This design comes from an exercise in tuning for small area and a short achievable clock period on the open sky130 flow, not from production work. At most, simulation tests tie the RTL to the original design; equivalence was not proved. The series may have gaps, and a smaller design here may also do less where the tests do not look. Only the layout flow was run in run 2; the RTL was not checked for function there. With no activity given, the tool overestimates toggling in this design, so its power and IR-drop figures are unreliable.

`flow/design.v`:
```
`timescale 1ns / 1ps
module hammingDistance #(
    parameter BIT_WIDTH                      = 512,
    parameter LOG_BIT_SIZE                   = 9,
    parameter THRESHOLD                      = 32,
    parameter PIPELINE_PROFILE               = {LOG_BIT_SIZE{1'b0}},  
    parameter NUM_PIPELINE_STAGES            = 0
) (
    input clk,
    input rstb,
    input valid,
    input wnr,
    input [BIT_WIDTH - 1 : 0] vector,
    input [BIT_WIDTH - 1 : 0] address,
    output [BIT_WIDTH - 1 : 0] addressPipelined,
    output decisionReady,
    output wnrDelayed,
    output hit
);
genvar p;
generate
    if (NUM_PIPELINE_STAGES > 0) begin:pipelineStages
        reg [1 : 0] pipe[0 : NUM_PIPELINE_STAGES - 1];
        reg [BIT_WIDTH - 1 : 0] addressPipeline[0 : NUM_PIPELINE_STAGES - 1];
        for (p = 0; p < NUM_PIPELINE_STAGES; p = p + 1) begin:pipeStages
            always @(posedge clk or negedge rstb) begin
                if (~rstb) begin
                    pipe[p] <= 2'b0;
                    addressPipeline[p] <= {BIT_WIDTH{1'b0}};
                end
                else begin
                    pipe[p] <= (p == 0) ? {valid, wnr} : pipe[p - 1];
                    addressPipeline[p] <= (p == 0) ? vector : addressPipelined[p - 1];
                end
            end
        end
        assign {decisionReady, wnrDelayed} = pipe[NUM_PIPELINE_STAGES - 1];
        assign addressPipelined = addressPipeline[NUM_PIPELINE_STAGES - 1];
    end
    else begin:noPipelineStages
        assign {decisionReady, wnrDelayed} = {valid, wnr};
        assign addressPipelined = vector;
    end
endgenerate
genvar k, l, m;
generate
    for (k = 0; k <= LOG_BIT_SIZE; k = k + 1) begin:hammingLoop  
        reg [k : 0] sums[0 : BIT_WIDTH/{1'b1, {(k){1'b0}}} - 1];  
        if (k == 0) begin:zeroCaseSpecialCase
            for (l = 0; l < BIT_WIDTH/{1'b1, {(k){1'b0}}}; l = l + 1) begin:innerLoop
                if (PIPELINE_PROFILE[0] == 0) begin
                    always@* sums[l] <= vector[l] ^ address[l];
                end
                else begin
                    always @(posedge clk or negedge rstb) begin
                        if (~rstb) begin
                            sums[l] <= {BIT_WIDTH/{1'b1, {(k){1'b0}}}{1'b0}};
                        end
                        else begin
                            sums[l] <= vector[l] ^ address[l];
                        end
                    end
                end
            end
        end
        else begin:allOtherCases
            for (m = 0; m < BIT_WIDTH/{1'b1, {(k){1'b0}}}; m = m + 1) begin:innerLoop
                if (PIPELINE_PROFILE[k] == 0) begin
                    always@* sums[m] = hammingLoop[k - 1].sums[2 * (m + 1) - 1] + hammingLoop[k - 1].sums[2 * m]; 
                end
                else begin
                    always @(posedge clk or negedge rstb) begin
                        if (~rstb) begin
                            sums[m] <= {BIT_WIDTH/{1'b1, {(k){1'b0}}}{1'b0}};
                        end
                        else begin
                            sums[m] <= hammingLoop[k - 1].sums[2 * (m + 1) - 1] + hammingLoop[k - 1].sums[2 * m]; 
                        end
                    end
                end
            end
        end
    end
endgenerate
assign hit = hammingLoop[LOG_BIT_SIZE].sums[0] <= THRESHOLD;
endmodule
`timescale 1ps / 1ps
module memCell #(
    parameter BIT_WIDTH            = 512,
    parameter LOG_BIT_SIZE         = 9,
    parameter THRESHOLD            = 32,
    parameter HYSTERISIS           = 8,
    parameter HYSTERISIS_THRESHOLD = 25,
    parameter COUNTER_WIDTH        = 8
) (
    input clk,
    input rstb,
    input [BIT_WIDTH - 1 : 0] address,
    input valid,
    input wnr,
    input setAddress,
    input otherHit,
    output [BIT_WIDTH - 1 : 0] rdata,
    output decisionValid,
    output decisionSuccess,
    output reg locationEmpty,
    output locationStrong,
    output hit
);
reg [BIT_WIDTH - 1 : 0]                    softLocation;
reg [1 : 0]                                state;
wire                                       hammingDistanceReady;
wire                                       wnrDelayed;
wire                                       hammingHit;
reg                                        rdMemDelayed;
wire [BIT_WIDTH - 1 : 0]                   addressPipelined;
reg [BIT_WIDTH - 1 : 0]                    addressDelayed;
wire [BIT_WIDTH - 1 : 0]                   decisionPerBit;
reg [COUNTER_WIDTH * BIT_WIDTH - 1 : 0]    mem;
reg [COUNTER_WIDTH * BIT_WIDTH - 1 : 0]    new_data;
wire                                       modifyMem;
wire [BIT_WIDTH - 1 : 0]                   strength;
hammingDistance #(
    .BIT_WIDTH(BIT_WIDTH),
    .LOG_BIT_SIZE(LOG_BIT_SIZE),
    .THRESHOLD(THRESHOLD),
    .PIPELINE_PROFILE(0),
    .NUM_PIPELINE_STAGES(0)
) distance (
    .clk(clk),
    .rstb(rstb),
    .valid(valid),
    .wnr(wnr),
    .vector(address),
    .address(softLocation),
    .decisionReady(hammingDistanceReady),
    .wnrDelayed(wnrDelayed),
    .hit(hammingHit),
    .addressPipelined(addressPipelined)
);
assign hit           = hammingHit & ~locationEmpty;
assign decisionValid = hammingDistanceReady;
always @(posedge clk or negedge rstb) begin
    if (~rstb) begin
        locationEmpty <= 1'b1;
    end
    else begin
        if (setAddress) begin
            locationEmpty <= 1'b0;
        end
        else begin
            if (hit & otherHit & hammingDistanceReady & wnrDelayed & ~(&strength)) locationEmpty <= 1'b1;  
        end
    end
end
assign modifyMem = setAddress | ((hit & ~otherHit) & wnrDelayed & hammingDistanceReady);
always @(posedge clk) begin
    if (modifyMem) begin
        mem <= new_data;
    end
end
genvar k;
generate
    for (k = 0; k < BIT_WIDTH; k = k + 1) begin:strengthLoop
        wire [COUNTER_WIDTH - 1 : 0] magnitude = -mem[(k + 1) * COUNTER_WIDTH - 1 : k * COUNTER_WIDTH];  
        assign strength[k] = mem[(k + 1) * COUNTER_WIDTH - 1] ? magnitude >= HYSTERISIS : mem[(k + 1) * COUNTER_WIDTH - 1 : k * COUNTER_WIDTH] >= HYSTERISIS;
    end
endgenerate
genvar l;
generate
    for (l = 0; l < BIT_WIDTH; l = l + 1) begin:writeDataLoop
        wire [COUNTER_WIDTH - 1 : 0] negNewData = -new_data[(l + 1) * COUNTER_WIDTH - 1 : l * COUNTER_WIDTH];  
        wire [7 : 0] negMemContents = ~mem[(l + 1) * COUNTER_WIDTH - 1 : l * COUNTER_WIDTH] + {{(COUNTER_WIDTH - 2){1'b0}}, 2'b10};
        always @* begin
            if (setAddress) begin
                new_data[(l + 1) * COUNTER_WIDTH - 1 : l * COUNTER_WIDTH] <= addressPipelined[l] ? {{(COUNTER_WIDTH - 1){1'b0}}, 1'b1} : {(COUNTER_WIDTH){1'b1}};  
            end
            else begin
                if (addressPipelined[l]) begin
                    if ((~mem[(l + 1) *COUNTER_WIDTH - 1]) && (mem[(l + 1) * COUNTER_WIDTH - 1 : l * COUNTER_WIDTH] + {{(COUNTER_WIDTH - 1){1'b0}}, 1'b1} > HYSTERISIS_THRESHOLD)) begin
                        new_data[(l + 1) * COUNTER_WIDTH - 1 : l * COUNTER_WIDTH] <= HYSTERISIS_THRESHOLD;
                    end
                    else begin
                        new_data[(l + 1) * COUNTER_WIDTH - 1 : l * COUNTER_WIDTH] <= mem[(l + 1) * COUNTER_WIDTH - 1: l * COUNTER_WIDTH] + 1;
                    end
                end
                else begin
                    if ((mem[(l + 1) * COUNTER_WIDTH - 1]) && (negMemContents > HYSTERISIS_THRESHOLD)) begin
                        new_data[(l + 1) * COUNTER_WIDTH - 1 : l * COUNTER_WIDTH] <= -HYSTERISIS_THRESHOLD;
                    end
                    else begin
                        new_data[(l + 1) * COUNTER_WIDTH - 1 : l * COUNTER_WIDTH] <= mem[(l + 1) * COUNTER_WIDTH - 1: l * COUNTER_WIDTH] - 1;
                    end
                end
            end
        end
        always @(posedge clk or negedge rstb) begin
            if (~rstb) begin
                softLocation[l] <= 1'b0;
            end
            else begin
                if (setAddress) begin
                    softLocation[l] <= addressPipelined[l];  
                end
                else begin
                    if (modifyMem) begin  
                        softLocation[l] <=  (~new_data[(l + 1) * COUNTER_WIDTH - 1]) && new_data[(l + 1) * COUNTER_WIDTH - 1 : l * COUNTER_WIDTH] >= HYSTERISIS ? 1'b1 : 
                                          (new_data[(l + 1) * COUNTER_WIDTH - 1]) && negNewData >= HYSTERISIS ? 1'b0 :
                                           softLocation[l];
                    end
                end
            end
        end
        assign decisionPerBit[l] = mem[(l + 1) * COUNTER_WIDTH - 1] ? (strengthLoop[l].magnitude >= HYSTERISIS) :
                                                                          mem[(l + 1) * COUNTER_WIDTH - 1 : l * COUNTER_WIDTH] >= HYSTERISIS;
        assign rdata[l]          = ~mem[(l + 1) * COUNTER_WIDTH - 1] & hit & decisionValid;  
    end
endgenerate
assign decisionSuccess = &decisionPerBit;
assign locationStrong  = &strength;
endmodule
`timescale 1ns / 1ps
module trainedSDM #(
    parameter BIT_WIDTH              = 32,
    parameter BIT_WIDTH_SIZE         = 5,
    parameter THRESHOLD              = 4,
    parameter HYSTERISIS             = 4,
    parameter COUNTER_WIDTH          = 8,
    parameter NUM_LOCATIONS          = 8,
    parameter NUM_LOCATIONS_BIT_SIZE = 3
) (
    input clk,
    input rstb,
    input [BIT_WIDTH - 1 : 0] address,
    input valid,
    input wnr,
    output readValid,
    output readSuccess,
    output [BIT_WIDTH - 1 : 0] data
);
wire [NUM_LOCATIONS - 1 : 0]             hit;
wire [NUM_LOCATIONS - 1 : 0]             decisionValid;
wire [NUM_LOCATIONS - 1 : 0]             decisionSuccess;
wire [NUM_LOCATIONS - 1 : 0]             otherHit;
wire [NUM_LOCATIONS - 1 : 0]             setAddress;
wire [NUM_LOCATIONS - 1 : 0]             moreThanOneHit;
wire [BIT_WIDTH - 1 : 0]                 datac[0 : NUM_LOCATIONS - 1];
wire [NUM_LOCATIONS : 0]                 locationEmpty;
wire [NUM_LOCATIONS - 1 : 0]             locationStrong;
assign readValid   = |decisionValid;  
assign readSuccess = (|hit) & (~|moreThanOneHit) & (|(decisionSuccess & decisionValid & ~locationEmpty));
genvar p, q, r;
generate
    wire [NUM_LOCATIONS - 1 : 0] dataTranspose[0 : BIT_WIDTH - 1];
    for (p = 0; p < NUM_LOCATIONS; p = p + 1) begin:dataOuter
        for (q = 0; q < BIT_WIDTH; q = q + 1) begin:dataInner
            assign dataTranspose[q][p] = datac[p][q];
        end
    end
    for (r = 0; r < BIT_WIDTH; r = r + 1) begin:genData
        assign data[r] = |dataTranspose[r];
    end
endgenerate
genvar m;
generate
    assign locationEmpty[NUM_LOCATIONS] = 1'b0;
    for (m = 0; m < NUM_LOCATIONS; m = m + 1) begin:addressSetLoop
        assign setAddress[m] =  ~(|hit) & locationEmpty[m] & ~(|locationEmpty[NUM_LOCATIONS : m + 1]) & readValid;  
    end
endgenerate
genvar cells;
generate
    for (cells = 0; cells < NUM_LOCATIONS; cells = cells + 1) begin:memoryCells
        memCell #(
            .BIT_WIDTH(BIT_WIDTH),
            .LOG_BIT_SIZE(BIT_WIDTH_SIZE),
            .THRESHOLD(THRESHOLD),
            .HYSTERISIS(HYSTERISIS),
            .COUNTER_WIDTH(COUNTER_WIDTH)
        ) memcell (
            .clk(clk),
            .rstb(rstb),
            .address(address),
            .valid(valid),
            .wnr(wnr),
            .setAddress(setAddress[cells]),
            .otherHit(otherHit[cells]),
            .rdata(datac[cells]),
            .decisionValid(decisionValid[cells]),
            .decisionSuccess(decisionSuccess[cells]),
            .locationStrong(locationStrong[cells]),
            .locationEmpty(locationEmpty[cells]),
            .hit(hit[cells])
        );
    end
endgenerate
genvar k;
generate
    for (k = 0; k < NUM_LOCATIONS; k = k + 1) begin:otherHitGenerate
        wire [NUM_LOCATIONS - 1 : 0] maskedHits;
        if (k == 0) begin:zeroCaseSpecialCase
            assign maskedHits = {hit[NUM_LOCATIONS - 1 : 1], 1'b0};
        end
        else if (k == NUM_LOCATIONS - 1) begin:MSBCaseSpecialCase
            assign maskedHits = {1'b0, hit[NUM_LOCATIONS - 2 : 0]};
        end
        else begin:allOtherCases
            assign maskedHits = {hit[NUM_LOCATIONS - 1 : k + 1], 1'b0, hit[k - 1 : 0]};
        end
        assign otherHit[k] = |maskedHits;  
    end
endgenerate
assign moreThanOneHit = otherHit & hit;
endmodule
```
`flow/config.mk`:
```
export PLATFORM = sky130hd
export DESIGN_NAME = trainedSDM
export DESIGN_NICKNAME = trainedSDM
export VERILOG_FILES = /design/flow/design.v
export SDC_FILE = /design/flow/constraint.sdc
export NUM_CORES = 8
export LEC_CHECK = 0
export CAP_MARGIN = 20
export CORE_MARGIN = 2
export CORE_UTILIZATION = 40
export SETUP_SLACK_MARGIN = 0.25
export SLEW_MARGIN = 20
```
`flow/run.sh`:
```
#!/bin/bash
# synth_recipe.tcl (not shown) runs the flow's synth.tcl, then flattens the netlist and writes it again
# the make line also repeats each setting of config.mk as NAME=value (left out here)
make -C /OpenROAD-flow-scripts/flow DESIGN_CONFIG=/design/flow/config.mk WORK_HOME=/design/flow/orfs CLKGATE_MAP_FILE= SYNTH_SCRIPT=/design/flow/synth_recipe.tcl finish
```
`flow/constraint.sdc`:
```
create_clock -name core_clock -period 13.0 [get_ports {clk}]
set_input_delay 2.6000 -clock core_clock [delete_from_list [all_inputs] [get_ports {clk}]]
set_output_delay 2.6000 -clock core_clock [all_outputs]
set_load 0.01 [all_outputs]
```
Figure 1. Metal 2 (run 1).
The bar under the picture is 200 um long.
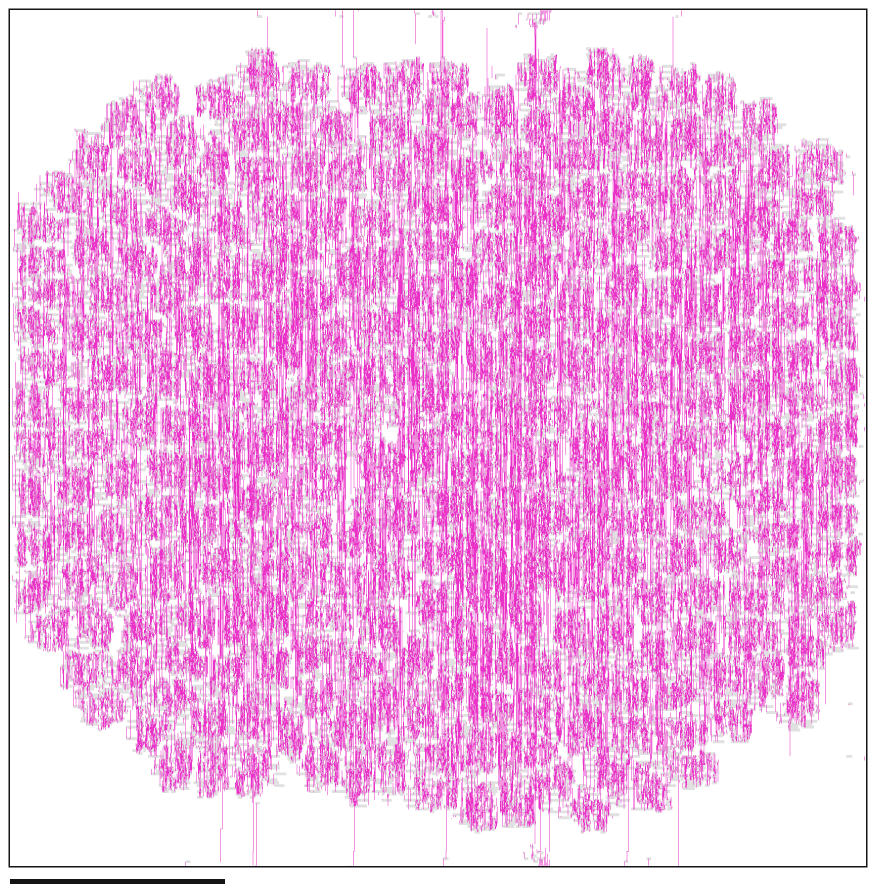
The longest straight run is 210 um. The layer carries 425 mm of wire. 26004 nets have wire on it. The layer holds 43% of the routed length. The wires run mostly vertical.
detailed-route wire length: 996000 um
total number of vias: 249300
met2 GRT Util: 0.4553

Figure 2. IR drop over the die (run 1).
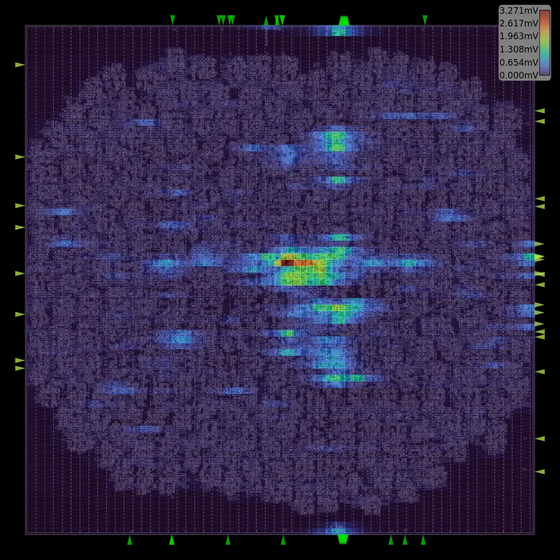

Figure 3. Nets reached from selected ports (run 1).
The bar under the picture is 200 um long.
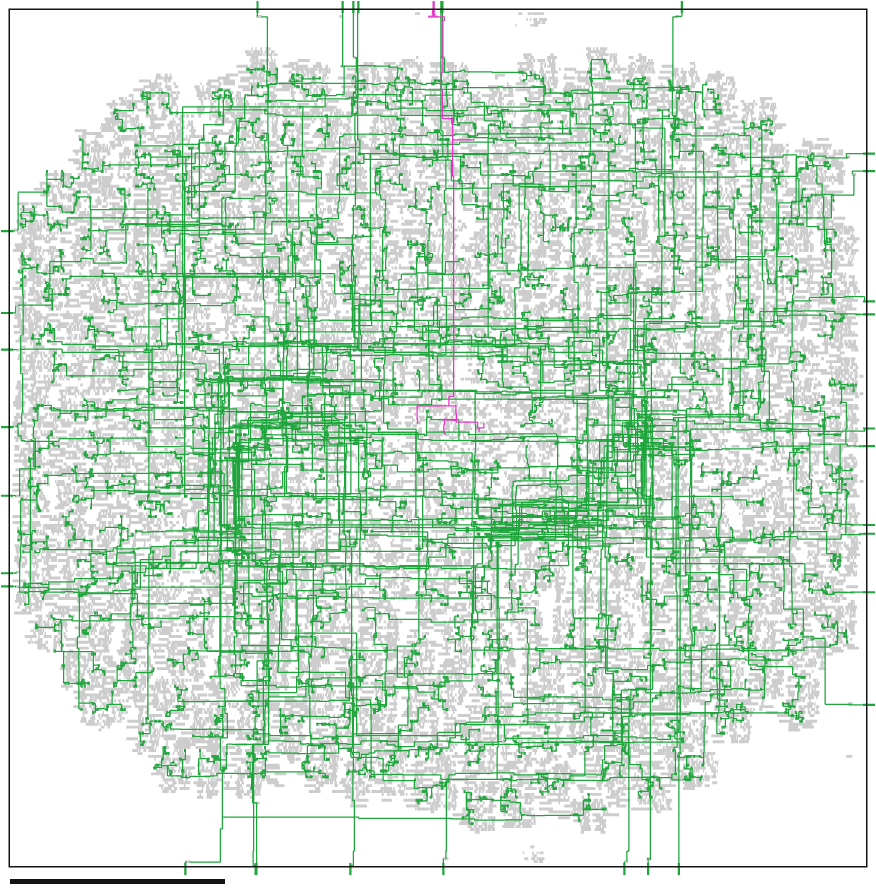
Key: green = address [bits 32, direction input, end cells 3828, buffers 173, wire 87.9 mm]; magenta = readValid [bits 1, direction output, end cells 0, buffers 3, wire 567 um]
PortBufs: 69
boundary pin count: 70

Figure 4. The worst timing path (run 1).
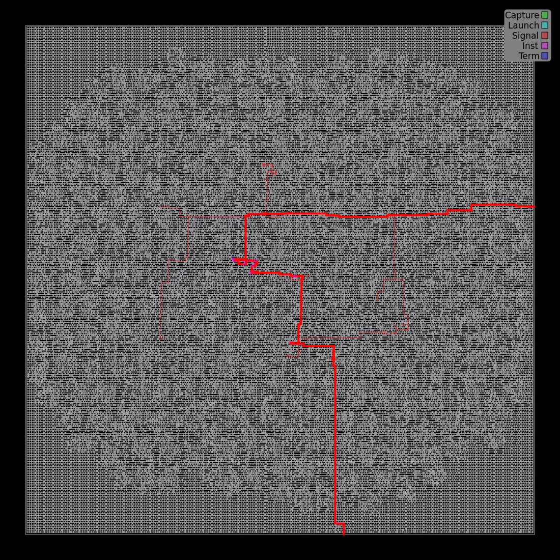
post-route setup slack: 0.2623 ns
setup TNS: 0 ns
post-route insts no fill: 39590

==> results.yml, run 1 <==
run_status:
  status: "no timing/DRC/antenna violations"
layout:
  multi_input_area_share: 0.6251
  area_growth_pct: 7.383
  buffers: 636
  seq_share: 0.2526
  clk_share: 0.03901
  seq_cells: 2312
  nets: 32780
worst_hold_path:
  hold_class: "flop to flop"
  min_from: "memoryCells[2].memcell.softLocation[29]$_DFFE_PN0P_"
  whs_endpoint: "memoryCells[2].memcell.softLocation[29]$_DFFE_PN0P_"
synthesis:
  synth_edf_count: 2048
  ys_async_sr_fraction: 0.1142
  netlist_area_um2: 251100
  synthCells: 32430
  synth.top_cell.area_share: 0.2449
die:
  initial_core_util: 0.4007
  num_rows: 291
  tap_cells: 8350
  die_w_um: 796.3
route:
  dr.pass1.iters: 9
  vias_per_cell: 6.298
  drt_iter0_drc: 29000
grt:
  grt_pass1_wl_um: 1465000
  grt_util_all_layers: 0.2976
  antenna_found_initial: 93
  first_global_vias: 229000
sta:
  setup_viol: 0
  period_share: 0.9798
  slew_violations: 0
  worst_pin_slew_ns: 1.244
  fin_skew_ns: 0.04731
cts:
  clkTransAtPathRegs_ns: 0.06
  htreeDepth: 5
setup_path:
  reg2reg_depth: 25
  endpoint: "data[12]"
  worstSetupEndpointType: "primary output"
placed_design:
  dpl_worst_slack_ns: 0.06812
==> run 1: metrics by stage <==
| stage | hold slack (ns) | area [um^2] |
|---|---|---|
| after floorplan | 0.4693 | 252400 |
| after global placement | 0.4862 | 258800 |
| after detailed placement | 0.4894 | 258900 |
| after CTS | 0.5024 | 269400 |
| after global routing | 0.5243 | 269500 |
| final | 0.4986 | 269600 |
==> run 1: what timing repair did <==
action,CTS,global route
pin swaps,0,1
hold buffers,0,0
setup buffers,0,0
setup endpoints to repair,2,3
gates resized for setup,3,10
==> run 1: worst max-delay path, delay by kind of cell <==
kind / cells / cell delay (ns)
xor+xnor: 1 / 0.32
buf+inv: 5 / 1.77
compound gates: 2 / 0.59
fa+ha+maj: 8 / 3.60
simple gates: 3 / 1.14
==> run 1: metal layers <==
metal | up-vias | share of wire | global-route usage
li1 | 115400 | - | -
met1 | 120500 | 0.40 | 0.3765
met2 | 11200 | 0.43 | 0.4553
met3 | 2164 | 0.088 | 0.05280
met4 | 38 | 0.087 | 0.2195
met5 | - | 0.00029 | 0
Figure 5. Signal wires on met1 (run 1).
The bar under the picture is 200 um long. Supply wires on this layer in gray.
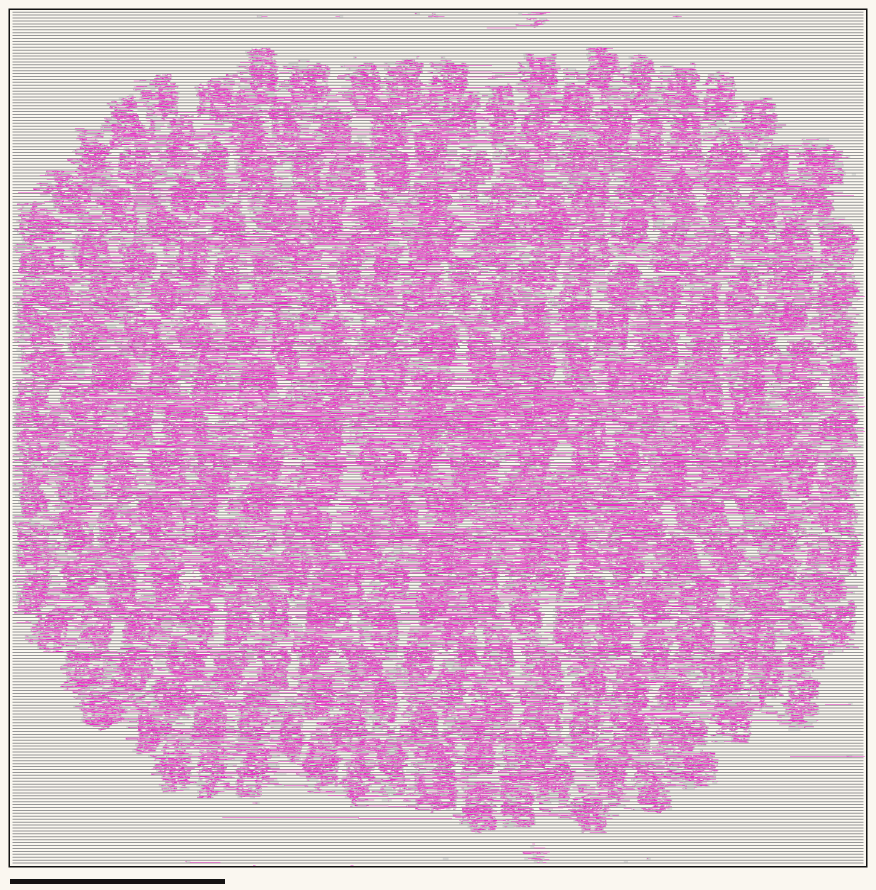

## Run 2: files that changed since run 1, shown whole
==> flow/design.v <==
module hammingDistance (
    input  [31:0] vector,
    input  [31:0] address,
    output        hit
);
wire [31:0] x = vector ^ address;
wire [1:0] s2 [0:15];
wire [2:0] s4 [0:7];
wire [2:0] s8 [0:3];
wire [2:0] s16 [0:1];
function [2:0] sat5;
    input [3:0] v;
    sat5 = (v > 4'd5) ? 3'd5 : v[2:0];
endfunction
genvar g;
generate
    for (g = 0; g < 16; g = g + 1) begin : pairs
        assign s2[g] = {1'b0, x[2*g]} + {1'b0, x[2*g+1]};
    end
    for (g = 0; g < 8; g = g + 1) begin : quads
        assign s4[g] = {1'b0, s2[2*g]} + {1'b0, s2[2*g+1]};
    end
    for (g = 0; g < 4; g = g + 1) begin : octets
        assign s8[g] = sat5({1'b0, s4[2*g]} + {1'b0, s4[2*g+1]});
    end
    for (g = 0; g < 2; g = g + 1) begin : hexes
        assign s16[g] = sat5({1'b0, s8[2*g]} + {1'b0, s8[2*g+1]});
    end
endgenerate
wire [3:0] total = {1'b0, s16[0]} + {1'b0, s16[1]};
assign hit = total <= 4'd4;
endmodule
module memCell (
    input             clk,
    input             write,
    input      [31:0] newA,
    input      [159:0] newU,
    output reg [31:0] softAddr,
    output     [159:0] cnt,
    output     [31:0] nonNeg,      
    output            allStrong    
);
reg  [4:0]  u [0:31];
wire [31:0] isStrong;
genvar b;
generate
    for (b = 0; b < 32; b = b + 1) begin : bits
        always @(posedge clk) begin
            if (write) begin
                softAddr[b] <= newA[b];
                u[b]        <= newU[5*b +: 5];
            end
        end
        assign cnt[5*b +: 5] = u[b];
        assign isStrong[b] = u[b] >= 5'd8;
        assign nonNeg[b]   = softAddr[b] ? (u[b] >= 5'd4) : (u[b] <= 5'd4);
    end
endgenerate
assign allStrong = &isStrong;
endmodule
module counterUpdate (
    input        load,
    input        addr,
    input        a,
    input  [4:0] u,
    output       newA,
    output [4:0] newU
);
wire toward = addr ~^ a;
assign newA = load ? addr : ((~toward && u == 5'd1) ? ~a : a);
assign newU = load ? 5'd5 :
              toward ? ((u == 5'd29) ? u : u + 5'd1) :
              (u == 5'd1) ? 5'd8 : u - 5'd1;
endmodule
`timescale 1ns / 1ps
module trainedSDM (
    input         clk,
    input         rstb,
    input  [31:0] address,
    input         valid,
    input         wnr,
    output        readValid,
    output        readSuccess,
    output [31:0] data
);
wire [7:0]   near;
wire [7:0]   hit;
wire [7:0]   allStrong;
reg  [7:0]   empty;
wire [31:0]  softAddr [0:7];
wire [159:0] cnt      [0:7];
wire [31:0]  nonNeg   [0:7];
wire [7:0]   load;
wire [7:0]   update;
wire [7:0]   otherHit;
wire [7:0]   topEmpty;    
wire anyHit  = |hit;
wire multHit = |(hit & otherHit);
reg [31:0]  selA;
reg [159:0] selU;
integer j;
always @* begin
    selA = 32'd0;
    selU = 160'd0;
    for (j = 0; j < 8; j = j + 1) begin
        selA = selA | (softAddr[j] & {32{hit[j]}});
        selU = selU | (cnt[j] & {160{hit[j]}});
    end
end
wire [31:0]  newA;
wire [159:0] newU;
genvar i;
generate
    for (i = 0; i < 32; i = i + 1) begin : upd
        counterUpdate cu (
            .load(~anyHit),
            .addr(address[i]),
            .a(selA[i]),
            .u(selU[5*i +: 5]),
            .newA(newA[i]),
            .newU(newU[5*i +: 5])
        );
    end
    for (i = 0; i < 8; i = i + 1) begin : loc
        hammingDistance hd (
            .vector(address),
            .address(softAddr[i]),
            .hit(near[i])
        );
        memCell mc (
            .clk(clk),
            .write(load[i] | update[i]),
            .newA(newA),
            .newU(newU),
            .softAddr(softAddr[i]),
            .cnt(cnt[i]),
            .nonNeg(nonNeg[i]),
            .allStrong(allStrong[i])
        );
        assign hit[i]      = near[i] & ~empty[i];
        assign otherHit[i] = |(hit & ~(8'd1 << i));
        if (i == 7) begin : top
            assign topEmpty[i] = empty[i];
        end
        else begin : lower
            assign topEmpty[i] = empty[i] & ~|empty[7:i+1];
        end
        assign load[i]   = valid & ~anyHit & topEmpty[i];
        assign update[i] = valid & wnr & hit[i] & ~otherHit[i];
        always @(posedge clk or negedge rstb) begin
            if (~rstb)
                empty[i] <= 1'b1;
            else if (load[i])
                empty[i] <= 1'b0;
            else if (valid & wnr & hit[i] & otherHit[i] & ~allStrong[i])
                empty[i] <= 1'b1;
        end
    end
endgenerate
assign readValid   = valid;
assign readSuccess = valid & anyHit & ~multHit & |(allStrong & ~empty);
genvar b;
generate
    for (b = 0; b < 32; b = b + 1) begin : dbits
        assign data[b] = valid & |{hit[7] & nonNeg[7][b], hit[6] & nonNeg[6][b],
                                   hit[5] & nonNeg[5][b], hit[4] & nonNeg[4][b],
                                   hit[3] & nonNeg[3][b], hit[2] & nonNeg[2][b],
                                   hit[1] & nonNeg[1][b], hit[0] & nonNeg[0][b]};
    end
endgenerate
endmodule
Figure 6. Signal wires on met1 (run 2).
The bar under the picture is 100 um long. Supply wires on this layer in gray.
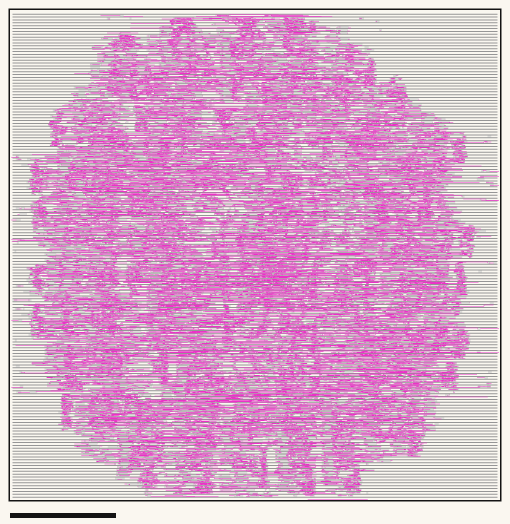
The layer holds 37% of the routed length. The wires run mostly horizontal. 7771 nets have wire on it.
detailed-route wire length: 353000 um
total number of vias: 70550
met1 usage: 0.4232

Figure 7. Nets reached from selected ports (run 2).
The bar under the picture is 100 um long.
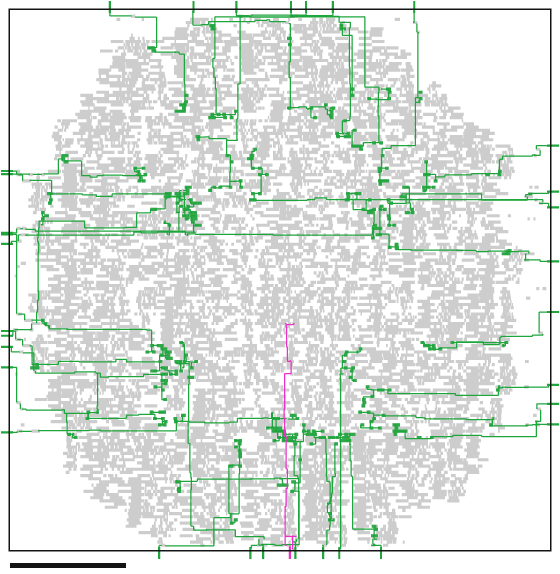
Key: magenta = readValid [bits 1, direction output, end cells 0, buffers 2, wire 242 um]; green = address [bits 32, direction input, end cells 342, buffers 84, wire 7840 um]

==> results.yml, run 2 <==
run_status:
  status: "no timing/DRC/antenna violations"
die:
  ios: 70
  initial_core_util: 0.4028
  tap_cells: 2805
  num_rows: 168
synthesis:
  synth_edf_count: 1536
  ys_async_sr_fraction: 0.005181
  synth.top_cell.area_share: 0.5458
  synthCells: 7195
  netlist_area_um2: 84500
layout:
  stdcell_area_um2: 99610
  area_growth_pct: 17.88
  seq_cells: 1544
  multi_input_area_share: 0.3673
  clk_share: 0.05518
  final_cells: 10660
  nets: 8140
  buffers: 664
route:
  dr.pass1.iters: 8
  drt_iter0_drc: 11730
  met2WireLength_um: 147600
  vias_per_cell: 6.617
  route.met3.wl_um: 49380
grt:
  first_global_vias: 66420
  gr-usage-met3: 0.09329
  antenna_found_initial: 42
  grt_pass1_wl_um: 492700
  grt_busiest_layer: "met2"
sta:
  tns_ns: 0
  slew_violations: 0
  worst_pin_slew_ns: 1.216
  fin_skew_ns: 0.04581
  finalWorstSetupSlack_ns: 0.3509
  hold-worst-slack_ns: 0.5515
setup_path:
  path_delay_family: "adder cells"
  worstSetupEndpointType: "primary output"
  critPathBufInv: 10
placed_design:
  dpl_worst_slack_ns: -0.3189
  portBuffers: 69
  dpl_cell_area_um2: 92450
worst_hold_path:
  whs_endpoint: "empty[0]$_DFFE_PN1P_"
cts:
  htreeDepth: 4
  hold_buffers: 0
Figure 8. Register map, names as in the netlist (run 2).
Other cells in gray.
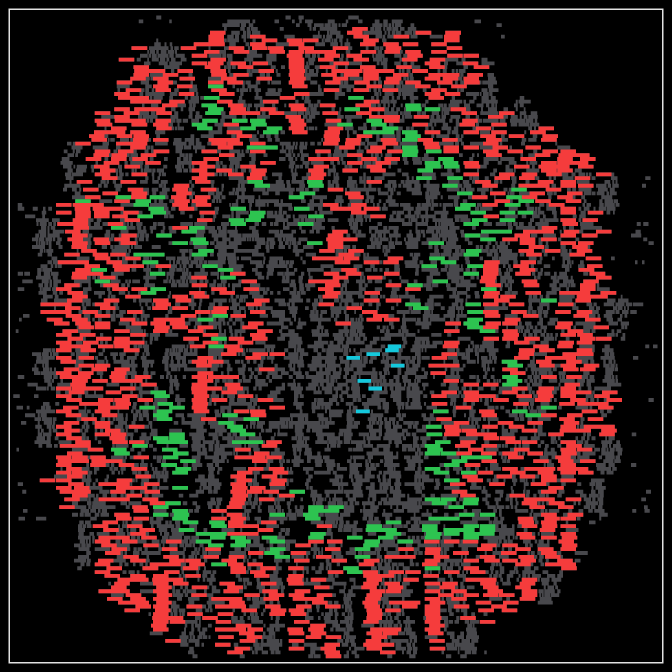
Key: green = loc.mc.softAddr [flops 256]; red = loc.mc.u [flops 1280, where spread over the die]; cyan = empty [flops 8, where center]
fin util: 0.4748
sequential cell area share: 0.4651
Sequential Area: 46330 um^2

## run 2: cell count changes in the layout (fill, tap and decap cells not counted), sizes merged, moves of 1041 or more
cell   delta
a21oi  -1592
ha     -1370
inv    -1237
nand2  -3052
nand3  -1041
nor2   -2713
o21ai  -1952
xnor2  -1319
## run 2: worst max path at each step
stage,from,end,slack (ns),cells past startpoint
after global routing,address[3],data[9],0.17,33
after CTS,address[0],data[1],0.08,31
after detailed placement,address[8],data[1],-0.32,30
after global placement,address[1],data[1],-0.20,30
final,address[3],data[28],0.35,30
after floorplan,address[27],loc[7].mc.softAddr[0]$_DFFE_PP_,-1.08,25
## run 2: timing repair
action / 4_1_cts / 5_1_grt
setup buffers: 19 / 16
endpoints found under the hold margin: 0 / 0
cloned: 5 / 2
endpoints found under the setup margin: 33 / 33
gates resized for setup: 157 / 148
pin swaps: 49 / 91
Figure 9. The worst timing path (run 2).
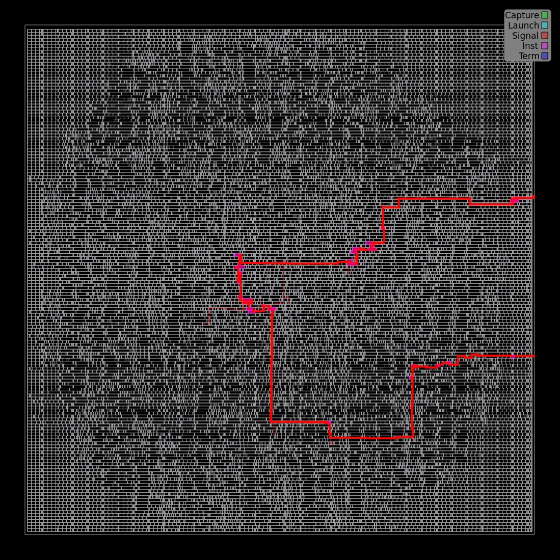

==> run 3: a larger rewrite; changed files in full <==
==> flow/design.v <==
module hammingDistance (
    input  [31:0] vector,
    input  [31:0] address,
    output        hit
);
wire [31:0] x = vector ^ address;
function [4:0] merge5;
    input [4:0] a;
    input [4:0] b;
    begin
        merge5[0] = a[0] | b[0];
        merge5[1] = a[1] | b[1] | (a[0] & b[0]);
        merge5[2] = a[2] | b[2] | (a[1] & b[0]) | (a[0] & b[1]);
        merge5[3] = a[3] | b[3] | (a[2] & b[0]) | (a[1] & b[1]) | (a[0] & b[2]);
        merge5[4] = a[4] | b[4] | (a[3] & b[0]) | (a[2] & b[1]) | (a[1] & b[2]) | (a[0] & b[3]);
    end
endfunction
wire [4:0] t2  [0:15];
wire [4:0] t4  [0:7];
wire [4:0] t8  [0:3];
wire [4:0] t16 [0:1];
wire [4:0] t32;
genvar g;
generate
    for (g = 0; g < 16; g = g + 1) begin : pairs
        assign t2[g] = {3'b000, x[2*g] & x[2*g+1], x[2*g] | x[2*g+1]};
    end
    for (g = 0; g < 8; g = g + 1) begin : quads
        assign t4[g] = merge5(t2[2*g], t2[2*g+1]);
    end
    for (g = 0; g < 4; g = g + 1) begin : octets
        assign t8[g] = merge5(t4[2*g], t4[2*g+1]);
    end
    for (g = 0; g < 2; g = g + 1) begin : hexes
        assign t16[g] = merge5(t8[2*g], t8[2*g+1]);
    end
endgenerate
assign t32 = merge5(t16[0], t16[1]);
assign hit = ~t32[4];
endmodule
module memCell (
    input              clk,
    input              write,
    input      [31:0]  newAn,
    input      [159:0] newU,
    output reg [31:0]  softAddrN,   
    output     [159:0] cnt,
    output     [31:0]  nonNeg,      
    output             allStrong    
);
reg  [4:0]  u [0:31];
wire [31:0] isStrong;
genvar b;
generate
    for (b = 0; b < 32; b = b + 1) begin : bits
        always @(posedge clk) begin
            if (write) begin
                softAddrN[b] <= newAn[b];
                u[b]         <= newU[5*b +: 5];
            end
        end
        assign cnt[5*b +: 5] = u[b];
        assign isStrong[b] = u[b][4] | u[b][3];
        assign nonNeg[b]   = softAddrN[b] ^ (u[b][4] | u[b][3] | u[b][2]);
    end
endgenerate
assign allStrong = &isStrong;
endmodule
module counterUpdate (
    input        addr,
    input        an,
    input  [4:0] u,
    output       newAn,
    output [4:0] newU
);
wire [5:0] o;
  wire _00_;
  wire _01_;
  wire _02_;
  wire _03_;
  wire _04_;
  wire _05_;
  wire _06_;
  wire _07_;
  wire _08_;
  wire _09_;
  wire _10_;
  wire _11_;
  wire _12_;
  wire _13_;
  wire _14_;
  wire _15_;
  wire _16_;
  wire _17_;
  wire _18_;
  wire _19_;
  wire _20_;
  wire _21_;
  wire _22_;
  wire _23_;
  wire _24_;
  wire _25_;
  wire _26_;
  wire _27_;
  wire _28_;
  wire _29_;
  assign _00_ = (~(u[4])&~(u[3]));
  assign _01_ = (~(an)&~(addr));
  assign _02_ = (~(an)) | (~(addr));
  assign _03_ = (~(_02_));
  assign _04_ = (~(_01_)&~(_03_));
  assign _05_ = (~(u[4])) | (~(u[2])) | (~(u[3]));
  assign _06_ = (~(_04_)) | (~(u[1])) | (~(_05_));
  assign _07_ = (~(_05_)) | (~(u[1]));
  assign _08_ = (~(_01_)&~(_03_)) | (~(_07_));
  assign _09_ = (~(_06_)) | (~(_08_));
  assign _10_ = (~(_00_)) | (~(u[1])) | (~(u[2])) | (~(an));
  assign _11_ = (~(u[1])&~(u[2]));
  assign _12_ = (~(_00_)) | (~(_11_));
  assign _13_ = ((u[0])) | (~(_10_)) | (~(_12_));
  assign _14_ = (~(_09_)) | (~(_13_));
  assign _15_ = (~(_14_));
  assign _16_ = (~(_15_)) | (~(u[2])) | (~(_08_));
  assign _17_ = (~(u[4]));
  assign _18_ = (~(u[1])&~(u[2])&~(_04_));
  assign _19_ = (~(u[0])&~(_12_));
  assign _20_ = (~(an));
  assign _21_ = (~(_19_)) | (~(_20_));
  assign _22_ = (~(addr)&~(_12_)) | (~(u[0]));
  assign _23_ = (~(_18_)) | (~(_21_)) | (~(_22_));
  assign _24_ = (~(_16_)&~(u[3])) | (~(_23_)&~(u[3]));
  assign o[4] = (~(_17_)&~(_24_)) | (~(_00_)&~(_16_));
  assign _25_ = (~(_16_)) | (~(_23_));
  assign o[3] = ((u[3])&~(_25_)) | (~(u[3])&(_25_));
  assign _26_ = ((_08_)&(u[2])) | ((_18_));
  assign _27_ = (~(_20_)&~(_26_)) | (~(_20_)&~(_14_)) | (~(_19_)&~(_26_)) | (~(_19_)&~(_14_));
  assign o[2] = (~(_14_)&~(_26_)) | (~(_27_));
  assign _28_ = (~(u[0])&~(_09_)) | (~(_05_)&~(_09_)) | (~(_10_)&~(_09_));
  assign o[1] = (~(_28_)&~(_15_));
  assign _29_ = (~(u[4])&~(u[2])&~(_02_));
  assign o[0] = (~(_13_)&~(_29_)) | ((_28_));
  assign o[5] = (~(_20_)&~(_19_)) | (~(addr)&~(_12_));
  assign out = o;
assign {newAn, newU} = o;
endmodule
`timescale 1ns / 1ps
module trainedSDM (
    input         clk,
    input         rstb,
    input  [31:0] address,
    input         valid,
    input         wnr,
    output        readValid,
    output        readSuccess,
    output [31:0] data
);
wire [7:0]   near;
wire [7:0]   hit;
wire [7:0]   allStrong;
reg  [7:0]   empty;
wire [31:0]  softAddrN [0:7];
wire [159:0] cnt       [0:7];
wire [31:0]  nonNeg    [0:7];
wire [7:0]   load;
wire [7:0]   update;
wire [7:0]   otherHit;
wire [7:0]   topEmpty;    
wire anyHit  = |hit;
wire multHit = |(hit & otherHit);
reg [31:0]  selAn;
reg [159:0] selU;
integer j;
always @* begin
    selAn = 32'd0;
    selU  = 160'd0;
    for (j = 0; j < 8; j = j + 1) begin
        selAn = selAn | (softAddrN[j] & {32{hit[j]}});
        selU  = selU  | (cnt[j] & {160{hit[j]}});
    end
end
wire [31:0]  newAn;
wire [159:0] newU;
genvar i;
generate
    for (i = 0; i < 32; i = i + 1) begin : upd
        counterUpdate cu (
            .addr(address[i]),
            .an(selAn[i]),
            .u(selU[5*i +: 5]),
            .newAn(newAn[i]),
            .newU(newU[5*i +: 5])
        );
    end
    for (i = 0; i < 8; i = i + 1) begin : loc
        hammingDistance hd (
            .vector(~address),
            .address(softAddrN[i]),
            .hit(near[i])
        );
        memCell mc (
            .clk(clk),
            .write(load[i] | update[i]),
            .newAn(newAn),
            .newU(newU),
            .softAddrN(softAddrN[i]),
            .cnt(cnt[i]),
            .nonNeg(nonNeg[i]),
            .allStrong(allStrong[i])
        );
        assign hit[i]      = near[i] & ~empty[i];
        assign otherHit[i] = |(hit & ~(8'd1 << i));
        if (i == 7) begin : top
            assign topEmpty[i] = empty[i];
        end
        else begin : lower
            assign topEmpty[i] = empty[i] & ~|empty[7:i+1];
        end
        assign load[i]   = valid & ~anyHit & topEmpty[i];
        assign update[i] = valid & wnr & hit[i] & ~otherHit[i];
        always @(posedge clk or negedge rstb) begin
            if (~rstb)
                empty[i] <= 1'b1;
            else if (load[i])
                empty[i] <= 1'b0;
            else if (valid & wnr & hit[i] & otherHit[i] & ~allStrong[i])
                empty[i] <= 1'b1;
        end
    end
endgenerate
assign readValid   = valid;
assign readSuccess = valid & anyHit & ~multHit & |(allStrong & ~empty);
genvar b;
generate
    for (b = 0; b < 32; b = b + 1) begin : dbits
        assign data[b] = valid & |{hit[7] & nonNeg[7][b], hit[6] & nonNeg[6][b],
                                   hit[5] & nonNeg[5][b], hit[4] & nonNeg[4][b],
                                   hit[3] & nonNeg[3][b], hit[2] & nonNeg[2][b],
                                   hit[1] & nonNeg[1][b], hit[0] & nonNeg[0][b]};
    end
endgenerate
endmodule
==> flow/config.mk <==
export PLATFORM = sky130hd
export DESIGN_NAME = trainedSDM
export DESIGN_NICKNAME = trainedSDM
export VERILOG_FILES = /design/flow/design.v
export SDC_FILE = /design/flow/constraint.sdc
export NUM_CORES = 8
export LEC_CHECK = 0
export CAP_MARGIN = 20
export CORE_MARGIN = 2
export CORE_UTILIZATION = 55
export SETUP_SLACK_MARGIN = 5
export SLEW_MARGIN = 20
export TNS_END_PERCENT = 5
Figure 10. The worst timing path (run 3).
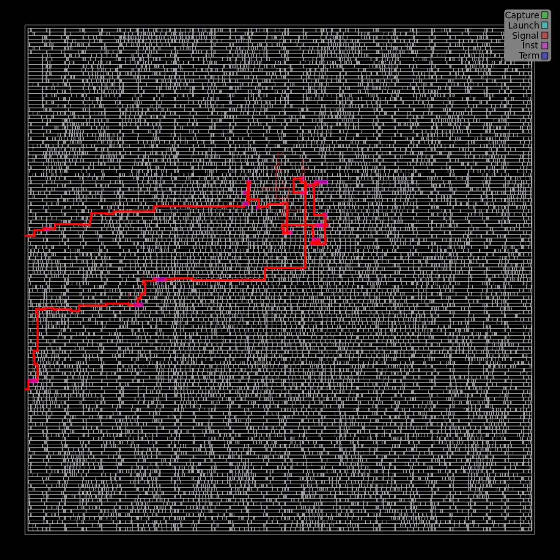
post-route insts no fill: 8979
fin util: 0.6840

Figure 11. Register map, names as in the netlist (run 3).
Other cells in gray.
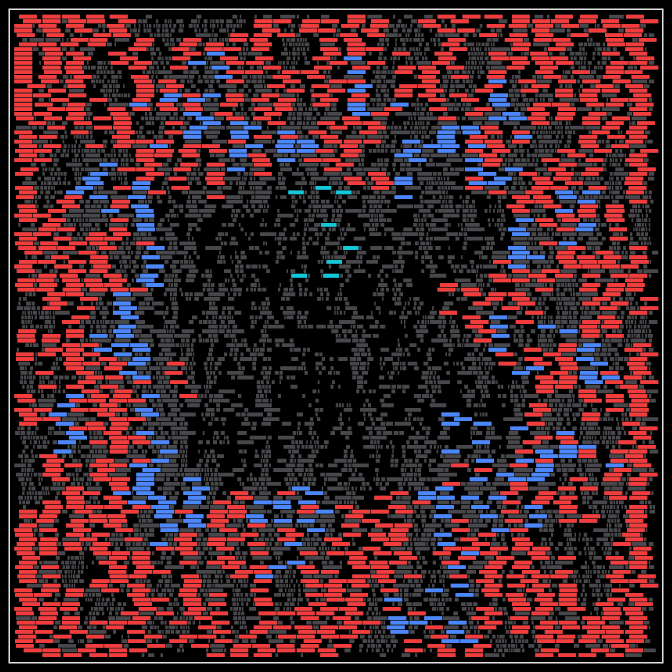
Key: red = loc.mc.u [flops 1280, where spread over the die]; cyan = empty [flops 8]; blue = loc.mc.softAddrN [flops 256, where spread over the die]
sequential cell area share: 0.4727

Figure 12. Signal wires on met1 (run 3).
The bar under the picture is 100 um long. Supply wires on this layer in gray.
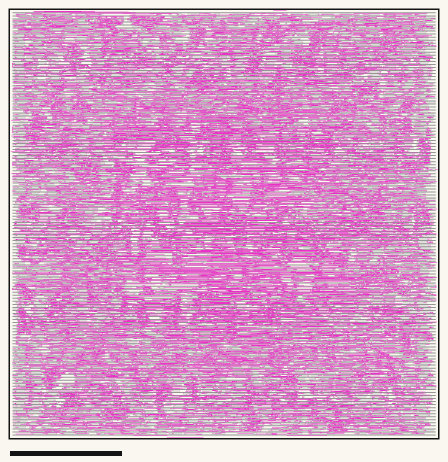
The longest straight run is 156 um. 6802 nets have wire on it.
met1 usage: 0.6234
total number of vias: 69940
detailed-route wire length: 363200 um

==> results.yml, run 3 <==
cts:
  htreeDepth: 4
  clkTransAtPathRegs_ns: 0.06
route:
  met2WireLength_um: 148500
  dr.pass1.iters: 13
  vias_per_cell: 7.789
layout:
  stdcell_area_um2: 98030
  regArea_um2: 46330
  seq_cells: 1544
  buffers: 608
  area_growth_pct: 23.85
  multi_input_area_share: 0.3608
setup_path:
  endpoint: "readSuccess"
  critPathBufInv: 7
  cp_num_cells: 22
worst_hold_path:
  min_from: "empty[2]$_DFFE_PN1P_"
run_status:
  status: "no timing/DRC/antenna violations"
sta:
  hold-worst-slack_ns: 0.5490
  slew_violations: 0
  worst_pin_slew_ns: 1.250
synthesis:
  synth_edf_count: 1536
  synth.top_cell.area_share: 0.5827
die:
  die_w_um: 383.4
  initial_core_util: 0.5523
grt:
  grt_util_all_layers: 0.4758
  use_met2: 0.6685
placed_design:
  dpl_cell_area_um2: 82460
[run 3: changes by cell type after synthesis, sizes merged, moves of 152 or more]
cell	previous run	this run
nand2	200	417
ha	264	32
fa	152	0
a22oi	517	253
o22ai	18	235
a222oi	59	443
a21oi	588	159
inv	316	112
xnor2	245	407
[run 3: what timing repair did]
action / in CTS / in global routing
buffers inserted: 245 / 95
hold buffers: 0 / 0
pin swaps: 131 / 143
endpoints found under the setup margin: 3022 / 1211
gates resized for setup: 979 / 189
gates cloned: 58 / 11
[run 3: logic make-up (layout without fill, tap and decap cells)]
kind of cell    Yosys count  after routing
compound gates         1986           1986
xor+xnor                580            580
fa+ha+maj                40             40
buf+inv                 484           1015
flops                  1544           1544
mux                      10             10
other cells               0             10
simple gates           1890           1891
Figure 13. Metal 2 (run 3).
The bar under the picture is 100 um long.
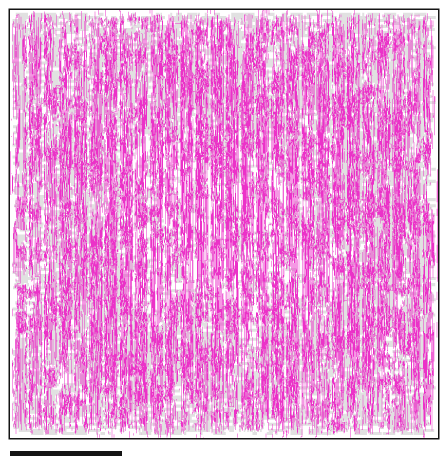

==> run 3 -> run 4 <==
--- a/flow/config.mk
+++ b/flow/config.mk
@@ -8,6 +8,8 @@
 export CAP_MARGIN = 20
 export CORE_MARGIN = 2
 export CORE_UTILIZATION = 55
+export CTS_CLUSTER_DIAMETER = 100
+export CTS_CLUSTER_SIZE = 20
 export SETUP_SLACK_MARGIN = 5
 export SLEW_MARGIN = 20
-export TNS_END_PERCENT = 5
+export TNS_END_PERCENT = 0
Figure 14. Metal 2 (run 4).
The bar under the picture is 100 um long.
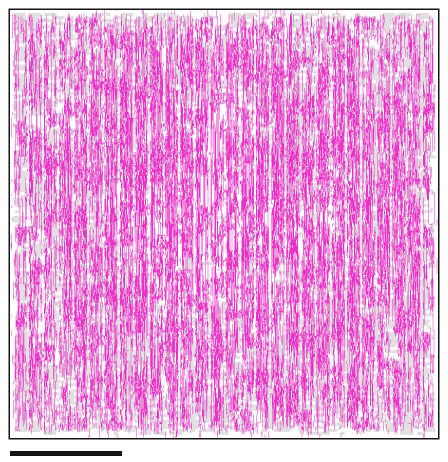
The layer holds 41% of the routed length. The wires run mostly vertical.
met2 GRT Util: 0.6408
total number of vias: 67260
detailed-route wire length: 344400 um

Figure 15. Nets reached from selected ports (run 4).
The bar under the picture is 100 um long.
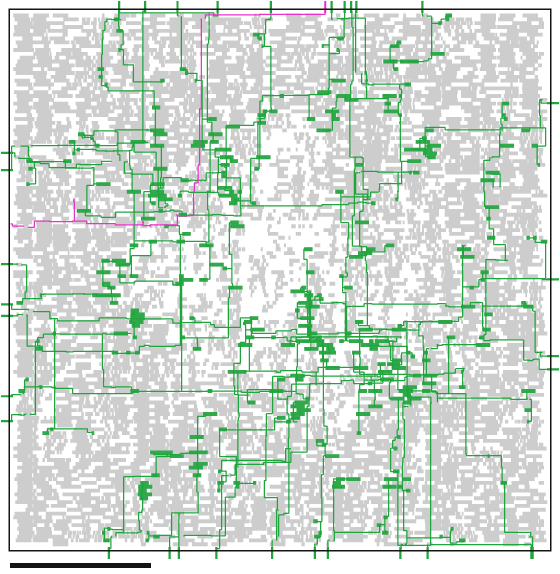
Key: magenta = readValid [bits 1, direction output, end cells 0, buffers 2, wire 402 um]; green = address [bits 32, direction input, end cells 362, buffers 66, wire 10300 um]

==> results.yml, run 4 <==
setup_path:
  rr_endpoint: "loc[0].mc.softAddrN[17]$_DFFE_PP_"
  endpoint: "readSuccess"
  worstPathArrival_ns: 6.49
  worstSetupEndpointType: "primary output"
  crit_start: "address[30]"
  reg2reg_depth: 18
die:
  die_w_um: 383.4
  initial_core_util: 0.5523
  ios: 70
  num_rows: 139
layout:
  nets: 6742
  utilization: 0.6437
  area_growth_pct: 16.54
  final_cells: 8607
  multi_input_area_um2: 35030
  stdcell_area_um2: 92240
  regArea_um2: 46330
placed_design:
  dpl_worst_slack_ns: 1.417
  portBuffers: 69
  dpl_cell_area_um2: 82420
synthesis:
  synth.top_cell.area_share: 0.5827
  ys_ff_latch: 1544
  synth_fa_ha_area_frac: 0.006070
  synth_edf_count: 1536
  ys_async_sr_fraction: 0.005181
  synthCells: 6534
cts:
  clk_root_buffer_cell: "clkbuf_16"
  htreeDepth: 3
  clkTransAtPathRegs_ns: 0.09
  hold_buffers: 0
worst_hold_path:
  min_from: "empty[2]$_DFFE_PN1P_"
  hold_class: "flop to flop"
grt:
  first_global_vias: 60110
  antenna_found_initial: 40
  grt_pass1_wl_um: 466600
sta:
  setup_viol: 0
  period_share: 0.6992
  worst_pin_slew_ns: 1.348
  finalWorstSetupSlack_ns: 3.910
  fin_skew_ns: 0.04735
  hold-worst-slack_ns: 0.5591
  slew_violations: 0
route:
  vias_per_cell: 7.815
  drt_iter0_drc: 14780
run_status:
  status: "no timing/DRC/antenna violations"
Figure 16. IR drop over the die (run 4).
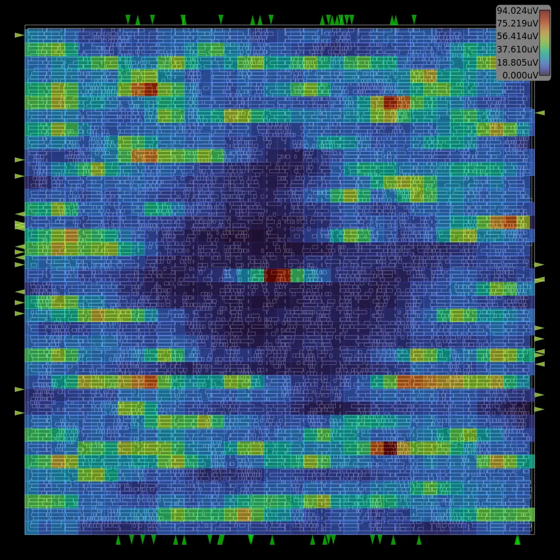

-- run 4: cell counts after synthesis --
Identical to the previous run, type by type.
-- run 4: cell type report --
type,instances,share of cell area
multi-input combinational,4507,0.3797
timing repair buffer,421,0.06078
tap,1903,0.02581
antenna,15,0.0004069
sequential,1544,0.5023
clock inverter,10,0.001953
inverter,112,0.004612
clock buffer,95,0.02439
-- run 4: what timing repair did --
action / 4_1_cts / 5_1_grt
resized for setup: 758 / 210
pin swaps: 96 / 90
setup buffers: 132 / 53
gates cloned: 38 / 2
setup endpoints to repair: 2866 / 597
-- run 4: worst max-delay path: cells and delay by family --
| kind | cells | cell delay, ns |
|---|---|---|
| and+or+nand+nor | 7 | 1.59 |
| xor gates and xnor gates | 2 | 0.45 |
| buffers and inverters | 5 | 0.73 |
| AOI/OAI and AO/OA | 6 | 1.10 |
-- run 4: metal layers --
| layer | track usage | up-vias | part of all wire |
|---|---|---|---|
| met5 | 0.007472 | - | 0.0012 |
| met4 | 0.3200 | 40 | 0.087 |
| met3 | 0.1448 | 1163 | 0.16 |
| met1 | 0.5984 | 33020 | 0.34 |
| li1 | - | 27030 | - |
| met2 | 0.6408 | 6013 | 0.41 |
Figure 17. Register map, names as in the netlist (run 4).
Other cells in gray.
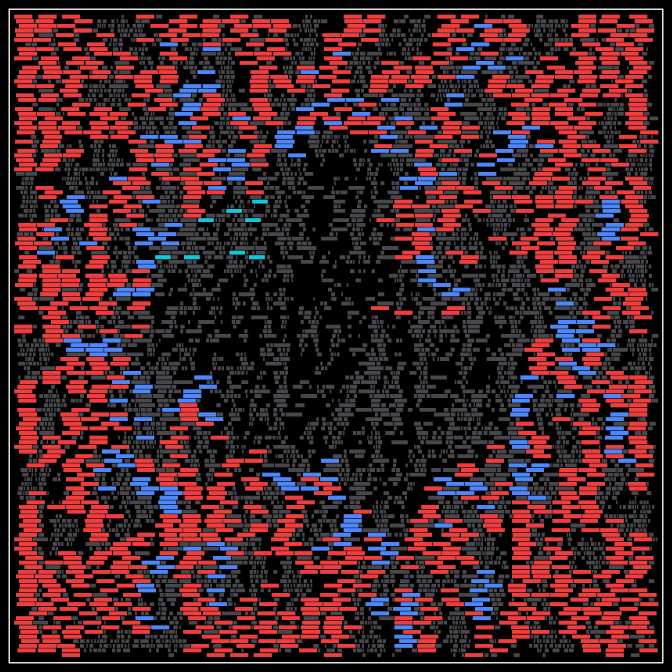

--- run 5 (changed files replaced; the others as in run 4) ---
removed: flow/run.sh
==> flow/design.v <==
module hammingDistance (
    input  [31:0] vector,
    input  [31:0] addressN,    
    input         empty,
    input         valid,
    input         wnr,
    output        hit,         
    output        validHit,    
    output        writeHit     
);
wire [31:0] x = vector ~^ addressN;
wire [1:0] pn [0:15];
wire [3:0] q  [0:7];
wire [4:0] on [0:3];
wire [4:0] h  [0:1];
genvar g;
generate
    for (g = 0; g < 16; g = g + 1) begin : pairs
        assign pn[g][0] = ~(x[2*g] | x[2*g+1]);
        assign pn[g][1] = ~(x[2*g] & x[2*g+1]);
    end
    for (g = 0; g < 8; g = g + 1) begin : quads
        wire [1:0] a = pn[2*g];
        wire [1:0] b = pn[2*g+1];
        assign q[g][0] = ~(a[0] & b[0]);
        assign q[g][1] = ~((a[0] | b[0]) & a[1] & b[1]);
        assign q[g][2] = ~((a[1] | b[0]) & (a[0] | b[1]));
        assign q[g][3] = ~(a[1] | b[1]);
    end
    for (g = 0; g < 4; g = g + 1) begin : octets
        wire [3:0] a = q[2*g];
        wire [3:0] b = q[2*g+1];
        assign on[g][0] = ~(a[0] | b[0]);
        assign on[g][1] = ~(a[1] | b[1] | (a[0] & b[0]));
        assign on[g][2] = ~(a[2] | b[2] | (a[1] & b[0]) | (a[0] & b[1]));
        assign on[g][3] = ~(a[3] | b[3] | (a[2] & b[0]) | (a[1] & b[1]) | (a[0] & b[2]));
        assign on[g][4] = ~((a[3] & b[0]) | (a[2] & b[1]) | (a[1] & b[2]) | (a[0] & b[3]));
    end
    for (g = 0; g < 2; g = g + 1) begin : sixteens
        wire [4:0] a = on[2*g];
        wire [4:0] b = on[2*g+1];
        assign h[g][0] = ~(a[0] & b[0]);
        assign h[g][1] = ~(a[1] & b[1] & (a[0] | b[0]));
        assign h[g][2] = ~(a[2] & b[2] & (a[1] | b[0]) & (a[0] | b[1]));
        assign h[g][3] = ~(a[3] & b[3] & (a[2] | b[0]) & (a[1] | b[1]) & (a[0] | b[2]));
        assign h[g][4] = ~(a[4] & b[4] & (a[3] | b[0]) & (a[2] | b[1]) & (a[1] | b[2]) & (a[0] | b[3]));
    end
endgenerate
wire far = h[0][4] | h[1][4] | (h[0][3] & h[1][0]) | (h[0][2] & h[1][1]) |
           (h[0][1] & h[1][2]) | (h[0][0] & h[1][3]);
assign hit      = ~(empty | far);
assign validHit = ~(empty | far | ~valid);
assign writeHit = ~(empty | far | ~wnr);
endmodule
module memCell (
    input              clk,
    input              write,
    input      [31:0]  newAn,
    input      [159:0] newU,
    output reg [31:0]  softAddrN,   
    output     [159:0] cnt,
    output     [31:0]  nonNeg,      
    output             allStrong    
);
reg  [4:0]  u [0:31];
wire [31:0] isStrong;
genvar b;
generate
    for (b = 0; b < 32; b = b + 1) begin : bits
        always @(posedge clk) begin
            if (write) begin
                softAddrN[b] <= newAn[b];
                u[b]         <= newU[5*b +: 5];
            end
        end
        assign cnt[5*b +: 5] = u[b];
        assign isStrong[b] = u[b][4] | u[b][3];
        assign nonNeg[b]   = softAddrN[b] ^ (u[b][4] | u[b][3] | u[b][2]);
    end
endgenerate
assign allStrong = &isStrong;
endmodule
module counterUpdate (
    input        addr,
    input        an,
    input  [4:0] u,
    output       newAn,
    output [4:0] newU
);
wire [5:0] o;
  wire _00_;
  wire _01_;
  wire _02_;
  wire _03_;
  wire _04_;
  wire _05_;
  wire _06_;
  wire _07_;
  wire _08_;
  wire _09_;
  wire _10_;
  wire _11_;
  wire _12_;
  wire _13_;
  wire _14_;
  wire _15_;
  wire _16_;
  wire _17_;
  wire _18_;
  wire _19_;
  wire _20_;
  wire _21_;
  wire _22_;
  wire _23_;
  wire _24_;
  wire _25_;
  wire _26_;
  wire _27_;
  wire _28_;
  wire _29_;
  assign _00_ = (~(u[4])&~(u[3]));
  assign _01_ = (~(an)&~(addr));
  assign _02_ = (~(an)) | (~(addr));
  assign _03_ = (~(_02_));
  assign _04_ = (~(_01_)&~(_03_));
  assign _05_ = (~(u[4])) | (~(u[2])) | (~(u[3]));
  assign _06_ = (~(_04_)) | (~(u[1])) | (~(_05_));
  assign _07_ = (~(_05_)) | (~(u[1]));
  assign _08_ = (~(_01_)&~(_03_)) | (~(_07_));
  assign _09_ = (~(_06_)) | (~(_08_));
  assign _10_ = (~(_00_)) | (~(u[1])) | (~(u[2])) | (~(an));
  assign _11_ = (~(u[1])&~(u[2]));
  assign _12_ = (~(_00_)) | (~(_11_));
  assign _13_ = ((u[0])) | (~(_10_)) | (~(_12_));
  assign _14_ = (~(_09_)) | (~(_13_));
  assign _15_ = (~(_14_));
  assign _16_ = (~(_15_)) | (~(u[2])) | (~(_08_));
  assign _17_ = (~(u[4]));
  assign _18_ = (~(u[1])&~(u[2])&~(_04_));
  assign _19_ = (~(u[0])&~(_12_));
  assign _20_ = (~(an));
  assign _21_ = (~(_19_)) | (~(_20_));
  assign _22_ = (~(addr)&~(_12_)) | (~(u[0]));
  assign _23_ = (~(_18_)) | (~(_21_)) | (~(_22_));
  assign _24_ = (~(_16_)&~(u[3])) | (~(_23_)&~(u[3]));
  assign o[4] = (~(_17_)&~(_24_)) | (~(_00_)&~(_16_));
  assign _25_ = (~(_16_)) | (~(_23_));
  assign o[3] = ((u[3])&~(_25_)) | (~(u[3])&(_25_));
  assign _26_ = ((_08_)&(u[2])) | ((_18_));
  assign _27_ = (~(_20_)&~(_26_)) | (~(_20_)&~(_14_)) | (~(_19_)&~(_26_)) | (~(_19_)&~(_14_));
  assign o[2] = (~(_14_)&~(_26_)) | (~(_27_));
  assign _28_ = (~(u[0])&~(_09_)) | (~(_05_)&~(_09_)) | (~(_10_)&~(_09_));
  assign o[1] = (~(_28_)&~(_15_));
  assign _29_ = (~(u[4])&~(u[2])&~(_02_));
  assign o[0] = (~(_13_)&~(_29_)) | ((_28_));
  assign o[5] = (~(_20_)&~(_19_)) | (~(addr)&~(_12_));
  assign out = o;
assign {newAn, newU} = o;
endmodule
`timescale 1ns / 1ps
module trainedSDM (
    input         clk,
    input         rstb,
    input  [31:0] address,
    input         valid,
    input         wnr,
    output        readValid,
    output        readSuccess,
    output [31:0] data
);
wire [7:0]   hit;
wire [7:0]   validHit;
wire [7:0]   allStrong;
reg  [7:0]   empty;
wire [31:0]  softAddrN [0:7];
wire [159:0] cnt       [0:7];
wire [255:0] nonNeg;
wire [7:0]   selHit;
wire [7:0]   write;
wire [7:0]   load;
wire [7:0]   kill;
decide dec (
    .hit(hit),
    .validHit(validHit),
    .empty(empty),
    .allStrong(allStrong),
    .nonNeg(nonNeg),
    .valid(valid),
    .wnr(wnr),
    .write(write),
    .load(load),
    .kill(kill),
    .readSuccess(readSuccess),
    .data(data)
);
wire [31:0]  newAn;
wire [159:0] newU;
selectUpdate su (
    .selHit(selHit),
    .address(address),
    .softAddrN({softAddrN[7], softAddrN[6], softAddrN[5], softAddrN[4],
                softAddrN[3], softAddrN[2], softAddrN[1], softAddrN[0]}),
    .cnt({cnt[7], cnt[6], cnt[5], cnt[4], cnt[3], cnt[2], cnt[1], cnt[0]}),
    .newAn(newAn),
    .newU(newU)
);
genvar i;
generate
    for (i = 0; i < 8; i = i + 1) begin : loc
        hammingDistance hd (
            .vector(address),
            .addressN(softAddrN[i]),
            .empty(empty[i]),
            .valid(valid),
            .wnr(wnr),
            .hit(hit[i]),
            .validHit(validHit[i]),
            .writeHit(selHit[i])
        );
        memCell mc (
            .clk(clk),
            .write(write[i]),
            .newAn(newAn),
            .newU(newU),
            .softAddrN(softAddrN[i]),
            .cnt(cnt[i]),
            .nonNeg(nonNeg[32*i +: 32]),
            .allStrong(allStrong[i])
        );
        always @(posedge clk or negedge rstb) begin
            if (~rstb)
                empty[i] <= 1'b1;
            else if (load[i])
                empty[i] <= 1'b0;
            else if (kill[i])
                empty[i] <= 1'b1;
        end
    end
endgenerate
assign readValid = valid;
endmodule
module decide (
    input  [7:0]   hit,         
    input  [7:0]   validHit,    
    input  [7:0]   empty,
    input  [7:0]   allStrong,
    input  [255:0] nonNeg,      
    input          valid,
    input          wnr,
    output [7:0]   write,       
    output [7:0]   load,        
    output [7:0]   kill,        
    output         readSuccess,
    output [31:0]  data
);
wire [7:0] otherHit;
wire [7:0] topEmpty;    
wire [3:0] any2  = hit[7:4] | hit[3:0];
wire [3:0] mult2 = hit[7:4] & hit[3:0];
wire [1:0] any4  = any2[3:2] | any2[1:0];
wire [1:0] mult4 = mult2[3:2] | mult2[1:0] | (any2[3:2] & any2[1:0]);
wire anyHit  = any4[1] | any4[0];
wire multHit = mult4[1] | mult4[0] | (any4[1] & any4[0]);
genvar i;
generate
    for (i = 0; i < 8; i = i + 1) begin : loc
        assign otherHit[i] = |(hit & ~(8'd1 << i));
        if (i == 7) begin : top
            assign topEmpty[i] = empty[i];
        end
        else begin : lower
            assign topEmpty[i] = empty[i] & ~|empty[7:i+1];
        end
        assign load[i]  = valid & ~anyHit & topEmpty[i];
        assign write[i] = valid & ~otherHit[i] & (hit[i] ? wnr : topEmpty[i]);
        assign kill[i]  = valid & wnr & hit[i] & otherHit[i] & ~allStrong[i];
    end
endgenerate
assign readSuccess = valid & |(allStrong & ~empty) & anyHit & ~multHit;
genvar b;
generate
    for (b = 0; b < 32; b = b + 1) begin : dbits
        assign data[b] = |{validHit[7] & nonNeg[224+b], validHit[6] & nonNeg[192+b],
                           validHit[5] & nonNeg[160+b], validHit[4] & nonNeg[128+b],
                           validHit[3] & nonNeg[96+b],  validHit[2] & nonNeg[64+b],
                           validHit[1] & nonNeg[32+b],  validHit[0] & nonNeg[b]};
    end
endgenerate
endmodule
module selectUpdate (
    input  [7:0]    selHit,
    input  [31:0]   address,
    input  [255:0]  softAddrN,    
    input  [1279:0] cnt,          
    output [31:0]   newAn,
    output [159:0]  newU
);
reg [31:0]  selAn;
reg [159:0] selU;
integer j;
always @* begin
    selAn = 32'd0;
    selU  = 160'd0;
    for (j = 0; j < 8; j = j + 1) begin
        selAn = selAn | (softAddrN[32*j +: 32] & {32{selHit[j]}});
        selU  = selU  | (cnt[160*j +: 160] & {160{selHit[j]}});
    end
end
genvar i;
generate
    for (i = 0; i < 32; i = i + 1) begin : upd
        counterUpdate cu (
            .addr(address[i]),
            .an(selAn[i]),
            .u(selU[5*i +: 5]),
            .newAn(newAn[i]),
            .newU(newU[5*i +: 5])
        );
    end
endgenerate
endmodule
==> flow/flow/run.sh <==
#!/bin/bash
# Own layout flow: the standard ORFS flow (standard.sh), run with a patched
# copy of ORFS's scripts folder:
#  - ABC maps the modules hammingDistance, decide and selectUpdate (the paths
#    from the address to the outputs and to the counters) on their own with
#    delay-driven scripts, and the rest with ORFS's speed script less its
#    final buffering and sizing,
#  - the resizer may resize to any footprint,
#  - the port buffers are buf_4 cells (every port is still buffered).
# Each tool's output is in the ORFS logs (orfs/logs/...); this script's own
# steps log to patch.log and flow.log.
set -euo pipefail
W=$PWD
rm -rf "$W/scripts"
cp -r "$FLOW_HOME/scripts" "$W/scripts"
python3 flow/patch.py "$W/scripts" > "$W/patch.log" 2>&1
cp flow/abc_speed.script "$W/scripts/abc_speed.script"
cp flow/abc_hamming.script flow/abc_decide.script flow/abc_update.script "$W/scripts/"
export SCRIPTS_DIR="$W/scripts"
export FAST_MODULES="hammingDistance=$W/scripts/abc_hamming.script decide=$W/scripts/abc_decide.script selectUpdate=$W/scripts/abc_update.script"
export BUFFER_PORTS_ARGS="-buffer_cell sky130_fd_sc_hd__buf_4"
bash standard.sh > "$W/flow.log" 2>&1
==> flow/flow/abc_decide.script <==
strash
dch
map -D 600
upsize -D 600
dnsize -D 600
==> flow/flow/abc_hamming.script <==
strash
dch
map -D 1600
upsize -D 1600
dnsize -D 1600
==> flow/flow/abc_speed.script <==
&get -n
&st
&dch
&nf
&st
&syn2
&if -g -K 6
&synch2
&nf
&st
&syn2
&if -g -K 6
&synch2
&nf
&st
&syn2
&if -g -K 6
&synch2
&nf
&st
&syn2
&if -g -K 6
&synch2
&nf
&st
&syn2
&if -g -K 6
&synch2
&nf
&put
topo
==> flow/flow/abc_update.script <==
strash
dch
map -D 1300 -a
upsize -D 1300
dnsize -D 1300
==> flow/flow/patch.py <==
"""Patch a copy of ORFS's scripts folder (argument) for this flow:
1. synth.tcl: modules named in FAST_MODULES (module=abc-script pairs) keep
   their hierarchy until the end of synthesis and are mapped by ABC on their
   own with their own script; the rest of the design is mapped as before.
   synth_recipe.tcl still flattens everything at the end.
2. util.tcl: repair_design/repair_timing may resize to any cell, not only to
   cells of the same footprint.
"""
import sys, pathlib
d = pathlib.Path(sys.argv[1])

def patch(name, old, new, count=1):
    p = d / name
    t = p.read_text()
    assert t.count(old) == count, (name, old)
    p.write_text(t.replace(old, new))

patch('synth.tcl', 'hierarchy -check -top $::env(DESIGN_NAME)\n',
      '''hierarchy -check -top $::env(DESIGN_NAME)
# modules mapped on their own, each with its own ABC script: FAST_MODULES
# holds module=script pairs
set fast_modules {}
foreach pair [env_var_or_empty FAST_MODULES] {
  lassign [split $pair =] m s
  lappend fast_modules $m $s
  setattr -mod -set keep_hierarchy 1 $m
}
''')
patch('synth.tcl', '  log_cmd abc {*}$abc_args\n',
      '''  if { [llength $fast_modules] } {
    foreach {m s} $fast_modules {
      log_cmd abc -script $s {*}$lib_args {*}$lib_dont_use_args -constr $::env(OBJECTS_DIR)/abc.constr $m
    }
    log_cmd abc {*}$abc_args $::env(DESIGN_NAME)
  } else {
    log_cmd abc {*}$abc_args
  }
''')
patch('util.tcl', '  append_env_var additional_args MATCH_CELL_FOOTPRINT -match_cell_footprint 0\n',
      '  # no footprint matching\n', count=3)
print('patched', d)
==> flow/standard.sh <==
#!/bin/bash
# synth_recipe.tcl (not shown) runs the flow's synth.tcl, then flattens the netlist and writes it again
# the make line also repeats each setting of config.mk as NAME=value (left out here)
make -C /OpenROAD-flow-scripts/flow DESIGN_CONFIG=/design/flow/config.mk WORK_HOME=/design/flow/orfs CLKGATE_MAP_FILE= SYNTH_SCRIPT=/design/flow/synth_recipe.tcl "${@:-finish}"
Figure 18. Register map, names as in the netlist (run 5).
Other cells in gray.
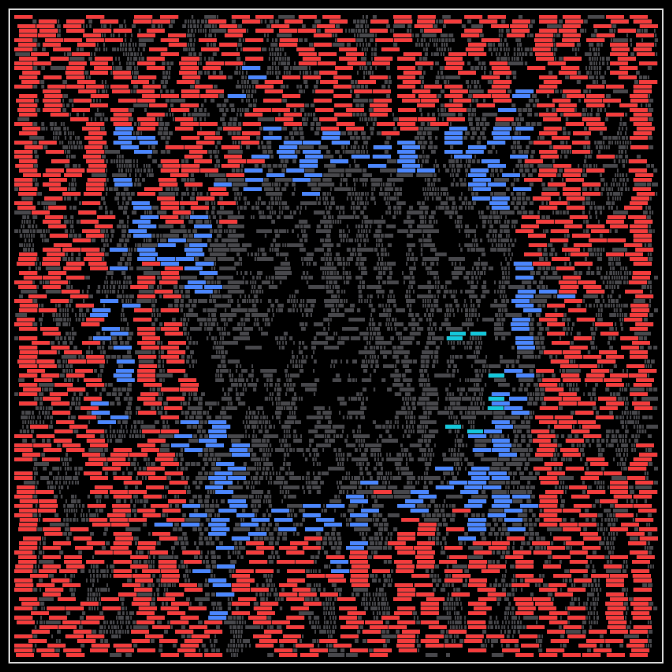
Key: blue = loc.mc.softAddrN [flops 256]; red = loc.mc.u [flops 1280, where spread over the die]; cyan = empty [flops 8]
sequential cell area share: 0.5167
fin util: 0.6349

Figure 19. Signal wires on met1 (run 5).
The bar under the picture is 100 um long. Supply wires on this layer in gray.
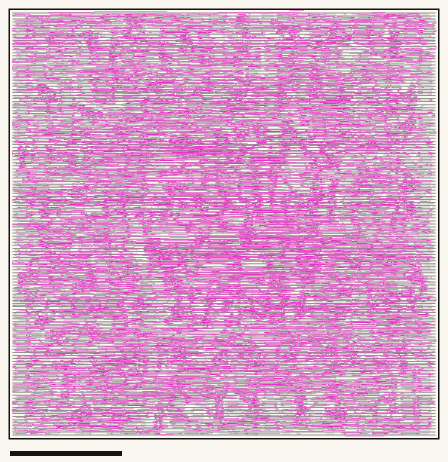
7124 nets have wire on it. The wires run mostly horizontal. The layer holds 38% of the routed length. The longest straight run is 122 um.
total number of vias: 62380
met1 usage: 0.5318
detailed-route wire length: 287200 um

==> results.yml, run 5 <==
run_status:
  status: "no timing/DRC/antenna violations"
grt:
  antenna_found_initial: 9
  first_global_vias: 58910
synthesis:
  synth.top_cell.area_share: 0.5910
  synth_fa_ha_area_frac: 0.005130
  ys_ff_latch: 1544
  synthCells: 7083
  netlist_area_um2: 78040
  ys.warnings.count: 6
worst_hold_path:
  whs_endpoint: "empty[2]$_DFFE_PN1P_"
  min_from: "empty[2]$_DFFE_PN1P_"
  hold_class: "flop to flop"
die:
  ios: 70
  die_w_um: 380.7
  initial_core_util: 0.5526
setup_path:
  rr_endpoint: "loc[6].mc.u[2][3]$_DFFE_PP_"
  crit_start: "address[12]"
  worstSetupEndpointType: "primary output"
  critPathBufInv: 4
  path_delay_family: "simple AND/OR/NAND/NOR gates"
  reg2reg_depth: 26
  cp_num_cells: 16
  endpoint: "data[2]"
sta:
  slew_violations: 0
  finalWorstSetupSlack_ns: 4.459
  worst_pin_slew_ns: 1.186
  setup_viol: 0
  hold-worst-slack_ns: 0.5553
  tns_ns: 0
  fin_skew_ns: 0.04936
  period_share: 0.6570
cts:
  htreeDepth: 3
  clk_root_buffer_cell: "clkbuf_16"
  post-cts-setup-buffers: 113
  clkTransAtPathRegs_ns: 0.08
  hold_buffers: 0
placed_design:
  portBuffers: 69
  dpl_worst_slack_ns: 3.095
layout:
  final_cells: 9316
  nets: 7469
  area_growth_pct: 14.90
route:
  vias_per_cell: 6.696
  avgRoutedWirePerCell_um: 30.83
  drt_iter0_drc: 8348
Figure 20. IR drop over the die (run 5).
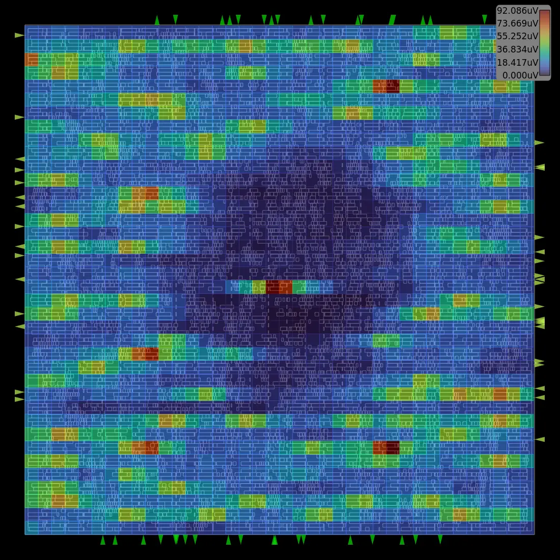

-- run 5: changes by cell type after synthesis, moves of 123 or more --
| cell | delta |
|---|---|
| o21ai_0 | -123 |
| nand2_1 | +580 |
| a222oi_1 | -443 |
| nor2_1 | +411 |
| clkinv_1 | +459 |
| a22oi_1 | +473 |
| and3_1 | -163 |
| nand4_1 | +123 |
| xnor2_1 | -126 |
| clkbuf_1 | -153 |
-- run 5: layer usage --
| metal | up-vias | wire (um) | global-route usage |
|---|---|---|---|
| met2 | 3936 | 128000 | 0.5961 |
| met5 | - | 55 | 0 |
| li1 | 27130 | - | - |
| met4 | 8 | 17860 | 0.1988 |
| met1 | 30620 | 109600 | 0.5318 |
| met3 | 694 | 31650 | 0.06232 |
-- run 5: per-module statistics from Yosys (local to each module, per instance) --
module           flip-flops and latches  cell area (um^2)  cells inside
trainedSDM                         1544             51100          2289
selectUpdate                          0             15030          2737
hammingDistance                       0              1284           226
decide                                0              1644           249
-- run 5: cell type report --
cell class,count,area [um^2]
fillers,11080,51570
flip-flops and latches,1544,46330
multi-input cells,4886,32910
repair buffers,292,3393
well taps,1890,2365
clock buffers,103,2301
inverters,588,2218
clock inverters,10,146.4
diodes,3,7.507
Figure 21. Nets reached from selected ports (run 5).
The bar under the picture is 100 um long.
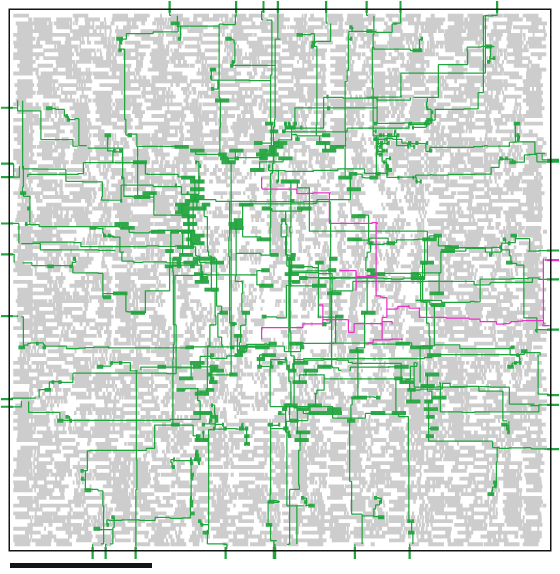

==> run 5 -> run 6 <==
==> flow/flow/run.sh (replaced) <==
#!/bin/bash
# Own layout flow: the standard ORFS flow (standard.sh), run with a patched
# copy of ORFS's scripts folder:
#  - ABC maps the modules hammingDistance, decide and selectUpdate (the paths
#    from the address to the outputs and to the counters) on their own with
#    delay-driven scripts, and counterUpdate and the rest of the design
#    (off the critical paths) with an area-driven script,
#  - the resizer may resize to any footprint,
#  - the port buffers are buf_4 cells (every port is still buffered).
# Each tool's output is in the ORFS logs (orfs/logs/...); this script's own
# steps log to patch.log and flow.log.
set -euo pipefail
W=$PWD
rm -rf "$W/scripts"
cp -r "$FLOW_HOME/scripts" "$W/scripts"
python3 flow/patch.py "$W/scripts" > "$W/patch.log" 2>&1
cp flow/abc_area_map.script "$W/scripts/abc_speed.script"
cp flow/abc_hamming.script flow/abc_decide.script flow/abc_update.script flow/abc_area_map.script "$W/scripts/"
export SCRIPTS_DIR="$W/scripts"
export FAST_MODULES="hammingDistance=$W/scripts/abc_hamming.script decide=$W/scripts/abc_decide.script selectUpdate=$W/scripts/abc_update.script counterUpdate=$W/scripts/abc_area_map.script"
export BUFFER_PORTS_ARGS="-buffer_cell sky130_fd_sc_hd__buf_4"
bash standard.sh > "$W/flow.log" 2>&1
==> flow/flow/abc_area_map.script (new file) <==
strash
dch
map -a
topo
removed: flow/flow/abc_speed.script
Figure 22. Nets reached from selected ports (run 6).
The bar under the picture is 100 um long.
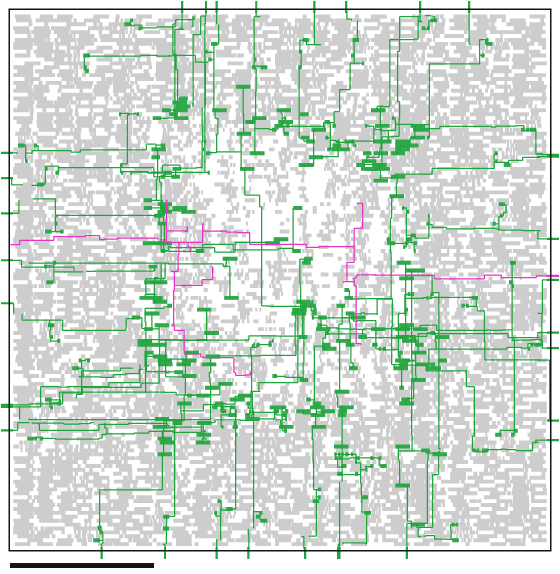
Key: magenta = readValid [bits 1, direction output, end cells 0, buffers 2, wire 806 um]; green = address [bits 32, direction input, end cells 400, buffers 59, wire 9750 um]

Figure 23. IR drop over the die (run 6).
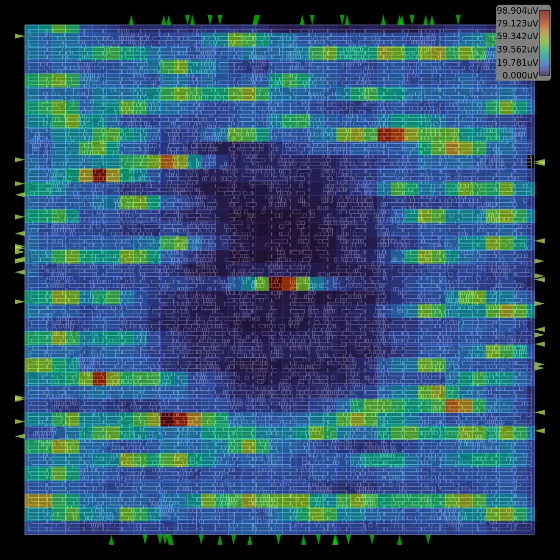

Figure 24. Metal 2 (run 6).
The bar under the picture is 100 um long.
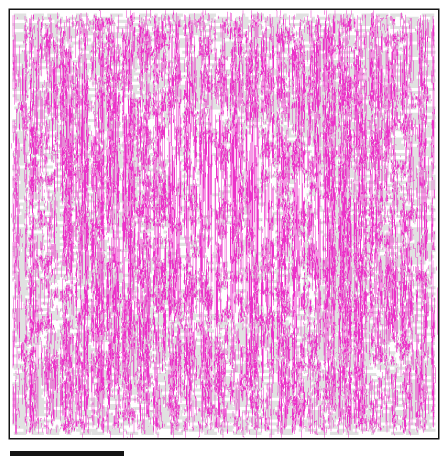
The wires run mostly vertical. The longest straight run is 171 um. The layer holds 45% of the routed length. The layer carries 125 mm of wire.
detailed-route wire length: 278000 um
met2 GRT Util: 0.5947
total number of vias: 60410

==> results.yml, run 6 <==
run_status:
  status: "no timing/DRC/antenna violations"
layout:
  buffer_area_frac: 0.04426
  stdcell_area_um2: 88540
  multi_input_comb_cells: 4504
  regArea_um2: 46330
  utilization: 0.6448
  biggestCellCategory: "sequential cells"
  clk_share: 0.02692
  multi_input_area_share: 0.3624
  multi_input_area_um2: 32090
sta:
  period_share: 0.6526
  tns_ns: 0
  setup_viol: 0
synthesis:
  ys.warnings.count: 6
  synthCells: 6490
  ys_ff_latch: 1544
die:
  die_w_um: 375.8
  num_rows: 136
  initial_core_util: 0.5536
  ios: 70
grt:
  grt_busiest_layer: "met2"
  gr-usage-met3: 0.07471
  grt_pass1_wl_um: 394200
route:
  dr.pass1.iters: 7
  route.met3.wl_um: 30570
  met2WireLength_um: 125000
  avgRoutedWirePerCell_um: 32.00
  wl_met1_um: 105900
  vias_per_cell: 6.954
worst_hold_path:
  hold_class: "flop to flop"
  min_from: "empty[5]$_DFFE_PN1P_"
setup_path:
  worstPathArrival_ns: 5.88
  critPathBufInv: 4
  endpoint: "readSuccess"
cts:
  hold_buffers: 0
  clk_root_buffer_cell: "clkbuf_16"
  htreeDepth: 3
[run 6: cell families after synthesis]
| logic type | after synthesis | synth area share |
|---|---|---|
| AOI/OAI and AO/OA | 1711 | 0.1662 |
| and+or+nand+nor | 2281 | 0.1395 |
| DFF | 1544 | 0.6095 |
| buffers and inverters | 442 | 0.02345 |
| adders and majority gates | 32 | 0.005267 |
| xor gates and xnor gates | 480 | 0.05609 |
[run 6: Yosys stat by module (local to each module, per instance)]
module | cells | flops+latches
hammingDistance | 226 | 0
selectUpdate | 960 | 0
trainedSDM | 2257 | 1544
counterUpdate | 38 | 0
decide | 249 | 0
[run 6: repair_timing]
action	CTS	global route
buffers inserted	147	29
endpoints found under the setup margin	1313	1227
pin swaps	135	69
cloned	13	4
gates resized for setup	664	128
Figure 25. The worst timing path (run 6).
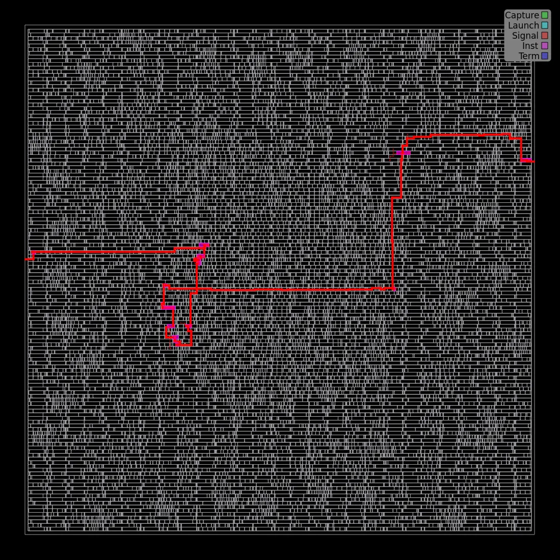

==> run 6 -> run 7 <==
--- a/flow/design.v
+++ b/flow/design.v
@@ -2,11 +2,7 @@
     input  [31:0] vector,
     input  [31:0] addressN,    
     input         empty,
-    input         valid,
-    input         wnr,
-    output        hit,         
-    output        validHit,    
-    output        writeHit     
+    output        hit
 );
 wire [31:0] x = vector ~^ addressN;
 wire [1:0] pn [0:15];
@@ -46,11 +42,8 @@
         assign h[g][4] = ~(a[4] & b[4] & (a[3] | b[0]) & (a[2] | b[1]) & (a[1] | b[2]) & (a[0] | b[3]));
     end
 endgenerate
-wire far = h[0][4] | h[1][4] | (h[0][3] & h[1][0]) | (h[0][2] & h[1][1]) |
-           (h[0][1] & h[1][2]) | (h[0][0] & h[1][3]);
-assign hit      = ~(empty | far);
-assign validHit = ~(empty | far | ~valid);
-assign writeHit = ~(empty | far | ~wnr);
+assign hit = ~(empty | h[0][4] | h[1][4] | (h[0][3] & h[1][0]) | (h[0][2] & h[1][1]) |
+                (h[0][1] & h[1][2]) | (h[0][0] & h[1][3]));
 endmodule
 module memCell (
     input              clk,
@@ -169,7 +162,6 @@
     output [31:0] data
 );
 wire [7:0]   hit;
-wire [7:0]   validHit;
 wire [7:0]   allStrong;
 reg  [7:0]   empty;
 wire [31:0]  softAddrN [0:7];
@@ -181,12 +173,12 @@
 wire [7:0]   kill;
 decide dec (
     .hit(hit),
-    .validHit(validHit),
     .empty(empty),
     .allStrong(allStrong),
     .nonNeg(nonNeg),
     .valid(valid),
     .wnr(wnr),
+    .selHit(selHit),
     .write(write),
     .load(load),
     .kill(kill),
@@ -211,11 +203,7 @@
             .vector(address),
             .addressN(softAddrN[i]),
             .empty(empty[i]),
-            .valid(valid),
-            .wnr(wnr),
-            .hit(hit[i]),
-            .validHit(validHit[i]),
-            .writeHit(selHit[i])
+            .hit(hit[i])
         );
         memCell mc (
             .clk(clk),
@@ -241,12 +229,12 @@
 endmodule
 module decide (
     input  [7:0]   hit,         
-    input  [7:0]   validHit,    
     input  [7:0]   empty,
     input  [7:0]   allStrong,
     input  [255:0] nonNeg,      
     input          valid,
     input          wnr,
+    output [7:0]   selHit,      
     output [7:0]   write,       
     output [7:0]   load,        
     output [7:0]   kill,        
@@ -276,14 +264,15 @@
         assign kill[i]  = valid & wnr & hit[i] & otherHit[i] & ~allStrong[i];
     end
 endgenerate
+assign selHit = hit & {8{wnr}};
 assign readSuccess = valid & |(allStrong & ~empty) & anyHit & ~multHit;
 genvar b;
 generate
     for (b = 0; b < 32; b = b + 1) begin : dbits
-        assign data[b] = |{validHit[7] & nonNeg[224+b], validHit[6] & nonNeg[192+b],
-                           validHit[5] & nonNeg[160+b], validHit[4] & nonNeg[128+b],
-                           validHit[3] & nonNeg[96+b],  validHit[2] & nonNeg[64+b],
-                           validHit[1] & nonNeg[32+b],  validHit[0] & nonNeg[b]};
+        assign data[b] = valid & |{hit[7] & nonNeg[224+b], hit[6] & nonNeg[192+b],
+                                   hit[5] & nonNeg[160+b], hit[4] & nonNeg[128+b],
+                                   hit[3] & nonNeg[96+b],  hit[2] & nonNeg[64+b],
+                                   hit[1] & nonNeg[32+b],  hit[0] & nonNeg[b]};
     end
 endgenerate
 endmodule
==> flow/flow/abc_hamming.script (replaced) <==
strash
dch
map -D 1450
upsize -D 1450
dnsize -D 1450
Figure 26. The worst timing path (run 7).
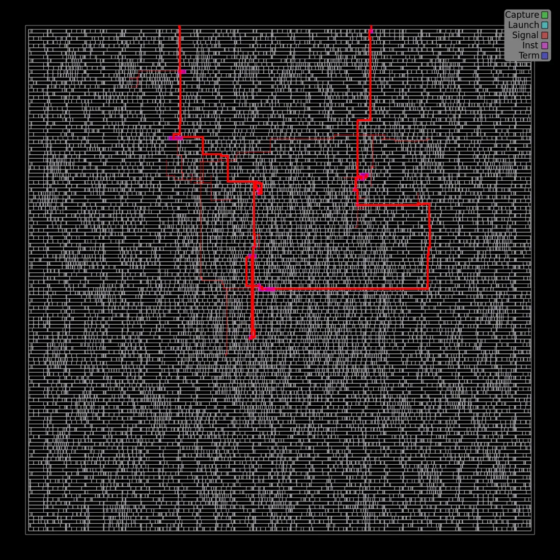
min Tclk post-route: 8.663 ns
post-route insts no fill: 8447
post-route setup slack: 4.337 ns
fin util: 0.6152

Figure 27. Register map, names as in the netlist (run 7).
Other cells in gray.
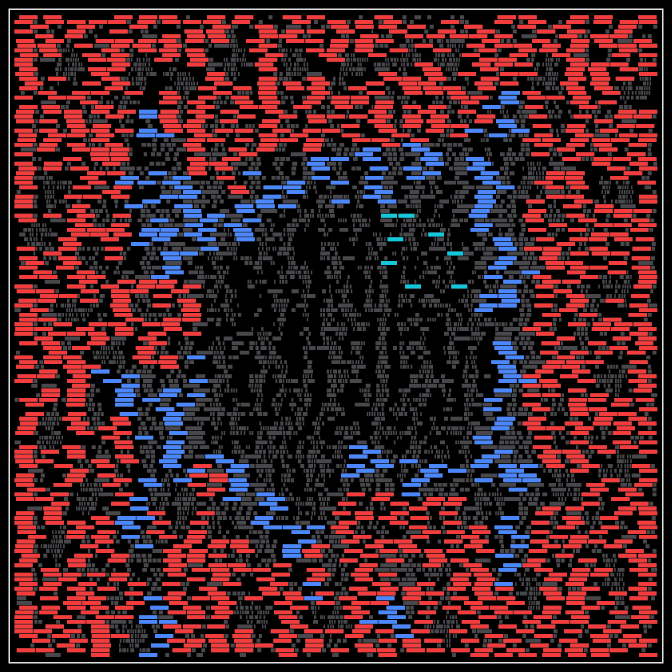
Key: red = loc.mc.u [flops 1280, where spread over the die]; cyan = empty [flops 8]; blue = loc.mc.softAddrN [flops 256]
sequential cell area share: 0.5491

Figure 28. Signal wires on met1 (run 7).
The bar under the picture is 100 um long. Supply wires on this layer in gray.
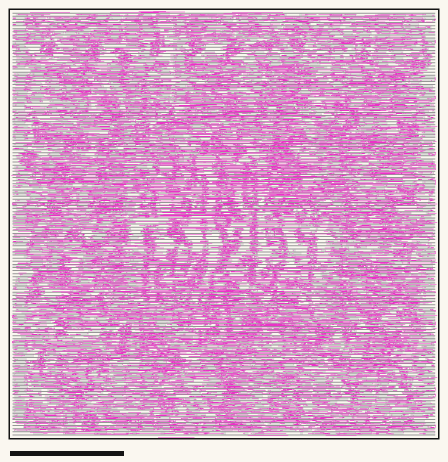
The wires run mostly horizontal. The layer carries 103 mm of wire. 6420 nets have wire on it.
met1 usage: 0.5044
detailed-route wire length: 268100 um

==> results.yml, run 7 <==
route:
  dr.pass1.iters: 8
  avgRoutedWirePerCell_um: 31.74
  drt_iter0_drc: 8450
  route.met3.wl_um: 29000
  vias_per_cell: 7.019
die:
  die_w_um: 375.5
  num_rows: 136
  tap_cells: 1794
  ios: 70
layout:
  multi_input_area_um2: 30070
  fill_cells: 10740
  clk_share: 0.02911
  stdcell_area_um2: 84380
  area_growth_pct: 11.16
  multi_input_area_share: 0.3564
  multi_input_comb_cells: 4448
  nClkBuffers: 98
  buffers: 160
  biggestCellCategory: "sequential cells"
  inv_count: 392
worst_hold_path:
  hold_class: "flop to flop"
  min_from: "empty[0]$_DFFE_PN1P_"
grt:
  antenna_found_initial: 8
  grt_util_all_layers: 0.3730
  first_global_vias: 56150
  grt_busiest_layer: "met2"
  use_met2: 0.5786
  gr-usage-met3: 0.07457
  grt_pass1_wl_um: 382200
synthesis:
  synth_xor_area_frac: 0.05789
  synth.top_cell.area_share: 0.6076
  netlist_area_um2: 75910
  synth_compound_area_frac: 0.1732
  ys_ff_latch: 1544
cts:
  hold_buffers: 0
  post-cts-setup-buffers: 33
  clk_root_buffer_cell: "clkbuf_16"
  clkTransAtPathRegs_ns: 0.09
  ctsResizeCount: 306
sta:
  tns_ns: 0
  fin_skew_ns: 0.02949
  hold-worst-slack_ns: 0.5549
setup_path:
  critPathBufInv: 4
  rr_endpoint: "loc[2].mc.u[30][2]$_DFFE_PP_"
  cp_num_cells: 17
  worstSetupEndpointType: "primary output"
  endpoint: "readSuccess"
  reg2reg_depth: 26
  path_delay_family: "simple AND/OR/NAND/NOR gates"
run_status:
  status: "no timing/DRC/antenna violations"
placed_design:
  dpl_worst_slack_ns: 2.919
## run 7: changes by cell type in the layout (fill, tap and decap cells not counted), moves of 40 or more
cell,before,now
buf_4,214,100
xor2_4,108,68
or2_2,63,8
inv_1,12,56
buf_12,66,25
clkinv_1,316,266
## run 7: kinds of logic after synthesis
kind of cell / after synthesis
fa+ha+maj: 32
flops: 1544
compound gates: 1793
simple gates: 2135
buf+inv: 425
xor+xnor: 488
## run 7: worst register-to-register path: stages (launching register included)
cell	delay, ns
edfxtp_1	0.49
xnor2_2	0.54
nand2_1	0.22
o22ai_1	0.34
clkinv_1	0.18
o2111ai_1	0.17
nand2_1	0.08
nand3_1	0.08
o22ai_1	0.08
nand4_1	0.14
nor2_4	0.06
buf_12	0.13
buf_6	0.17
nand2_1	0.28
clkinv_8	0.60
buf_4	0.60
a22oi_1	0.26
nand4_1	0.33
ha_1	0.43
clkinv_1	0.09
nand2_1	0.07
clkinv_1	0.07
nor2_1	0.10
clkinv_1	0.09
nand2_1	0.07
clkinv_1	0.13
o21ai_0	0.82
Figure 29. Metal 2 (run 7).
The bar under the picture is 100 um long.
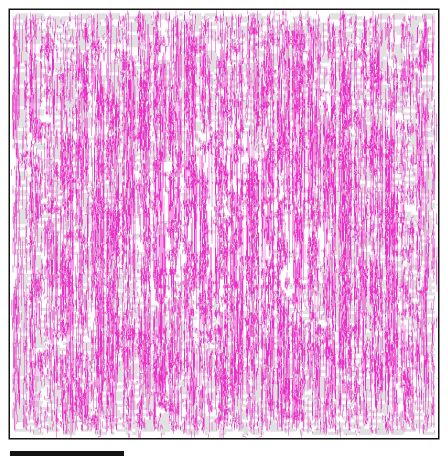

==> run 7 -> run 8 <==
==> flow/flow/abc_hamming.script (replaced) <==
strash
dch
map -D 1100
upsize -D 1100
dnsize -D 1100
Figure 30. Metal 2 (run 8).
The bar under the picture is 100 um long.
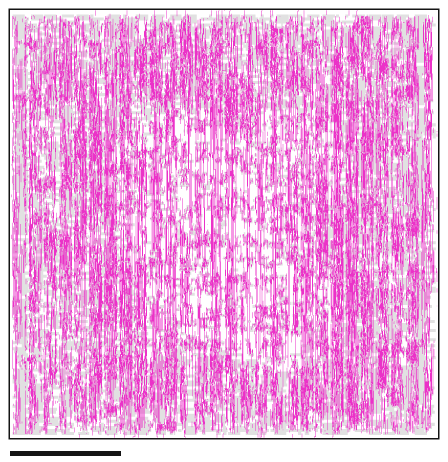
6787 nets have wire on it. The longest straight run is 182 um.
met2 GRT Util: 0.5976
detailed-route wire length: 306500 um
total number of vias: 67900

Figure 31. Signal wires on met1 (run 8).
The bar under the picture is 100 um long. Supply wires on this layer in gray.
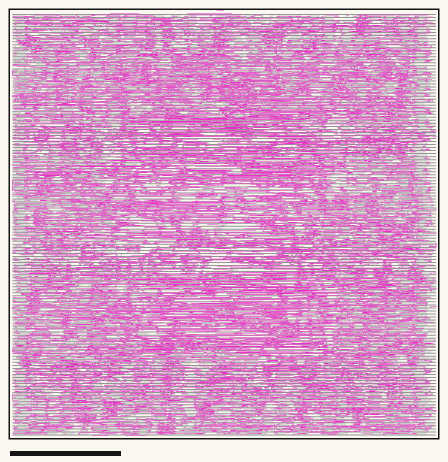
The wires run mostly horizontal. The layer holds 37% of the routed length. 7511 nets have wire on it. The layer carries 114 mm of wire.
met1 usage: 0.5492

==> results.yml, run 8 <==
run_status:
  status: "no timing/DRC/antenna violations"
die:
  num_rows: 139
  ios: 70
  initial_core_util: 0.5545
layout:
  fill_cells: 11320
  regArea_um2: 46330
  utilization: 0.6158
  area_growth_pct: 11.06
setup_path:
  critPathBufInv: 5
  path_delay_family: "simple AND/OR/NAND/NOR gates"
  crit_start: "address[23]"
  worstPathArrival_ns: 5.60
  cp_num_cells: 16
  endpoint: "data[22]"
  rr_endpoint: "loc[4].mc.u[21][4]$_DFFE_PP_"
sta:
  tns_ns: 0
  setup_viol: 0
  period_share: 0.6308
  slew_violations: 0
  worst_pin_slew_ns: 1.381
  fin_skew_ns: 0.04503
  hold-worst-slack_ns: 0.5296
  finalWorstSetupSlack_ns: 4.800
grt:
  antenna_found_initial: 15
  grt_util_all_layers: 0.4051
worst_hold_path:
  hold_class: "flop to flop"
  min_from: "empty[0]$_DFFE_PN1P_"
placed_design:
  portBuffers: 69
cts:
  htreeDepth: 3
  hold_buffers: 0
route:
  vias_per_cell: 6.998
  met2WireLength_um: 130400
  drt_iter0_drc: 10120
  avgRoutedWirePerCell_um: 31.59
  dr.pass1.iters: 9
synthesis:
  ys_ff_latch: 1544
Figure 32. Nets reached from selected ports (run 8).
The bar under the picture is 100 um long.
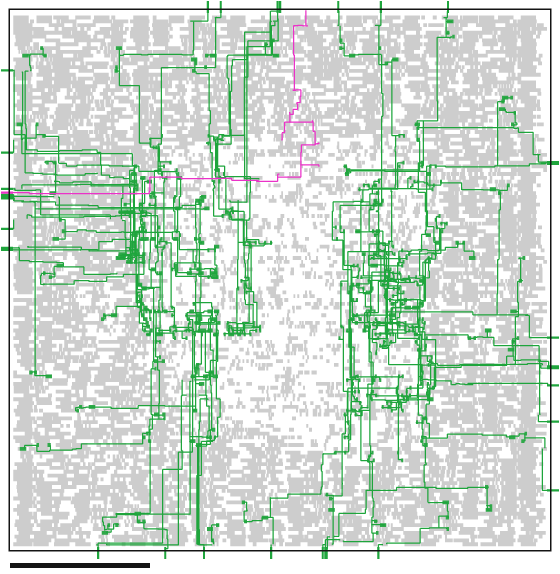
Key: magenta = readValid [bits 1, direction output, end cells 0, buffers 2, wire 443 um]; green = address [bits 32, direction input, end cells 656, buffers 53, wire 15000 um]

[run 8: changes by cell type in the layout (fill, tap and decap cells not counted), moves of 33 or more]
cell / previous run / this run
or2_1: 48 / 3
nand4_1: 283 / 483
xor2_2: 73 / 0
inv_1: 56 / 16
buf_4: 100 / 134
xor2_1: 43 / 0
nand3_2: 2 / 35
nor2_1: 559 / 506
nand2_1: 657 / 1431
nand3_1: 82 / 190
clkinv_1: 266 / 426
or2_2: 8 / 96
xor2_4: 68 / 0
[run 8: area by class of cell]
cell class	instances	area share
repair buffers	225	0.03184
diodes	6	0.0001695
inverters	536	0.02383
well taps	1903	0.02688
clock inverters	11	0.002430
multi-input cells	5378	0.3657
flip-flops and latches	1544	0.5231
clock buffers	99	0.02605
[run 8: kinds of logic after synthesis]
kind of cell	count (synthesis)	share of synthesized area
buf+inv	569	0.02837
flops	1544	0.5810
fa+ha+maj	32	0.005020
simple gates	3383	0.2025
compound gates	1673	0.1515
xor+xnor	288	0.03163

## what the ideal ports hide
Ports are ideal in the flow. The routed layouts listed here were re-timed in OpenROAD. Step 1: set_driving_cell puts a clkbuf_16 on clk and a buf_2 on each other input, an assumption about the parent block. Step 2, shift: input delay + t, output delay - t, t = (earliest + latest rising clock arrival at the registers) / 2. This alone moves slack from input paths to output paths. a / b / c = ideal ports / drivers / drivers and shift; a / b = the first two.
| run | t (ns) | setup slack, ns | latest minus earliest clock arrival (ns) |
|---|---|---|---|
| run 1 | 1.146 | 0.262 / 0.223 / 0.223 | 0.048 / 0.048 |
| run 2 | 0.925 | 0.351 / 0.323 / 0.323 | 0.048 / 0.048 |
| run 3 | 0.899 | 3.865 / 3.818 / 3.359 | 0.044 / 0.044 |
| run 4 | 0.832 | 3.910 / 3.816 / 3.708 | 0.047 / 0.048 |
| run 5 | 0.816 | 4.459 / 4.303 / 3.842 | 0.050 / 0.049 |
| run 6 | 0.831 | 4.516 / 4.383 / 3.800 | 0.042 / 0.042 |
| run 7 | 0.811 | 4.337 / 4.250 / 3.744 | 0.029 / 0.030 |
| run 8 | 0.822 | 4.800 / 4.554 / 3.972 | 0.045 / 0.045 |
After both steps setup and hold are still met in every run listed. The setup slack of run 8, which loses most, moves by -0.246 ns with the drivers and by -0.828 ns with both steps.
